This is an optimization exercise on Yosys and OpenROAD, whose aim is small area, not a production implementation. RTL that was checked went through simulation tests only; none was proved equivalent to the original. Some runs may be left out. An edit can pass the tests and still lose a function that they never use. For run 5, only the layout was checked, not whether the RTL still works.

run_1/wire_density.png
The bar under the picture is 100 um long. 37 x 37 tiles, from black (low) to pale yellow (high), scaled to the fullest tile. Values are wire area over tile area, all layers added.
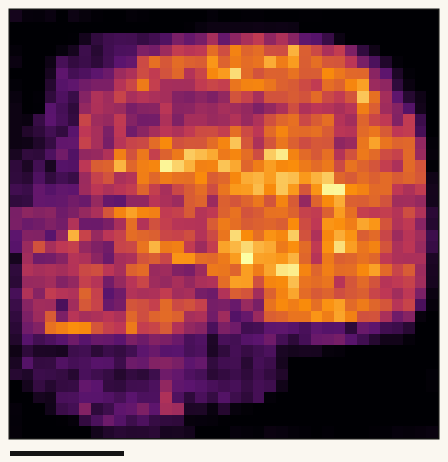
run_1/final_all.png
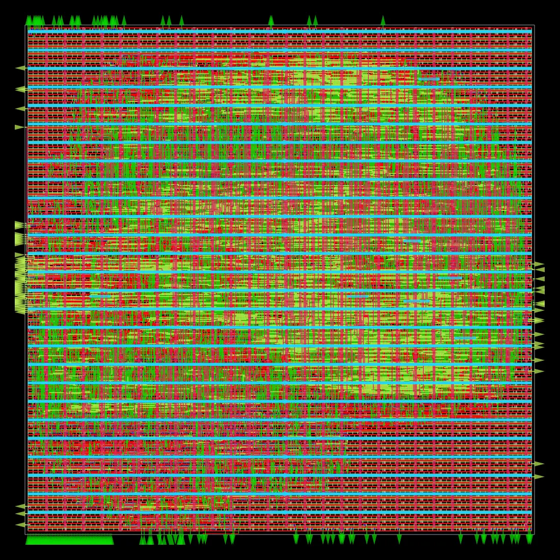
run_1/met2.png
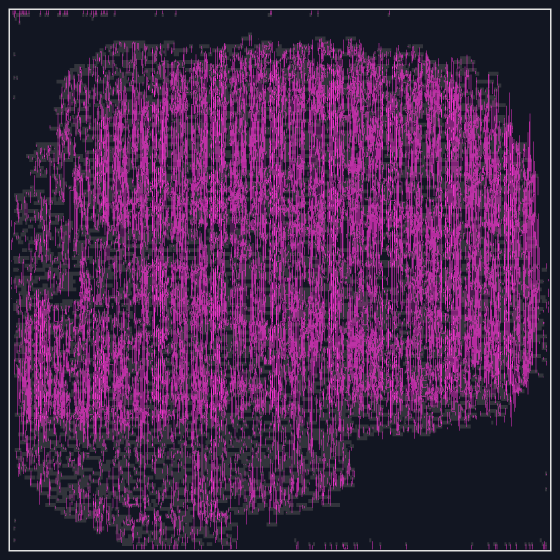
## flow/design.v in outline (module list and top-level ports)
// module GAIN_MUL: 1831 lines
// module FA: 4 lines
// module HA: 4 lines
// module IIR_SUM: 6373 lines
// module MAF_SUM: 184 lines
// module SonarOnChip: 163 lines
module SonarOnChip(
    input wire wb_clk_i,
    input wire wb_rst_i,
    input wire wbs_stb_i,
    input wire wbs_cyc_i,
    input wire wbs_we_i,
    input wire [3:0] wbs_sel_i,
    input wire [31:0] wbs_dat_i,
    input wire [31:0] wbs_adr_i,
    output wire wbs_ack_o,
    output wire [31:0] wbs_dat_o,
    input wire  [37:0] io_in,
    output wire [37:0] io_out,
    output wire [37:0] io_oeb
  );
  // ...
==> flow/flow/run.sh <==
#!/bin/bash
# Standard layout; clock tree synthesis adds no dummy loads and builds the
# tree from small clock buffers driving clusters of up to 8 flip-flops.
set -euo pipefail
export CTS_ARGS="-sink_clustering_enable -repair_clock_nets -dont_use_dummy_load -buf_list sky130_fd_sc_hd__clkbuf_4 -sink_clustering_size 8 -sink_clustering_max_diameter 50"
bash standard.sh > standard_make.log 2>&1
==> flow/standard.sh <==
#!/bin/bash
# synth_recipe.tcl (not shown) runs the flow's synth.tcl, then flattens the netlist and writes it again
# the make line also repeats each setting of config.mk as NAME=value (left out here)
make -C /OpenROAD-flow-scripts/flow DESIGN_CONFIG=/design/flow/config.mk WORK_HOME=/design/flow/orfs CLKGATE_MAP_FILE= SYNTH_SCRIPT=/design/flow/synth_recipe.tcl "${@:-finish}"
==> flow/config.mk <==
export PLATFORM = sky130hd
export DESIGN_NAME = SonarOnChip
export DESIGN_NICKNAME = SonarOnChip
export VERILOG_FILES = /design/flow/design.v
export SDC_FILE = /design/flow/constraint.sdc
export NUM_CORES = 4
export LEC_CHECK = 0
export CAP_MARGIN = 20
export CORE_MARGIN = 2
export CORE_UTILIZATION = 45
export PLACE_DENSITY = 0.6
export SLEW_MARGIN = 20
export SYNTH_HIERARCHICAL = 1
export SYNTH_MINIMUM_KEEP_SIZE = 0
==> flow/constraint.sdc <==
create_clock -name core_clock -period 12.0 [get_ports {wb_clk_i}]
set_input_delay 2.4000 -clock core_clock [delete_from_list [all_inputs] [get_ports {wb_clk_i}]]
set_output_delay 2.4000 -clock core_clock [all_outputs]
set_load 0.01 [all_outputs]
==> key figures, run 1 <==
Timing
  • Worst setup skew after layout: 146.3 ps
  • Final critical-path share of the clock period: 88.25%
  • Tightest Pin Transition: 1175 ps
  • Highest clock rate: 94.43 MHz
  • Number of hold-slack violations in the final timing report: 0
  • Sum of negative setup slack: 0 ps
  • Worst hold-check slack: 296.7 ps
  • Count of final setup violators: 0
  • Final critical-path setup slack: 1410 ps
  • Final critical-path required period: approximately 11000 ps
  • Max transition margin: between 20 and 25%
  • RSZ-0062 raised after global routing: false

Floorplanning
  • Initial standard-cell utilization of the core: 45.15%
  • Std-Cell Core Area: ~0.14 mm^2
  • Overall die height: 374.7 um
  • Die Outline Area: 0.1404 mm^2
  • Horizontal die dimension: 374.7 um

GRT
  • First-pass GRT wire length: 330.8 mm
  • Sum of overflow across all layers after global routing: 0
  • Met2 layer usage reported by global route: 47.87%
  • Antenna violations before repair: 11
  • Overall global routing resource usage: 33.11%
  • Via count of the first global-routing pass: 47840
  • Maximum number of pins on one net before global-route repair: 102
  • Layer with the highest usage after global routing: met2
  • Global Route met1 Usage: 42.21%

Worst setup path
  • Worst-path fanout max: 32
  • Critical Path AT: between 10000 and 15000 ps
  • Worst Path Required: 12820 ps
  • Worst Setup Start Kind: register
  • Instance count on the critical path: 34
  • Kind of cell adding the most delay to the critical path: adder cells
  • Kind of critical path: register to register
  • Slowest cell on the critical path: sky130_fd_sc_hd__fa_1
  • Kind of capture point of the worst setup path: register
  • Reg-to-reg setup timing slack: approximately 1400 ps
  • Critical path's largest stage delay: 490 ps
  • Worst reg2reg path depth: 34
  • Count of buffering cells on the critical path with inverters included: 4

Finish
  • Share of final-layout standard cells stronger than drive strength 1: 6.301%
  • Multi-input logic area: between 0.04 and 0.05 mm^2
  • Final design instance area without fill: between 0.06 and 0.07 mm^2
  • Number of fill cells: 12540
  • Number of nets in the finished design: 7354
  • Signed area change from the synthesized netlist to the final layout: 4.485%

Detailed routing
  • Drt total wl: 227.9 mm
  • Routed len/inst: roughly 31 um
  • Initial DRC Count: 5875
  • DRC violations left: 0
  • Count of TritonRoute iterations in the first routing pass: 6
  • Routed via count: 44270
  • Routed Antenna Nets: 0
  • Per-cell via count in the routed design: 6.029

Clocking
  • Clock buffer depth: 3
  • CTS HTree Levels: 3
  • Clock transition at the register clock pins on the worst setup and hold paths after CTS: roughly 90 ps
  • Clock root buffer: sky130_fd_sc_hd__clkbuf_4
  • Clock latency on the worst-skew pair: 1030 ps
  • Clock net sink count: 553
  • Post-CTS setup buffers: 0
  • Hold buffer count at cts: 0
  • Number of gates given a new drive strength after cts: 0
  • CTS Buf Count: 87

Synth
  • Post-synthesis instance total: between 5000 and 6000
  • Average instance area after synthesis: 10.84 um^2
  • Yosys warning count: 7
  • Area of the mapped netlist: 0.06185 mm^2

Min path
  • Hold Path Cell Cnt: 0
  • Class of the most critical hold timing path: register to register

Placed design
  • Worst slack at placement: 891.5 ps
  • Sum of net half-perimeters after detailed placement: 172.4 mm
  • Placer Congestion: between 1 and 1.5
  • Input/output buffers: 77
  • Placed Area: 0.06394 mm^2

Status
  • Run status: complete, no violations

Run
  • Max Cap Violations: 0
Back to the opening pictures, wire_density.png:
mean over tiles	0.29
densest ninth of the die	center
tiles over half the peak	35%
nearly empty tiles	19%
emptiest ninth of the die	lower right
fullest tile	0.83

Back to the opening pictures, final_all.png:
Post-Layout Cell Count: 7342
boundary pin count: 220

Back to the opening pictures, met2.png:
longest straight run	166 um
wire length on this layer	97.4 mm

[run 1: metrics by stage]
stage	cells	utilization [%]
after global routing	7338	47.17
after detailed placement	7246	46.68
after floorplan	5780	-
after CTS	7333	47.16
final	7342	47.18
after global placement	7245	46.66
[run 1: layout make-up]
cell class | instances | share of cell area [%]
Timing Repair Buffer | 273 | 3.487
Inverter | 188 | 1.092
Multi-Input combinational cell | 4438 | 71.54
Clock buffer | 87 | 1.011
Antenna cell | 9 | 0.03485
Sequential cell | 553 | 19.37
Tap cell | 1794 | 3.473
[run 1: cells in the final DEF (no fill, tap or decap), drive strengths merged, types with 25 or more instances in the layout]
cell,instances
nand2,1608
fa,1605
nor2,415
dfxtp,409
buf,196
inv,188
edfxtp,144
ha,97
clkbuf,88
nor2b,80
clkdlybuf4s50,76
conb,74
a21oi,63
xnor2,58
o21ai,54
mux2i,51
xor2,50
a221oi,32
a22oi,25
[run 1: routing by layer]
metal	routed length, um	share of wire [%]	up-vias
li1	-	-	16930
met1	80750	35	22960
met2	97440	43	3498
met3	30520	13	869
met4	19120	8.4	14
met5	99	0.043	-
[run 1: worst register-to-register path, delay by kind of cell, from the launching register on]
kind                     cells  cell delay (ps)
flip-flops                   1              320
adder cells (fa/ha/maj)     23             8620
AND/OR/NAND/NOR              4              640
XOR/XNOR                     1              150
buffers and inverters        4              530
AO/OA/AOI/OAI                2              220
--- run 2: outline of the changes from run 1 ---
flow/design.v: 8559 -> 8559 lines; modules unchanged: 3
  GAIN_MUL: edited, 1831 -> 1831 lines
  IIR_SUM: edited, 6373 -> 6373 lines
  MAF_SUM: edited, 184 -> 184 lines
==> module MAF_SUM as of run 2 <==
module MAF_SUM(
  input  wire [30:0] d4, d5,
  input  wire        v4, v5,
  output wire [31:0] sn);
  wire [30:0] pn = ~(d4 & {31{v4}});
  wire [30:0] qn = ~(d5 & {31{v5}});
  wire m_s1;
  wire m_c2;
  wire m_s3;
  wire m_c4;
  wire m_s5;
  wire m_c6;
  wire m_s7;
  wire m_c8;
  wire m_s9;
  wire m_c10;
  wire m_s11;
  wire m_c12;
  wire m_s13;
  wire m_c14;
  wire m_s15;
  wire m_c16;
  wire m_s17;
  wire m_c18;
  wire m_s19;
  wire m_c20;
  wire m_s21;
  wire m_c22;
  wire m_s23;
  wire m_c24;
  wire m_s25;
  wire m_c26;
  wire m_s27;
  wire m_c28;
  wire m_s29;
  wire m_c30;
  wire m_s31;
  wire m_c32;
  wire m_s33;
  wire m_c34;
  wire m_s35;
  wire m_c36;
  wire m_s37;
  wire m_c38;
  wire m_s39;
  wire m_c40;
  wire m_s41;
  wire m_c42;
  wire m_s43;
  wire m_c44;
  wire m_s45;
  wire m_c46;
  wire m_s47;
  wire m_c48;
  wire m_s49;
  wire m_c50;
  wire m_s51;
  wire m_c52;
  wire m_s53;
  wire m_c54;
  wire m_s55;
  wire m_c56;
  wire m_s57;
  wire m_c58;
  wire m_s59;
  wire m_c60;
  wire m_s61;
  wire m_c62;
  wire m_s63;
  wire m_c64;
  wire m_s65;
  wire m_c66;
  wire m_s67;
  wire m_c68;
  wire m_s69;
  wire m_c70;
  wire m_s71;
  wire m_c72;
  wire m_s73;
  wire m_c74;
  wire m_s75;
  wire m_c76;
  wire m_s77;
  wire m_c78;
  wire m_s79;
  wire m_c80;
  wire m_s81;
  wire m_c82;
  wire m_s83;
  wire m_c84;
  wire m_s85;
  wire m_c86;
  wire m_s87;
  wire m_c88;
  wire m_s89;
  wire m_c90;
  wire m_s91;
  wire m_c92;
  wire m_s93;
  wire m_c94;
  wire m_s95;
  wire m_c96;
  wire m_s97;
  wire m_c98;
  wire m_s99;
  wire m_c100;
  wire m_s101;
  wire m_c102;
  FA mf2 (.a(qn[0]), .b(pn[1]), .ci(qn[1]), .s(m_s1), .co(m_c2));
  FA mf4 (.a(qn[1]), .b(pn[2]), .ci(qn[2]), .s(m_s3), .co(m_c4));
  FA mf6 (.a(qn[2]), .b(pn[3]), .ci(qn[3]), .s(m_s5), .co(m_c6));
  FA mf8 (.a(qn[3]), .b(pn[4]), .ci(qn[4]), .s(m_s7), .co(m_c8));
  FA mf10 (.a(qn[4]), .b(pn[5]), .ci(qn[5]), .s(m_s9), .co(m_c10));
  FA mf12 (.a(qn[5]), .b(pn[6]), .ci(qn[6]), .s(m_s11), .co(m_c12));
  FA mf14 (.a(qn[6]), .b(pn[7]), .ci(qn[7]), .s(m_s13), .co(m_c14));
  FA mf16 (.a(qn[7]), .b(pn[8]), .ci(qn[8]), .s(m_s15), .co(m_c16));
  FA mf18 (.a(qn[8]), .b(pn[9]), .ci(qn[9]), .s(m_s17), .co(m_c18));
  FA mf20 (.a(qn[9]), .b(pn[10]), .ci(qn[10]), .s(m_s19), .co(m_c20));
  FA mf22 (.a(qn[10]), .b(pn[11]), .ci(qn[11]), .s(m_s21), .co(m_c22));
  FA mf24 (.a(qn[11]), .b(pn[12]), .ci(qn[12]), .s(m_s23), .co(m_c24));
  FA mf26 (.a(qn[12]), .b(pn[13]), .ci(qn[13]), .s(m_s25), .co(m_c26));
  FA mf28 (.a(qn[13]), .b(pn[14]), .ci(qn[14]), .s(m_s27), .co(m_c28));
  FA mf30 (.a(qn[14]), .b(pn[15]), .ci(qn[15]), .s(m_s29), .co(m_c30));
  FA mf32 (.a(qn[15]), .b(pn[16]), .ci(qn[16]), .s(m_s31), .co(m_c32));
  FA mf34 (.a(qn[16]), .b(pn[17]), .ci(qn[17]), .s(m_s33), .co(m_c34));
  FA mf36 (.a(qn[17]), .b(pn[18]), .ci(qn[18]), .s(m_s35), .co(m_c36));
  FA mf38 (.a(qn[18]), .b(pn[19]), .ci(qn[19]), .s(m_s37), .co(m_c38));
  FA mf40 (.a(qn[19]), .b(pn[20]), .ci(qn[20]), .s(m_s39), .co(m_c40));
  FA mf42 (.a(qn[20]), .b(pn[21]), .ci(qn[21]), .s(m_s41), .co(m_c42));
  FA mf44 (.a(qn[21]), .b(pn[22]), .ci(qn[22]), .s(m_s43), .co(m_c44));
  FA mf46 (.a(qn[22]), .b(pn[23]), .ci(qn[23]), .s(m_s45), .co(m_c46));
  FA mf48 (.a(qn[23]), .b(pn[24]), .ci(qn[24]), .s(m_s47), .co(m_c48));
  FA mf50 (.a(qn[24]), .b(pn[25]), .ci(qn[25]), .s(m_s49), .co(m_c50));
  FA mf52 (.a(qn[25]), .b(pn[26]), .ci(qn[26]), .s(m_s51), .co(m_c52));
  FA mf54 (.a(qn[26]), .b(pn[27]), .ci(qn[27]), .s(m_s53), .co(m_c54));
  FA mf56 (.a(qn[27]), .b(pn[28]), .ci(qn[28]), .s(m_s55), .co(m_c56));
  FA mf58 (.a(qn[28]), .b(pn[29]), .ci(qn[29]), .s(m_s57), .co(m_c58));
  FA mf60 (.a(qn[29]), .b(pn[30]), .ci(qn[30]), .s(m_s59), .co(m_c60));
  assign m_s61 = ~(pn[0] ^ qn[0]);
  assign m_c62 = pn[0] | qn[0];
  assign sn[0] = m_s61;
  assign m_s63 = ~(m_s1 ^ m_c62);
  assign m_c64 = m_s1 | m_c62;
  assign sn[1] = m_s63;
  FA mf66 (.a(m_c2), .b(m_s3), .ci(m_c64), .s(m_s65), .co(m_c66));
  assign sn[2] = m_s65;
  FA mf68 (.a(m_c4), .b(m_s5), .ci(m_c66), .s(m_s67), .co(m_c68));
  assign sn[3] = m_s67;
  FA mf70 (.a(m_c6), .b(m_s7), .ci(m_c68), .s(m_s69), .co(m_c70));
  assign sn[4] = m_s69;
  FA mf72 (.a(m_c8), .b(m_s9), .ci(m_c70), .s(m_s71), .co(m_c72));
  assign sn[5] = m_s71;
  FA mf74 (.a(m_c10), .b(m_s11), .ci(m_c72), .s(m_s73), .co(m_c74));
  assign sn[6] = m_s73;
  FA mf76 (.a(m_c12), .b(m_s13), .ci(m_c74), .s(m_s75), .co(m_c76));
  assign sn[7] = m_s75;
  FA mf78 (.a(m_c14), .b(m_s15), .ci(m_c76), .s(m_s77), .co(m_c78));
  assign sn[8] = m_s77;
  FA mf80 (.a(m_c16), .b(m_s17), .ci(m_c78), .s(m_s79), .co(m_c80));
  assign sn[9] = m_s79;
  FA mf82 (.a(m_c18), .b(m_s19), .ci(m_c80), .s(m_s81), .co(m_c82));
  assign sn[10] = m_s81;
  FA mf84 (.a(m_c20), .b(m_s21), .ci(m_c82), .s(m_s83), .co(m_c84));
  assign sn[11] = m_s83;
  FA mf86 (.a(m_c22), .b(m_s23), .ci(m_c84), .s(m_s85), .co(m_c86));
  assign sn[12] = m_s85;
  FA mf88 (.a(m_c24), .b(m_s25), .ci(m_c86), .s(m_s87), .co(m_c88));
  assign sn[13] = m_s87;
  FA mf90 (.a(m_c26), .b(m_s27), .ci(m_c88), .s(m_s89), .co(m_c90));
  assign sn[14] = m_s89;
  FA mf92 (.a(m_c28), .b(m_s29), .ci(m_c90), .s(m_s91), .co(m_c92));
  assign sn[15] = m_s91;
  FA mf94 (.a(m_c30), .b(m_s31), .ci(m_c92), .s(m_s93), .co(m_c94));
  assign sn[16] = m_s93;
  FA mf96 (.a(m_c32), .b(m_s33), .ci(m_c94), .s(m_s95), .co(m_c96));
  assign sn[17] = m_s95;
  FA mf98 (.a(m_c34), .b(m_s35), .ci(m_c96), .s(m_s97), .co(m_c98));
  assign sn[18] = m_s97;
  FA mf100 (.a(m_c36), .b(m_s37), .ci(m_c98), .s(m_s99), .co(m_c100));
  assign sn[19] = m_s99;
  FA mf102 (.a(m_c38), .b(m_s39), .ci(m_c100), .s(m_s101), .co(m_c102));
  assign sn[20] = m_s101;
  assign sn[31:21] = {qn[30], m_c58, m_c56, m_c54, m_c52, m_c50, m_c48, m_c46, m_c44, m_c42, m_c40} + {m_c60, m_s59, m_s57, m_s55, m_s53, m_s51, m_s49, m_s47, m_s45, m_s43, m_s41} + m_c102;
endmodule
run_2/metal_stack.png
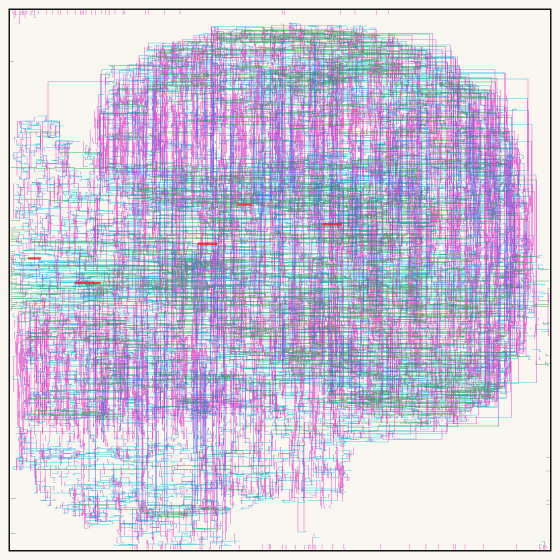
color	layer	wire length
red	met5	56.1 um
magenta	met2	96.3 mm
green	met3	31.7 mm
blue	met4	15400 um
cyan	met1	79.9 mm

run_2/met2.png
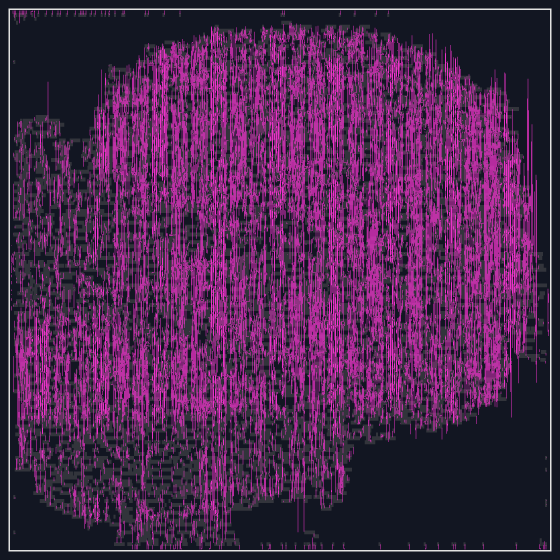
main direction	vertical
longest straight run	141 um
nets with wire on the layer	6396
wire length on this layer	96.3 mm

==> key figures, run 2 <==
Worst setup path
  • Slowest cell on the critical path: sky130_fd_sc_hd__fa_1 (unchanged)
  • Library cell appearing most often on the critical path: sky130_fd_sc_hd__fa_1 (unchanged)
  • Kind of critical path: register to register (unchanged)
  • Critical Path AT: 11460 ps (was 11410 ps)
  • Worst Path Required: 12760 ps (was 12820 ps)
  • Worst Setup Start Kind: register (unchanged)
  • Kind of cell adding the most delay to the critical path: adder cells (unchanged)
  • Reg-to-reg setup timing slack: 1300 ps (was 1410 ps)
  • Instance count on the critical path: 34 (unchanged)
  • Count of buffering cells on the critical path with inverters included: 4 (unchanged)
  • Worst-path fanout max: 31 (was 32)
  • Worst reg2reg path depth: 34 (unchanged)
  • Kind of capture point of the worst setup path: register (unchanged)
  • Critical path's largest stage delay: 490 ps (about the same)

Clocking
  • CTS HTree Levels: 3 (unchanged)
  • Clock tree from TritonCTS: done (unchanged)
  • Clock buffer depth: 3 (unchanged)
  • Clock root buffer: sky130_fd_sc_hd__clkbuf_4 (unchanged)
  • CTS Buf Count: 88 (was 87)
  • Clock net sink count: 553 (unchanged)
  • Post-CTS setup buffers: 0 (unchanged)
  • Clock latency on the worst-skew pair: 1010 ps (was 1030 ps)
  • Clock transition at the register clock pins on the worst setup and hold paths after CTS: 90 ps (about the same)
  • Number of gates given a new drive strength after cts: 0 (unchanged)
  • Hold buffer count at cts: 0 (unchanged)

Placed design
  • # placed instances: 7236 (was 7246)
  • Input/output buffers: 77 (unchanged)
  • Sum of net half-perimeters after detailed placement: 168.3 mm (was 172.4 mm)
  • Placer Congestion: 1.049 (was 1.015)

Timing
  • Sum of negative setup slack: 0 ps (unchanged)
  • Tightest Pin Transition: 1247 ps (was 1175 ps)
  • Max transition margin: 16.77% (was 21.63%)
  • Max Transition Viols Final: 0 (unchanged)
  • Number of hold-slack violations in the final timing report: 0 (unchanged)
  • RSZ-0062 raised after global routing: false (unchanged)
  • Count of final setup violators: 0 (unchanged)
  • Highest clock rate: 93.50 MHz (was 94.43 MHz)
  • Worst setup skew after layout: 205.1 ps (was 146.3 ps)
  • Final critical-path required period: 10700 ps (was 10590 ps)
  • Final critical-path share of the clock period: 89.13% (was 88.25%)

Min path
  • Hold Path Cell Cnt: 0 (unchanged)
  • Class of the most critical hold timing path: register to register (unchanged)

Status
  • Run status: complete, no violations (unchanged)

Detailed routing
  • Per-cell via count in the routed design: 5.996 (was 6.029)
  • Routed len/inst: 30.47 um (was 31.04 um)
  • Count of TritonRoute iterations in the first routing pass: 10 (was 6)
  • Routed via count: 43970 (was 44270)
  • Initial DRC Count: 5666 (was 5875)
  • Drt total wl: 223.4 mm (was 227.9 mm)
  • Routed Antenna Nets: 0 (unchanged)
  • DRC violations left: 0 (unchanged)

Synth
  • Average instance area after synthesis: 10.83 um^2 (was 10.84 um^2)
  • Area of the mapped netlist: 0.06184 mm^2 (was 0.06185 mm^2)
  • Yosys warning count: 7 (unchanged)
  • Post-synthesis instance total: 5708 (unchanged)

Finish
  • Share of final-layout standard cells stronger than drive strength 1: 6.166% (was 6.301%)
  • Leading cell type in the layout, fill and taps excluded: sky130_fd_sc_hd__nand2_1 (unchanged)
  • Most frequent cells in the layout: 1608 x sky130_fd_sc_hd__nand2_1, 1605 x sky130_fd_sc_hd__fa_1, 411 x sky130_fd_sc_hd__nor2_1 (was 1607 x sky130_fd_sc_hd__nand2_1, 1605 x sky130_fd_sc_hd__fa_1, 411 x sky130_fd_sc_hd__nor2_1)
  • Number of nets in the finished design: 7345 (was 7354)
  • Post-Layout Cell Count: 7333 (was 7342)
  • Signed area change from the synthesized netlist to the final layout: 4.362% (was 4.485%)

Floorplanning
  • Boundary pin count: 220 (unchanged)
  • Die Outline Area: 0.1404 mm^2 (about the same)
  • Horizontal die dimension: 374.7 um (about the same)
  • Site row count: 136 (unchanged)
  • Std-Cell Core Area: 0.1370 mm^2 (unchanged)
  • Overall die height: 374.7 um (about the same)
  • Initial standard-cell utilization of the core: 45.15% (about the same)

GRT
  • Sum of overflow across all layers after global routing: 0 (unchanged)
  • Via count of the first global-routing pass: 47000 (was 47840)
  • Maximum number of pins on one net before global-route repair: 142 (was 102)
  • Overall global routing resource usage: 32.41% (was 33.11%)
  • First-pass GRT wire length: 325.1 mm (was 330.8 mm)
  • Antenna violations before repair: 12 (was 11)

Run
  • Max Cap Violations: 0 (unchanged)
run_2/clock_map.png
The bar under the picture is 100 um long.
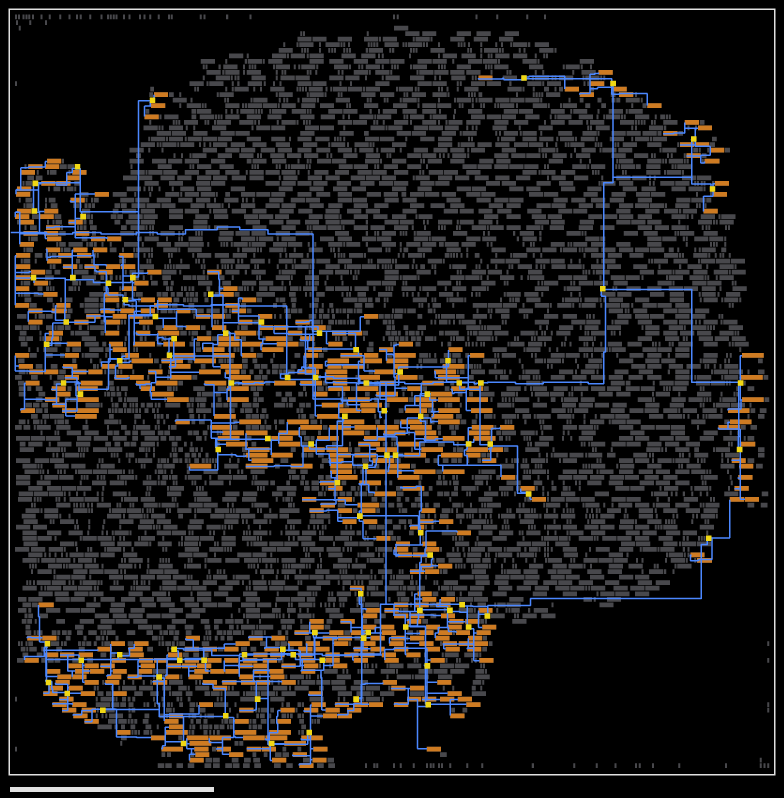
[orange] flip-flops | count: 553
[yellow] cells driving clock nets | count: 88
[blue] clock wires | length: 7630 um
routed clock nets	89

## run 2: layout make-up
class | instances | area [um^2]
diodes | 9 | 22.52
clock buffers | 88 | 660.6
repair buffers | 263 | 2183
flip-flops and latches | 553 | 12520
multi-input cells | 4438 | 46210
fillers | 12500 | 72440
well taps | 1794 | 2245
inverters | 188 | 705.7
## run 2: metal layers
metal  part of all wire, %  vias to the layer above  wire (um)  track usage [%]
met2                    43                     3414      96350            47.58
met5                 0.025                        -         56                0
met3                    14                      812      31670            11.70
li1                      -                    16910          -                -
met1                    36                    22820      79920            41.74
met4                   6.9                       10      15430            18.01
## run 2: per-stage QoR
step	setup slack [ps]	area, um^2	hold WS [ps]	utilization [%]
2_1_floorplan	1742	62110	309.6	-
3_3_place_gp	968.2	63850	310.2	46.61
3_5_place_dp	935.9	63850	312.1	46.61
4_1_cts	1166	64510	286.2	47.10
5_1_grt	746.1	64520	283.0	47.10
6_report	1305	64540	283.8	47.12
==> run 3, diff against run 2 <==
==> flow/flow/run.sh (replaced) <==
#!/bin/bash
# Standard layout with two changes:
# - before the post-placement repair, the buffers that timing-driven global
#   placement put after plain flip-flops are removed and those flip-flops get
#   the drive-2 cell instead (flow/upsize.tcl); repair_design then buffers
#   whatever still needs it;
# - clock tree synthesis adds no dummy loads and builds the tree from
#   clkbuf_4 cells driving clusters of up to 8 flip-flops.
set -euo pipefail
here=$(cd "$(dirname "$0")" && pwd)
export PRE_RESIZE_TCL="$here/upsize.tcl"
export CTS_ARGS="-sink_clustering_enable -repair_clock_nets -dont_use_dummy_load -buf_list sky130_fd_sc_hd__clkbuf_4 -sink_clustering_size 8 -sink_clustering_max_diameter 50"
bash standard.sh > standard_make.log 2>&1
==> flow/flow/upsize.tcl (new file) <==
# Replace the buffers that timing-driven global placement put after
# flip-flops by a stronger drive of the flip-flop itself; repair_design,
# which runs next, buffers whatever still needs it.
# dfxtp_2 for a dfxtp_1 or dfxtp_2 driver; other drivers keep their buffers.
proc stronger { master } {
  if { [string match "*__dfxtp_\[12\]" $master] } { return "sky130_fd_sc_hd__dfxtp_2" }
  return ""
}

set block [ord::get_db_block]
set count 0
set drivers {}
set changed 1
while { $changed } {
set changed 0
foreach inst [$block getInsts] {
  set name [$inst getName]
  if { ![string match "place*" $name] } { continue }
  if { ![string match "sky130_fd_sc_hd__buf_*" [[$inst getMaster] getName]] } { continue }
  set in_net [[$inst findITerm A] getNet]
  set out_net [[$inst findITerm X] getNet]
  if { $in_net == "NULL" || $out_net == "NULL" } { continue }
  if { [llength [$out_net getBTerms]] > 0 } { continue }
  set drv ""
  foreach it [$in_net getITerms] {
    if { [$it isOutputSignal] } { set drv [$it getInst] }
  }
  if { $drv == "" } { continue }
  set bigger [stronger [[$drv getMaster] getName]]
  if { $bigger == "" } { continue }
  foreach it [$out_net getITerms] {
    if { [$it getInst] == $inst } { continue }
    $it disconnect
    $it connect $in_net
  }
  [$inst findITerm A] disconnect
  [$inst findITerm X] disconnect
  odb::dbInst_destroy $inst
  odb::dbNet_destroy $out_net
  lappend drivers $drv
  incr count
  set changed 1
}
}
set drivers [lsort -unique $drivers]
foreach d $drivers {
  set bigger [stronger [[$d getMaster] getName]]
  if { $bigger != "" } { replace_cell [$d getName] $bigger }
}
puts "upsize.tcl: removed $count buffers, upsized [llength $drivers] flip-flops"
run_3/clock_map.png
The bar under the picture is 100 um long.
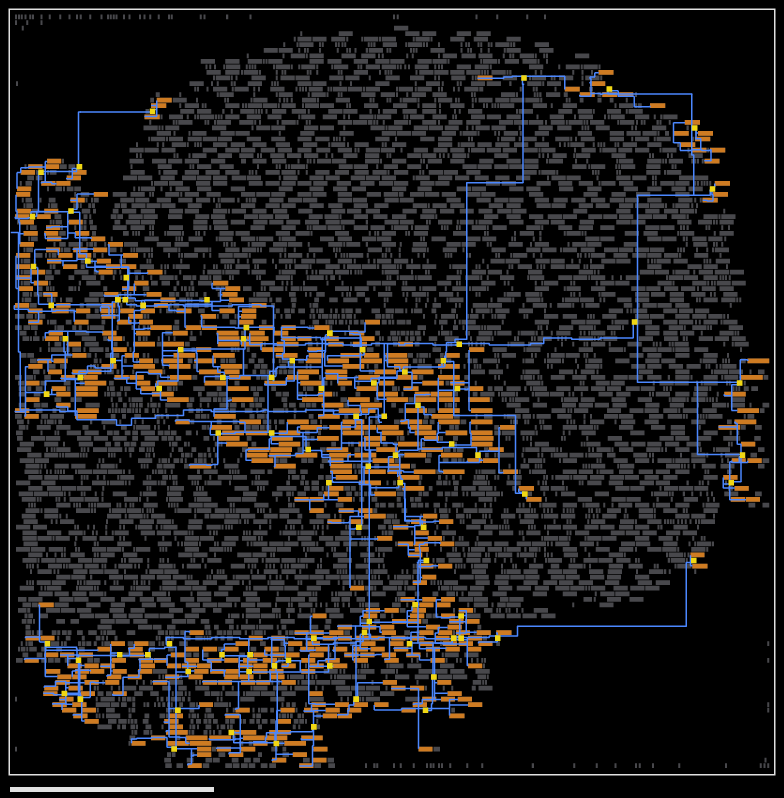
[orange] flip-flops | count: 553
[blue] clock wires | length: 7630 um
[yellow] cells driving clock nets | count: 88
routed clock nets	89

run_3/wire_density.png
The bar under the picture is 100 um long. 37 x 37 tiles, from black (low) to pale yellow (high), scaled to the fullest tile. Values are wire area over tile area, all layers added.
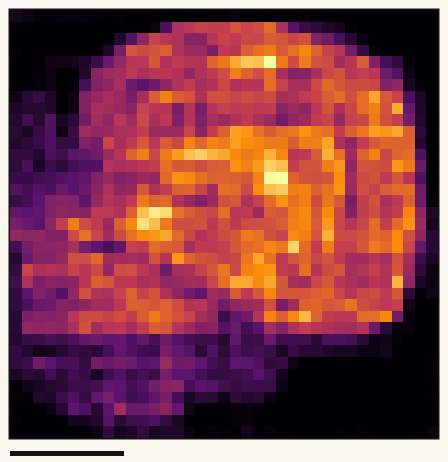
emptiest ninth of the die	lower right
nearly empty tiles	19%
densest ninth of the die	center

==> key figures, run 3 <==
Worst setup path
  • Reg-to-reg setup timing slack: 1080 ps (was 1300 ps)
  • Kind of critical path: register to register (unchanged)
  • Kind of capture point of the worst setup path: register (unchanged)
  • Worst Setup Start Kind: register (unchanged)
  • Critical Path AT: 11640 ps (was 11460 ps)
  • Worst reg2reg path depth: 33 (was 34)
  • Worst-path fanout max: 31 (unchanged)
  • Critical path's largest stage delay: 760 ps (was 490 ps)
  • Library cell appearing most often on the critical path: sky130_fd_sc_hd__fa_1 (unchanged)
  • Worst Path Required: 12720 ps (was 12760 ps)
  • Slowest cell on the critical path: sky130_fd_sc_hd__dfxtp_2 (was sky130_fd_sc_hd__fa_1)

Clocking
  • CTS HTree Levels: 3 (unchanged)
  • Post-CTS setup buffers: 0 (unchanged)
  • Clock root buffer: sky130_fd_sc_hd__clkbuf_4 (unchanged)
  • Clock buffer depth: 3 (unchanged)
  • Clock tree from TritonCTS: done (unchanged)
  • Clock latency on the worst-skew pair: 1030 ps (was 1010 ps)
  • Clock transition at the register clock pins on the worst setup and hold paths after CTS: 100 ps (was 90 ps)
  • CTS Buf Count: 88 (unchanged)
  • Number of gates given a new drive strength after cts: 0 (unchanged)
  • Hold buffer count at cts: 0 (unchanged)
  • Clock net sink count: 553 (unchanged)

Timing
  • Worst setup skew after layout: 167.7 ps (was 205.1 ps)
  • Sum of negative setup slack: 0 ps (unchanged)
  • Count of final setup violators: 0 (unchanged)
  • RSZ-0062 raised after global routing: false (unchanged)
  • Worst hold-check slack: 282.8 ps (was 283.8 ps)
  • Final critical-path share of the clock period: 91.01% (was 89.13%)
  • Highest clock rate: 91.56 MHz (was 93.50 MHz)
  • Number of hold-slack violations in the final timing report: 0 (unchanged)
  • Max Transition Viols Final: 0 (unchanged)
  • Max transition margin: 17.84% (was 16.77%)
  • Final critical-path required period: 10920 ps (was 10700 ps)
  • Tightest Pin Transition: 1231 ps (was 1247 ps)

Synth
  • Average instance area after synthesis: 10.83 um^2 (unchanged)
  • Post-synthesis instance total: 5708 (unchanged)
  • Yosys warning count: 7 (unchanged)
  • Area of the mapped netlist: 0.06184 mm^2 (unchanged)

Min path
  • Hold Path Cell Cnt: 0 (unchanged)
  • Class of the most critical hold timing path: register to register (unchanged)

Detailed routing
  • DRC violations left: 0 (unchanged)
  • Routed via count: 43630 (was 43970)
  • Initial DRC Count: 5459 (was 5666)
  • Per-cell via count in the routed design: 6.014 (was 5.996)
  • Count of TritonRoute iterations in the first routing pass: 7 (was 10)
  • Drt total wl: 222.1 mm (was 223.4 mm)
  • Routed len/inst: 30.61 um (was 30.47 um)
  • Routed Antenna Nets: 0 (unchanged)

Floorplanning
  • Site row count: 136 (unchanged)
  • Boundary pin count: 220 (unchanged)
  • Initial standard-cell utilization of the core: 45.15% (unchanged)
  • Horizontal die dimension: 374.7 um (unchanged)
  • Overall die height: 374.7 um (unchanged)
  • Std-Cell Core Area: 0.1370 mm^2 (unchanged)
  • Die Outline Area: 0.1404 mm^2 (unchanged)

Finish
  • Register area: 0.01261 mm^2 (was 0.01252 mm^2)
  • Share of final-layout standard cells stronger than drive strength 1: 6.217% (was 6.166%)
  • Most frequent cells in the layout: 1608 x sky130_fd_sc_hd__nand2_1, 1605 x sky130_fd_sc_hd__fa_1, 411 x sky130_fd_sc_hd__nor2_1 (unchanged)
  • Utilization of the core after routing: 46.76% (was 47.12%)
  • Leading cell type in the layout, fill and taps excluded: sky130_fd_sc_hd__nand2_1 (unchanged)
  • Multi-input logic area: 0.04621 mm^2 (unchanged)
  • Number of nets in the finished design: 7268 (was 7345)
  • Signed area change from the synthesized netlist to the final layout: 3.575% (was 4.362%)
  • Number of fill cells: 12490 (was 12500)

Placed design
  • Input/output buffers: 77 (unchanged)
  • Sum of net half-perimeters after detailed placement: 165.6 mm (was 168.3 mm)
  • Placer Congestion: 1.049 (unchanged)

GRT
  • First-pass GRT wire length: 323.9 mm (was 325.1 mm)
  • Maximum number of pins on one net before global-route repair: 142 (unchanged)
  • Overall global routing resource usage: 32.25% (was 32.41%)
  • Via count of the first global-routing pass: 46650 (was 47000)
  • Antenna violations before repair: 8 (was 12)
  • Sum of overflow across all layers after global routing: 0 (unchanged)

Status
  • Run status: complete, no violations (unchanged)

Run
  • Max Cap Violations: 0 (unchanged)
run_3/met2.png
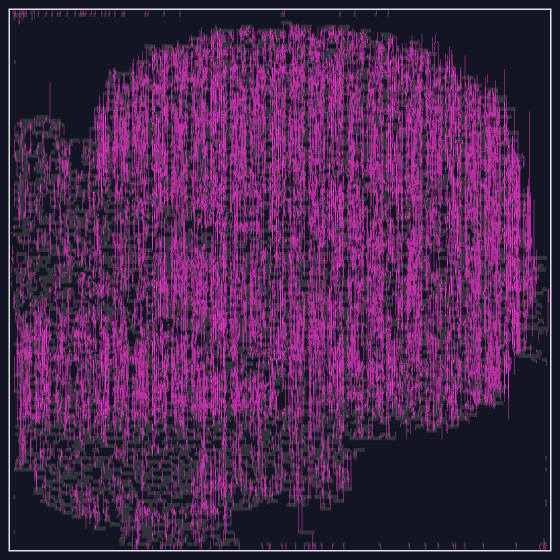
longest straight run	168 um
share of all routed wire	43%
main direction	vertical
wire length on this layer	95.4 mm

run 3: changes by cell type in the layout (fill, tap and decap cells not counted), sizes merged:
cell,delta
diode,-2
buf,-77
run 3: area by class of cell:
type | instances | share of cell area (%)
Antenna cell | 7 | 0.02735
Clock buffer | 88 | 1.031
Inverter | 188 | 1.102
Multi-Input combinational cell | 4438 | 72.14
Sequential cell | 553 | 19.69
Tap cell | 1794 | 3.504
Timing Repair Buffer | 186 | 2.506
run 3: stage by stage:
| stage | worst slack (ps) | cell area [um^2] | std cells |
|---|---|---|---|
| after global routing | 355.3 | 64050 | 7253 |
| after global placement | 968.2 | 63850 | 7236 |
| after floorplan | 1742 | 62110 | 5780 |
| final | 1079 | 64050 | 7254 |
| after CTS | 915.7 | 64030 | 7247 |
| after detailed placement | 941.4 | 63370 | 7159 |
run 3: critical path: cells and delay by family (launching register included):
kind	cells	cell delay, ps
and+or+nand+nor	4	740
DFF	1	760
buffers and inverters	3	200
AOI/OAI and AO/OA	2	220
adders and majority gates	23	8630
xor gates and xnor gates	1	150
run 3: metal layers:
metal | vias up | part of all wire, % | track usage [%]
li1 | 16770 | - | -
met1 | 22710 | 36 | 41.54
met2 | 3386 | 43 | 47.05
met3 | 759 | 14 | 12.15
met4 | 6 | 6.8 | 17.73
met5 | - | 0.019 | 0
==> run 4, diff against run 3 <==
--- a/flow/design.v
+++ b/flow/design.v
@@ -8427,14 +8427,23 @@
   always @(posedge clk) begin
     wbs_done <= wb_valid & ~rst;
     if (rst | (wr & (adr == 4'd0))) control   <= wdat[15:0];
-    if (rst | (wr & (adr == 4'd1))) a0        <= wdat[15:0];
-    if (rst | (wr & (adr == 4'd2))) a1        <= wdat[15:0];
-    if (rst | (wr & (adr == 4'd3))) a2        <= wdat[15:0];
-    if (rst | (wr & (adr == 4'd4))) b1n       <= ~wdat[15:0];
-    if (rst | (wr & (adr == 4'd5))) b2        <= wdat[15:0];
-    if (rst | (wr & (adr == 4'd6))) amp       <= wdat[15:0];
     if (rst | (wr & (adr == 4'd7))) threshold <= wdat;
   end
+  always @(posedge clk) begin
+    if (rst) begin
+      a0 <= 16'd0; a1 <= 16'd0; a2 <= 16'd0; b1n <= 16'hffff; b2 <= 16'd0; amp <= 16'd0;
+    end else if (wr) begin
+      case (adr)
+        4'd1: a0  <= wbs_dat_i[15:0];
+        4'd2: a1  <= wbs_dat_i[15:0];
+        4'd3: a2  <= wbs_dat_i[15:0];
+        4'd4: b1n <= ~wbs_dat_i[15:0];
+        4'd5: b2  <= wbs_dat_i[15:0];
+        4'd6: amp <= wbs_dat_i[15:0];
+        default: ;
+      endcase
+    end
+  end
   reg [3:0] div_cnt;
   reg       mclk;
   always @(posedge clk) begin
run_4/final_all.png
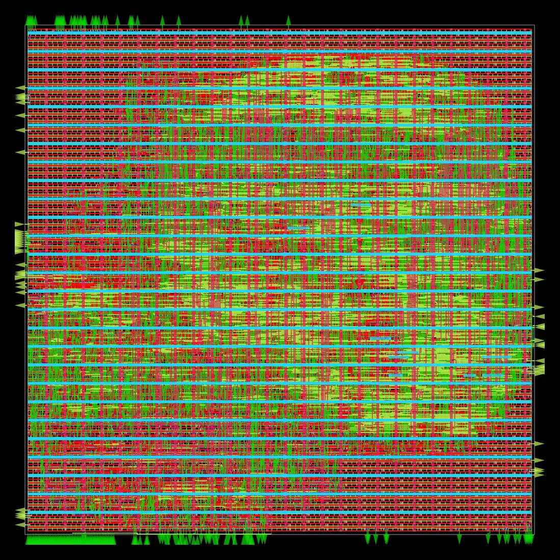
site row count: 136
final design instance area without fill: 0.06386 mm^2
overall die height: 375.8 um
Die Outline Area: 0.1412 mm^2
utilization of the core after routing: 46.51%

run_4/wire_density.png
The bar under the picture is 100 um long. 38 x 38 tiles, from black (low) to pale yellow (high), scaled to the fullest tile. Values are wire area over tile area, all layers added.
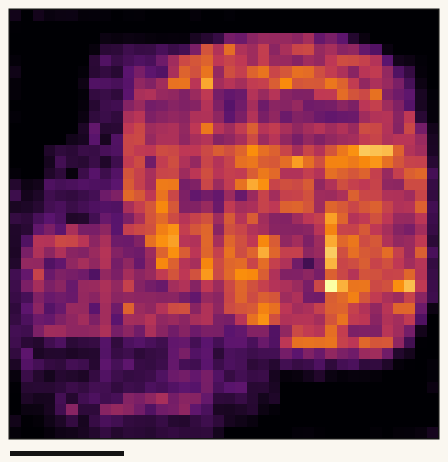
tiles over half the peak	23%
mean over tiles	0.29
emptiest ninth of the die	upper left
fullest tile	0.94

==> key figures, run 4 <==
Clocking
  • Clock transition at the register clock pins on the worst setup and hold paths after CTS: 90 ps (was 100 ps)
  • Post-CTS setup buffers: 0 (unchanged)
  • Hold buffer count at cts: 0 (unchanged)
  • Number of gates given a new drive strength after cts: 0 (unchanged)
  • Clock tree from TritonCTS: done (unchanged)
  • Clock buffer depth: 3 (unchanged)
  • Clock latency on the worst-skew pair: 1030 ps (about the same)
  • CTS Buf Count: 90 (was 88)
  • Clock root buffer: sky130_fd_sc_hd__clkbuf_4 (unchanged)
  • Clock net sink count: 553 (unchanged)
  • CTS HTree Levels: 3 (unchanged)

Floorplanning
  • Initial standard-cell utilization of the core: 45.30% (was 45.15%)
  • Boundary pin count: 220 (unchanged)
  • Std-Cell Core Area: 0.1373 mm^2 (was 0.1370 mm^2)
  • Horizontal die dimension: 375.8 um (was 374.7 um)

Placed design
  • Sum of net half-perimeters after detailed placement: 162.9 mm (was 165.6 mm)
  • Placed Area: 0.06315 mm^2 (was 0.06337 mm^2)
  • Input/output buffers: 77 (unchanged)
  • # placed instances: 7356 (was 7159)
  • Placer Congestion: 1.042 (was 1.049)

Finish
  • Number of nets in the finished design: 7468 (was 7268)
  • Leading cell type in the layout, fill and taps excluded: sky130_fd_sc_hd__nand2_1 (unchanged)
  • Share of final-layout standard cells stronger than drive strength 1: 5.997% (was 6.217%)
  • Post-Layout Cell Count: 7453 (was 7254)
  • Signed area change from the synthesized netlist to the final layout: 2.671% (was 3.575%)
  • Most frequent cells in the layout: 1770 x sky130_fd_sc_hd__nand2_1, 1605 x sky130_fd_sc_hd__fa_1, 415 x sky130_fd_sc_hd__nor2_1 (was 1608 x sky130_fd_sc_hd__nand2_1, 1605 x sky130_fd_sc_hd__fa_1, 411 x sky130_fd_sc_hd__nor2_1)
  • Number of fill cells: 12710 (was 12490)

Detailed routing
  • Routed len/inst: 30.15 um (was 30.61 um)
  • Routed via count: 45140 (was 43630)
  • Drt total wl: 224.7 mm (was 222.1 mm)
  • Routed Antenna Nets: 0 (unchanged)
  • Initial DRC Count: 6005 (was 5459)
  • DRC violations left: 0 (unchanged)
  • Per-cell via count in the routed design: 6.056 (was 6.014)
  • Count of TritonRoute iterations in the first routing pass: 8 (was 7)

Worst setup path
  • Slowest cell on the critical path: sky130_fd_sc_hd__dfxtp_2 (unchanged)
  • Reg-to-reg setup timing slack: 1170 ps (was 1080 ps)
  • Worst Setup Start Kind: register (unchanged)
  • Worst reg2reg path depth: 33 (unchanged)
  • Worst Path Required: 12860 ps (was 12720 ps)
  • Critical Path AT: 11690 ps (was 11640 ps)
  • Library cell appearing most often on the critical path: sky130_fd_sc_hd__fa_1 (unchanged)
  • Kind of capture point of the worst setup path: register (unchanged)
  • Worst-path fanout max: 31 (unchanged)
  • Kind of critical path: register to register (unchanged)
  • Critical path's largest stage delay: 730 ps (was 760 ps)

Timing
  • Max Transition Viols Final: 0 (unchanged)
  • Worst hold-check slack: 307.0 ps (was 282.8 ps)
  • Sum of negative setup slack: 0 ps (unchanged)
  • Number of hold-slack violations in the final timing report: 0 (unchanged)
  • Tightest Pin Transition: 1171 ps (was 1231 ps)
  • Final critical-path share of the clock period: 90.25% (was 91.01%)
  • Max transition margin: 21.81% (was 17.84%)
  • Final critical-path required period: 10830 ps (was 10920 ps)
  • Worst setup skew after layout: 175.6 ps (was 167.7 ps)
  • Count of final setup violators: 0 (unchanged)
  • Highest clock rate: 92.34 MHz (was 91.56 MHz)
  • RSZ-0062 raised after global routing: false (unchanged)

Min path
  • Hold Path Cell Cnt: 0 (unchanged)
  • Class of the most critical hold timing path: register to register (unchanged)

Synth
  • Average instance area after synthesis: 10.36 um^2 (was 10.83 um^2)
  • Post-synthesis instance total: 6006 (was 5708)
  • Yosys warning count: 7 (unchanged)
  • Area of the mapped netlist: 0.06220 mm^2 (was 0.06184 mm^2)

GRT
  • Maximum number of pins on one net before global-route repair: 97 (was 142)
  • Overall global routing resource usage: 32.40% (was 32.25%)
  • Sum of overflow across all layers after global routing: 0 (unchanged)
  • First-pass GRT wire length: 328.2 mm (was 323.9 mm)
  • Via count of the first global-routing pass: 47420 (was 46650)
  • Antenna violations before repair: 18 (was 8)

Status
  • Run status: complete, no violations (unchanged)

Run
  • Max Cap Violations: 0 (unchanged)
run_4/metal_stack.png
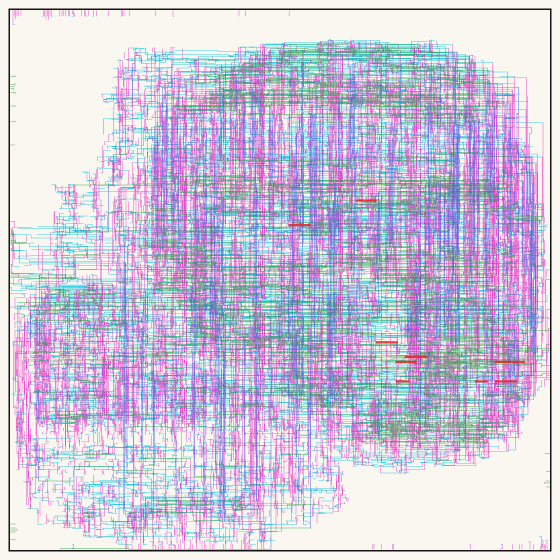
color	layer	wire length
cyan	met1	80.9 mm
green	met3	31.3 mm
red	met5	116 um
blue	met4	15500 um
magenta	met2	97.0 mm

==> run 4: critical path: cells and delay by family (launching register included) <==
family | cells | cell delay (ps)
adders and majority gates | 23 | 8650
xor gates and xnor gates | 1 | 150
AOI/OAI and AO/OA | 2 | 220
buffers and inverters | 3 | 200
DFF | 1 | 730
and+or+nand+nor | 4 | 740
==> run 4: layer usage <==
layer	share of wire (%)	up-vias	wire, um	GRT usage (%)
met5	0.051	-	115	0
met3	14	847	31290	11.40
met4	6.9	18	15450	18.02
met2	43	3590	96960	47.66
met1	36	23220	80890	41.77
li1	-	17470	-	-
==> run 4: final cells by class <==
cell class | count | area (um^2) | area share, %
clock buffers | 90 | 675.6 | 1.058
flip-flops and latches | 553 | 11760 | 18.41
well taps | 1794 | 2245 | 3.515
inverters | 170 | 638.1 | 0.9992
repair buffers | 112 | 1045 | 1.636
multi-input cells | 4728 | 47490 | 74.36
diodes | 6 | 15.01 | 0.02351
==> run 4: per-stage QoR <==
stage / util (%) / setup WS, ps
after floorplan: - / 1742
after detailed placement: 45.99 / 1079
final: 46.51 / 1170
after global placement: 46.73 / 1090
after global routing: 46.50 / 536.7
after CTS: 46.48 / 1076
==> run 5: a larger rewrite; changed files in full <==
removed: flow/flow/run.sh
removed: flow/flow/upsize.tcl
removed: flow/standard.sh
==> flow/design.v <==
module RSS0 #(parameter N = 16)(
  input clk, we, rst,
  input              data_in,
  output reg [N-1:0] data_out
);
   wire signed[N-1:0] pre_dec_sum;
   wire signed[N-1:0] dec_out;
   wire signed [N-1:0] sum0;
   wire signed [N-1:0] sum1;
  reg [N-1:0] ff0; 
  reg [N-1:0] ff1;
  reg [N-1:0] ff2;
  reg [N-1:0] ff3; 
  reg [N-1:0] ff4;
  reg [N-1:0] ff5;
  reg [N-1:0] ff6; 
  reg [N-1:0] ff7;
  reg [N-1:0] ff8;
  reg [N-1:0] ff9; 
  reg [N-1:0] ff10;
  reg [N-1:0] ff11;
  reg [N-1:0] ff12; 
  reg [N-1:0] ff13;
  reg [N-1:0] ff14;
  reg [N-1:0] ff15; 
  reg [N-1:0] ff16;
  reg [N-1:0] ff17;
  reg [N-1:0] ff18; 
  reg [N-1:0] ff19;
  reg [N-1:0] ff20;
  reg [N-1:0] ff21; 
  reg [N-1:0] ff22;
  reg [N-1:0] ff23;
  reg [N-1:0] ff24; 
  reg [N-1:0] ff25;
  reg [N-1:0] ff26;
  reg [N-1:0] ff27; 
  reg [N-1:0] ff28;
  reg [N-1:0] ff29;
  reg [N-1:0] ff30; 
  reg [N-1:0] ff31;
  reg [N-1:0] ff32;
   wire [N-1 : 0] data_N_in;
   assign data_N_in = data_in;
   assign sum0 = data_N_in-ff31;
   assign sum1 = sum0+ff32;
  always @(posedge clk)
    begin
      if (rst) begin
        ff0 <= 0;
        ff1 <= 0;
        ff2 <= 0;
        ff3 <= 0;
        ff4 <= 0;
        ff5 <= 0;
        ff6 <= 0;
        ff7 <= 0;
        ff8 <= 0;
        ff9 <= 0;
        ff10 <= 0;
        ff11 <= 0;
        ff12 <= 0;
        ff13 <= 0;
        ff14 <= 0;
        ff15 <= 0;
        ff16 <= 0;
        ff17 <= 0;
        ff18 <= 0;
        ff19 <= 0;
        ff20 <= 0;
        ff21 <= 0;
        ff22 <= 0;
        ff23 <= 0;
        ff24 <= 0;
        ff25 <= 0;
        ff26 <= 0;
        ff27 <= 0;
        ff28 <= 0;
        ff29 <= 0;
        ff30 <= 0;
        ff31 <= 0;
        ff32 <= 0;
        data_out <= 0; 
      end
      else if (we) begin
        ff0 <= data_in;
        ff1 <= ff0;
        ff2 <= ff1;
        ff3 <= ff2;
        ff4 <= ff3;
        ff5 <= ff4;
        ff6 <= ff5;
        ff7 <= ff6;
        ff8 <= ff7;
        ff9 <= ff8;
        ff10 <= ff9;
        ff11 <= ff10;
        ff12 <= ff11;
        ff13 <= ff12;
        ff14 <= ff13;
        ff15 <= ff14;
        ff16 <= ff15;
        ff17 <= ff16;
        ff18 <= ff17;
        ff19 <= ff18;
        ff20 <= ff19;
        ff21 <= ff20;
        ff22 <= ff21;
        ff23 <= ff22;
        ff24 <= ff23;
        ff25 <= ff24;
        ff26 <= ff25;
        ff27 <= ff26;
        ff28 <= ff27;
        ff29 <= ff28;
        ff30 <= ff29;
        ff31 <= ff30;
        ff32 <= sum1;
        data_out <= dec_out;  
      end
    end
     DEC dec(clk,we,rst,sum1,dec_out);
endmodule
module PRE_DEC#(parameter N=16)(
  				input[N-1:0] data_in,
  				input rst,clk,we,Ctrl,
  				output reg[N-1:0] data_out);
  wire [N-1:0] sum;
  wire[N-1:0] mux_o;
  wire[N-1:0] ff_to_sum;
  assign mux_o = (Ctrl) ? 0:data_in;  
  assign sum = data_in+ff_to_sum;	  
  always @(posedge clk)
    begin
      if (rst) begin
        data_out <= 0; 
      end
      else if (we) begin
        data_out <= sum;  
      end
   end
  FF ff(mux_o,rst,clk,we,ff_to_sum);
endmodule
module FF#(parameter N=16)(
  	input[N-1:0] data_i,
	input rst,clk,we,
  	output reg[N-1:0] Q);
  always @(posedge clk)  
	begin
      if(rst) Q<=0;  
         else if(we)
			Q<=data_i;
	end
endmodule
module DEC #(parameter N=16, parameter R=10)(
input clk, we, rst,
input [N-1:0] data_in,
output reg [N-1:0] data_out);
 reg [3:0] local_counter;  
  always @(posedge clk)
     begin
       if (rst) begin
         data_out <= 0;
         local_counter <= 0;
       end
       else begin
            if(we) begin
              if (data_in >= 0 || data_in <= 0) begin
             		local_counter <= local_counter + 1;               
                if (local_counter == R) begin
                      data_out <= data_in;  
                      local_counter <= 1;   
                   end  
                end
             end
   		end   
  end
endmodule 
module CLOCK_DIVIDER #(parameter N=8)( 
input clk, rst,
input [N-1:0] C,
output reg we_pcm);
  reg [N-1:0] count;  
  always @(posedge clk)
     begin
       if (rst) begin
         we_pcm <= 1'b0;
         count <= 0;
       end
       else begin
            count <= count + 1;               
                if (count == C-1) begin
			if (we_pcm) we_pcm <= 1'b0;
                      	else we_pcm <= 1'b1;
		   count <= 0;   
                end 
   	end   
  end
endmodule 
module REG(clk,rst,ce, D, Q);
	parameter n=16;  
  input wire [n-1:0] D;
	input wire rst,clk,ce;
  output reg [n-1:0] Q;
  always @(posedge clk)
	begin
      if(rst) Q<=0;
		else 
          if(ce)
			Q<=D;
	end
endmodule
module signext(
  input  wire [15:0] data_i,
  output wire [31:0] data_o);
  assign data_o = {{16{data_i[15]}},data_i};
endmodule
module MULTI   #(parameter n =32)  (data_i,amplify, multiplier_o);
  input   wire [n-1:0]   data_i;
  input   wire [n-1:0]   amplify;
  output  wire [n-1:0]   multiplier_o;
  assign multiplier_o = data_i * amplify; 
endmodule
module Abs
  #(  parameter n=32)( 
  input  [n-1:0] data_in,
  output [n-1:0] data_out);
  assign data_out = ~data_in[n-1] ? data_in : ~data_in; 
endmodule
module IIR_Filter
  #(
    parameter N  = 16)
  (
    input wire clk,
    input wire rst,
    input wire en,
    input wire [N-1:0] X,
    input wire [N-1:0] a0,
    input wire [N-1:0] a1,
    input wire [N-1:0] a2,
    input wire [N-1:0] b1,
    input wire [N-1:0] b2,
    output reg  valid,
    output reg [2*N-1:0] Y);
  reg [N-1:0] X1, X2;
  reg [N-1:0] Y1, Y2;
  wire [N-1:0] Yt;
  always@(posedge clk) begin
    if(rst ==1'b1) 
    begin
      Y1 <= 0;
      Y2 <= 0;
      X1 <= 0;
      X2 <= 0;
			Y <= 0;
			valid <=0;
    end
    else if(en == 1'b1) 
    begin 
      Y1 <= Y;
      Y2 <= Y1;
      X1 <= X;
      X2 <= X1;
  	  Y <= X*a0 + X1*a1 + a2*X2 - Y1*b1 + Y2*b2;
			valid <=1;
    end
		else 
			valid <=0;
  end
endmodule
module MAF_FILTER
(
  input wire clk,
  input wire rst,
  input wire we,
  input wire [32-1:0]data_in,
  output wire [32-1:0] data_out 
);
wire [32-1:0] connect_wire[4:0];  
wire [32-1:0] connect_wire_adder[4-2:0];  
  wire [32-1:0] connect_wire_shifter[1:0];  
assign data_out = connect_wire_shifter[0];   
assign connect_wire[0] = data_in;
genvar i;
generate
   for (i=1; i <= 4; i=i+1) begin
     dff DFF(clk, rst, we, connect_wire[i-1], connect_wire[i]);
      if(i == 1)
        adder ADD(clk, rst, we,connect_wire[i], connect_wire[i+1], connect_wire_adder[0]);
      if( i <= 4-1 && i > 1 )
        adder ADD(clk, rst, we, connect_wire_adder[i-2], connect_wire[i+1], connect_wire_adder[i-1]);
      if( i == 4 )
        shifter shift(clk, rst, we, connect_wire_adder[i-2], connect_wire_shifter[0]);
   end     
endgenerate
endmodule
module dff (
  input      clk,
  input      rst,
  input		 we,
  input      [32-1:0] d,
  output reg     [32-1:0] q);
  always @(posedge clk)
  begin
	if (rst) begin
      	q <= 0;
    end
    else begin
    	if (we) begin
         q <= d;
        end
    end 
  end
endmodule
module adder(
    input clk,
  	input rst,
    input we,
    input [32-1:0] data_in_a,
    input [32-1:0] data_in_b,
    output reg [32-1:0] data_out_adder);
    always @(posedge clk) begin
      if (rst) begin
        data_out_adder <= 0;
      end
      else begin
        if (we) begin
        	data_out_adder <= data_in_a + data_in_b;
        end
      end
     end
endmodule
module shifter(
  input clk,
  input rst,
  input we,
  input [32-1:0] data_in_shifter,
  output reg [32-1:0] data_out_shifter);
    always @(posedge clk) begin
      if (rst) begin
      	data_out_shifter <= 0;
      end
      else begin
        if (we) begin
        	data_out_shifter <= data_in_shifter >> 2;
        end
      end
    end
endmodule
module comparator #(parameter n=32)(data_i,threshold,compare_o);
  input wire [n-1:0] data_i, threshold;  
  output wire compare_o;  
  assign compare_o = (data_i >= threshold) ? 1'b1:1'b0;
endmodule
module SonarOnChip(
    input wire wb_clk_i,
    input wire wb_rst_i,
    input wire wbs_stb_i,
    input wire wbs_cyc_i,
    input wire wbs_we_i,
    input wire [3:0] wbs_sel_i,
    input wire [31:0] wbs_dat_i,
    input wire [31:0] wbs_adr_i,
    output wire wbs_ack_o,
    output wire [31:0] wbs_dat_o,
    input wire  [37:0] io_in,
    output wire [37:0] io_out,
    output wire [37:0] io_oeb
	);
  localparam BUS_WIDTH = 16;
  wire clk;
  wire rst;
  assign io_oeb = 38'h00FFFF0000;
  assign clk = wb_clk_i;
  assign rst = wb_rst_i;
  wire mclk;
  wire [2*BUS_WIDTH-1:0] maf_o;
  wire compare_ch1_out;
  assign io_out = {21'd0, compare_ch1_out, 14'd0, mclk, 1'b0};
  wire [BUS_WIDTH-1:0] pcm_reg_i;
  wire [BUS_WIDTH-1:0] pcm_reg_o;
  wire [2*BUS_WIDTH-1:0] pcm32, pcm32abs;
  wire ce;
  assign ce = 1;
  wire [2*BUS_WIDTH-1:0] mul_o;
	reg [31:0] rdata;
	reg wbs_done;
	wire wb_valid;
	assign wbs_ack_o = wbs_done;
	assign wb_valid = wbs_cyc_i && wbs_stb_i;
	assign wbs_dat_o = rdata;
	localparam CONTROL_ADDR = 'd0;
	localparam A0_ADDR = 'd1;
	localparam A1_ADDR = 'd2;
	localparam A2_ADDR = 'd3;
	localparam B1_ADDR = 'd4;
	localparam B2_ADDR = 'd5;
	localparam AMP_ADDR = 'd6;
	localparam THRESHOLD_ADDR = 'd7;
	localparam PCM_ADDR = 'd8;
	localparam IIR_ADDR = 'd9;
	localparam MAF_ADDR = 'd10;
	localparam STATUS_ADDR = 'd11;
	reg [BUS_WIDTH-1:0] control;
	reg [BUS_WIDTH-1:0] amp;
	reg [BUS_WIDTH-1:0] a0;
	reg [BUS_WIDTH-1:0] a1;
	reg [BUS_WIDTH-1:0] a2;
	reg [BUS_WIDTH-1:0] b1;
	reg [BUS_WIDTH-1:0] b2;
  reg [2*BUS_WIDTH-1:0] threshold;
  reg [7:0] pdm_clk_div_reg;
  reg [7:0] pcm_clk_div_reg;
	wire iir_valid;
	wire [2*BUS_WIDTH-1:0]iir_data;
	always@(posedge clk) begin
		if(rst) begin
			wbs_done <= 0;
			control <= 0;
			threshold <= 0;
			a0 <= 0;
			a1 <= 0;
			a2 <= 0;
			b1 <= 0;
			b2 <= 0;
      amp <= 0;
      pdm_clk_div_reg <= 8'h09;
      pcm_clk_div_reg <= 8'h65;
		end
		else begin
			wbs_done <= 0;
			if(wb_valid) begin
				if(wbs_we_i) begin
				case(wbs_adr_i[5:2])
					CONTROL_ADDR		: control <= wbs_dat_i[15:0];
					A0_ADDR					: a0 <= wbs_dat_i[15:0];
					A1_ADDR					: a1 <= wbs_dat_i[15:0];
					A2_ADDR					: a2 <= wbs_dat_i[15:0];
					B1_ADDR					: b1 <= wbs_dat_i[15:0];
					B2_ADDR					: b2 <= wbs_dat_i[15:0];
					AMP_ADDR				: amp <= wbs_dat_i[15:0];
					THRESHOLD_ADDR	: threshold <= wbs_dat_i;
					default:;
				endcase
				end
				wbs_done <= 1;
			end
		end
	end
	always@(posedge clk) begin
		if(rst)
			rdata <= 0;
		else
			case(wbs_adr_i[5:2])
				CONTROL_ADDR		: rdata <= {16'd0, control};
				A0_ADDR					: rdata <= {16'd0, a0};
				A1_ADDR					: rdata <= {16'd0, a1};
				A2_ADDR					: rdata <= {16'd0, a2};
				B1_ADDR					: rdata <= {16'd0, b1};
				B2_ADDR					: rdata <= {16'd0, b2};
				AMP_ADDR				: rdata <= {16'd0, amp};
				THRESHOLD_ADDR	: rdata <= threshold;
				PCM_ADDR				: rdata <= {16'd0, pcm_reg_o};
				IIR_ADDR				: rdata <= iir_data;
				MAF_ADDR				: rdata <= maf_o;
				STATUS_ADDR			: rdata <= {30'd0, mclk, compare_ch1_out};
				default					: rdata <= 0;
			endcase
	end
  wire mic_in;
  assign mic_in = io_in[0];
  wire [BUS_WIDTH-1:0] cic_out;
  RSS0  cicmodule(clk, mclk, rst, mic_in, cic_out);
  assign pcm_reg_i = cic_out;
  REG pcm_reg(clk, rst, control[0], pcm_reg_i, pcm_reg_o);
  signext se(pcm_reg_o, pcm32);
	wire [2*BUS_WIDTH-1:0]mul_i;
	assign mul_i = (io_in[4]) ? pcm32 : iir_data;
  MULTI mul(mul_i, {16'd0, amp}, mul_o);
  Abs  abs(mul_o, pcm32abs);
	IIR_Filter u_Filter(
    .clk(clk),
    .rst(rst),
    .en(ce),
    .X(pcm_reg_o),
    .a0(a0),
    .a1(a1),
    .a2(a2),
    .b1(b1),
    .b2(b2),
    .valid(iir_valid),
    .Y(iir_data)
		);
  MAF_FILTER maf(clk, rst, ce, pcm32abs, maf_o);
  comparator comp(maf_o, threshold, compare_ch1_out);
  wire [7:0] pdm_clkdiv_i;
  assign pdm_clkdiv_i = pdm_clk_div_reg;
  CLOCK_DIVIDER divpdm(clk, rst, pdm_clkdiv_i, mclk);
  wire [7:0] pcm_clkdiv_i;
  wire  we_pcm;
  assign pcm_clkdiv_i = pcm_clk_div_reg;
  CLOCK_DIVIDER divpcm(clk, rst, pcm_clkdiv_i, we_pcm);
endmodule
==> flow/run.sh <==
#!/bin/bash
# synth_recipe.tcl (not shown) runs the flow's synth.tcl, then flattens the netlist and writes it again
# the make line also repeats each setting of config.mk as NAME=value (left out here)
make -C /OpenROAD-flow-scripts/flow DESIGN_CONFIG=/design/flow/config.mk WORK_HOME=/design/flow/orfs CLKGATE_MAP_FILE= SYNTH_SCRIPT=/design/flow/synth_recipe.tcl finish
==> flow/config.mk <==
export PLATFORM = sky130hd
export DESIGN_NAME = SonarOnChip
export DESIGN_NICKNAME = SonarOnChip
export VERILOG_FILES = /design/flow/design.v
export SDC_FILE = /design/flow/constraint.sdc
export NUM_CORES = 4
export LEC_CHECK = 0
export CAP_MARGIN = 20
export CORE_MARGIN = 2
export CORE_UTILIZATION = 45
export PLACE_DENSITY = 0.6
export SLEW_MARGIN = 20
run_5/wire_density.png
The bar under the picture is 100 um long. 21 x 21 tiles, from black (low) to pale yellow (high), scaled to the fullest tile. Values are wire area over tile area, all layers added.
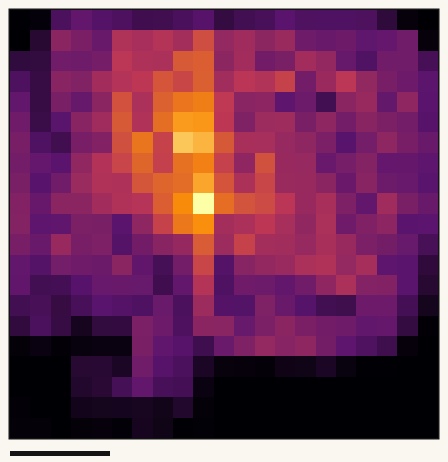
nearly empty tiles	16%
fullest tile	0.74
tiles over half the peak	11%
mean over tiles	0.21

run_5/met2.png
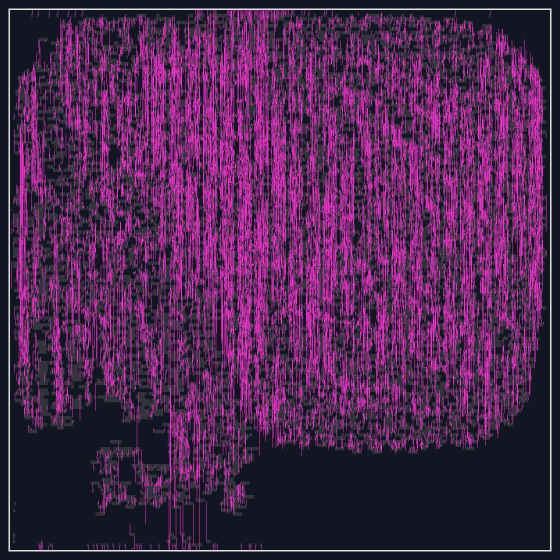
share of all routed wire	48%
nets with wire on the layer	9076

==> key figures, run 5 <==
Worst setup path
  • Kind of capture point of the worst setup path: register (unchanged)
  • Worst reg2reg path depth: 28 (was 33)
  • Worst Path Required: 12540 ps (was 12860 ps)
  • Library cell appearing most often on the critical path: sky130_fd_sc_hd__fa_1 (unchanged)
  • Slowest cell on the critical path: sky130_fd_sc_hd__buf_2 (was sky130_fd_sc_hd__dfxtp_2)
  • Kind of critical path: primary input to register (was register to register)
  • Critical path's largest stage delay: 760 ps (was 730 ps)
  • Reg-to-reg setup timing slack: 1960 ps (was 1170 ps)

Detailed routing
  • Routed Antenna Nets: 0 (unchanged)
  • Routed len/inst: 20.91 um (was 30.15 um)
  • Routed via count: 58030 (was 45140)

Placed design
  • Worst slack at placement: 1121 ps (was 1079 ps)
  • Input/output buffers: 77 (unchanged)

Timing
  • Max transition margin: 14.23% (was 21.81%)
  • Highest clock rate: 97.10 MHz (was 92.34 MHz)
  • Tightest Pin Transition: 1281 ps (was 1171 ps)
  • RSZ-0062 raised after global routing: false (unchanged)
  • Number of hold-slack violations in the final timing report: 0 (unchanged)
  • Final critical-path required period: 10300 ps (was 10830 ps)
  • Worst setup skew after layout: 37.38 ps (was 175.6 ps)
  • Max Transition Viols Final: 0 (unchanged)

Synth
  • Yosys warning count: 10 (was 7)
  • Area of the mapped netlist: 0.08065 mm^2 (was 0.06220 mm^2)

Floorplanning
  • Horizontal die dimension: 427.3 um (was 375.8 um)
  • Site row count: 155 (was 136)
  • Boundary pin count: 220 (unchanged)

GRT
  • First-pass GRT wire length: 367.4 mm (was 328.2 mm)
  • Sum of overflow across all layers after global routing: 0 (unchanged)
  • Maximum number of pins on one net before global-route repair: 184 (was 97)

Finish
  • Most frequent cells in the layout: 1778 x sky130_fd_sc_hd__inv_1, 1520 x sky130_fd_sc_hd__fa_1, 1362 x sky130_fd_sc_hd__nand2_1 (was 1770 x sky130_fd_sc_hd__nand2_1, 1605 x sky130_fd_sc_hd__fa_1, 415 x sky130_fd_sc_hd__nor2_1)
  • Signed area change from the synthesized netlist to the final layout: 6.324% (was 2.671%)

Clocking
  • Clock net sink count: 634 (was 553)
  • Clock root buffer: sky130_fd_sc_hd__clkbuf_16 (was sky130_fd_sc_hd__clkbuf_4)
  • Hold buffer count at cts: 0 (unchanged)
  • Clock tree from TritonCTS: done (unchanged)
  • Clock latency on the worst-skew pair: 710 ps (was 1030 ps)
  • CTS HTree Levels: 3 (unchanged)
  • Post-CTS setup buffers: 0 (unchanged)

Status
  • Run status: complete, no violations (unchanged)
run_5/final_all.png
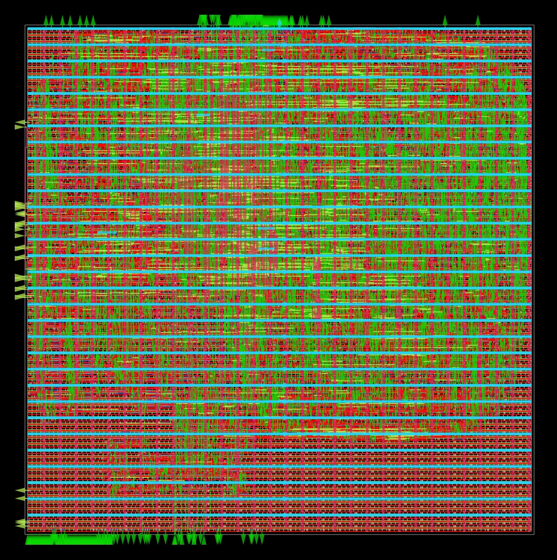
overall die height: 427.3 um
Die Outline Area: 0.1826 mm^2
utilization of the core after routing: 48.11%
final design instance area without fill: 0.08575 mm^2

[run 5: final cells by class]
cell class                      count  area [um^2]
Timing Repair Buffer              164         1436
Inverter                         1778         6674
Clock buffer                      106         2216
Sequential cell                   634        12700
Clock inverter                     30        407.9
Fill cell                       16970        92480
Antenna cell                       11        27.53
Tap cell                         2355         2947
Multi-Input combinational cell   6035        59340
[run 5: layer usage]
| layer | track usage (%) | part of all wire (%) | vias to the layer above |
|---|---|---|---|
| met1 | 32.76 | 40 | 29610 |
| li1 | - | - | 26030 |
| met2 | 44.46 | 48 | 1838 |
| met5 | 0 | 0.023 | - |
| met3 | 4.598 | 6.6 | 543 |
| met4 | 12.76 | 5.6 | 10 |
[run 5: cells by family after synthesis]
kind of cell             count (synthesis)  share of synthesized area [%]
adder cells (fa/ha/maj)               2133                          47.24
XOR/XNOR                               223                          2.450
AND/OR/NAND/NOR                       2796                          16.43
flip-flops                             634                          15.74
other                                    2                       0.009312
buffers and inverters                 2291                          11.11
AO/OA/AOI/OAI                          705                          5.689
multiplexers                           103                          1.326
[run 5: through the flow]
step | instances | util, % | hold WS, ps
final | 11110 | 48.11 | 420.8
after floorplan | 8960 | - | 413.8
after global placement | 10970 | 46.61 | 425.2
after global routing | 11110 | 48.10 | 435.5
after CTS | 11100 | 48.09 | 409.2
after detailed placement | 10970 | 46.62 | 422.7
[run 5: worst max-delay path: cells and delay by family]
family                   cells  cell delay (ps)
XOR/XNOR                     1              160
AO/OA/AOI/OAI                6             2100
adder cells (fa/ha/maj)      7             3390
buffers and inverters        5             1370
AND/OR/NAND/NOR              6             1340

## afterwards: timing with drivers on the ports
The results above use ideal ports. As a check the final layouts listed here were re-extracted and re-timed, cells and wires unchanged. Step 1 assumes that a clkbuf_16 drives the clock port and a buf_2 every other input. Step 2 moves the port delays by t, midway between the first and last clock arrival at a register: inputs arrive t later, outputs are due t later. That takes back most of the time a late clock gives input paths. Three values: ideal, step 1, step 2; two values: the first two.
run | t (ns) | setup slack, ns | worst setup path at the end | cell pins on the clock port's net
run 1 | 1.031 | 1.410 / 1.410 / 0.872 | input to register | 1
run 2 | 0.980 | 1.305 / 1.305 / 0.883 | input to register | 1
run 3 | 1.012 | 1.079 / 1.079 / 0.856 | input to register | 1
run 4 | 1.010 | 1.170 / 1.171 / 1.037 | input to register | 1
run 5 | 0.766 | 1.701 / 1.718 / 0.953 | input to register | 1
After both steps setup and hold are still met in every run listed. For run 5, which loses most, drivers alone change the setup slack by +0.017 ns; drivers and shift together by -0.748 ns.
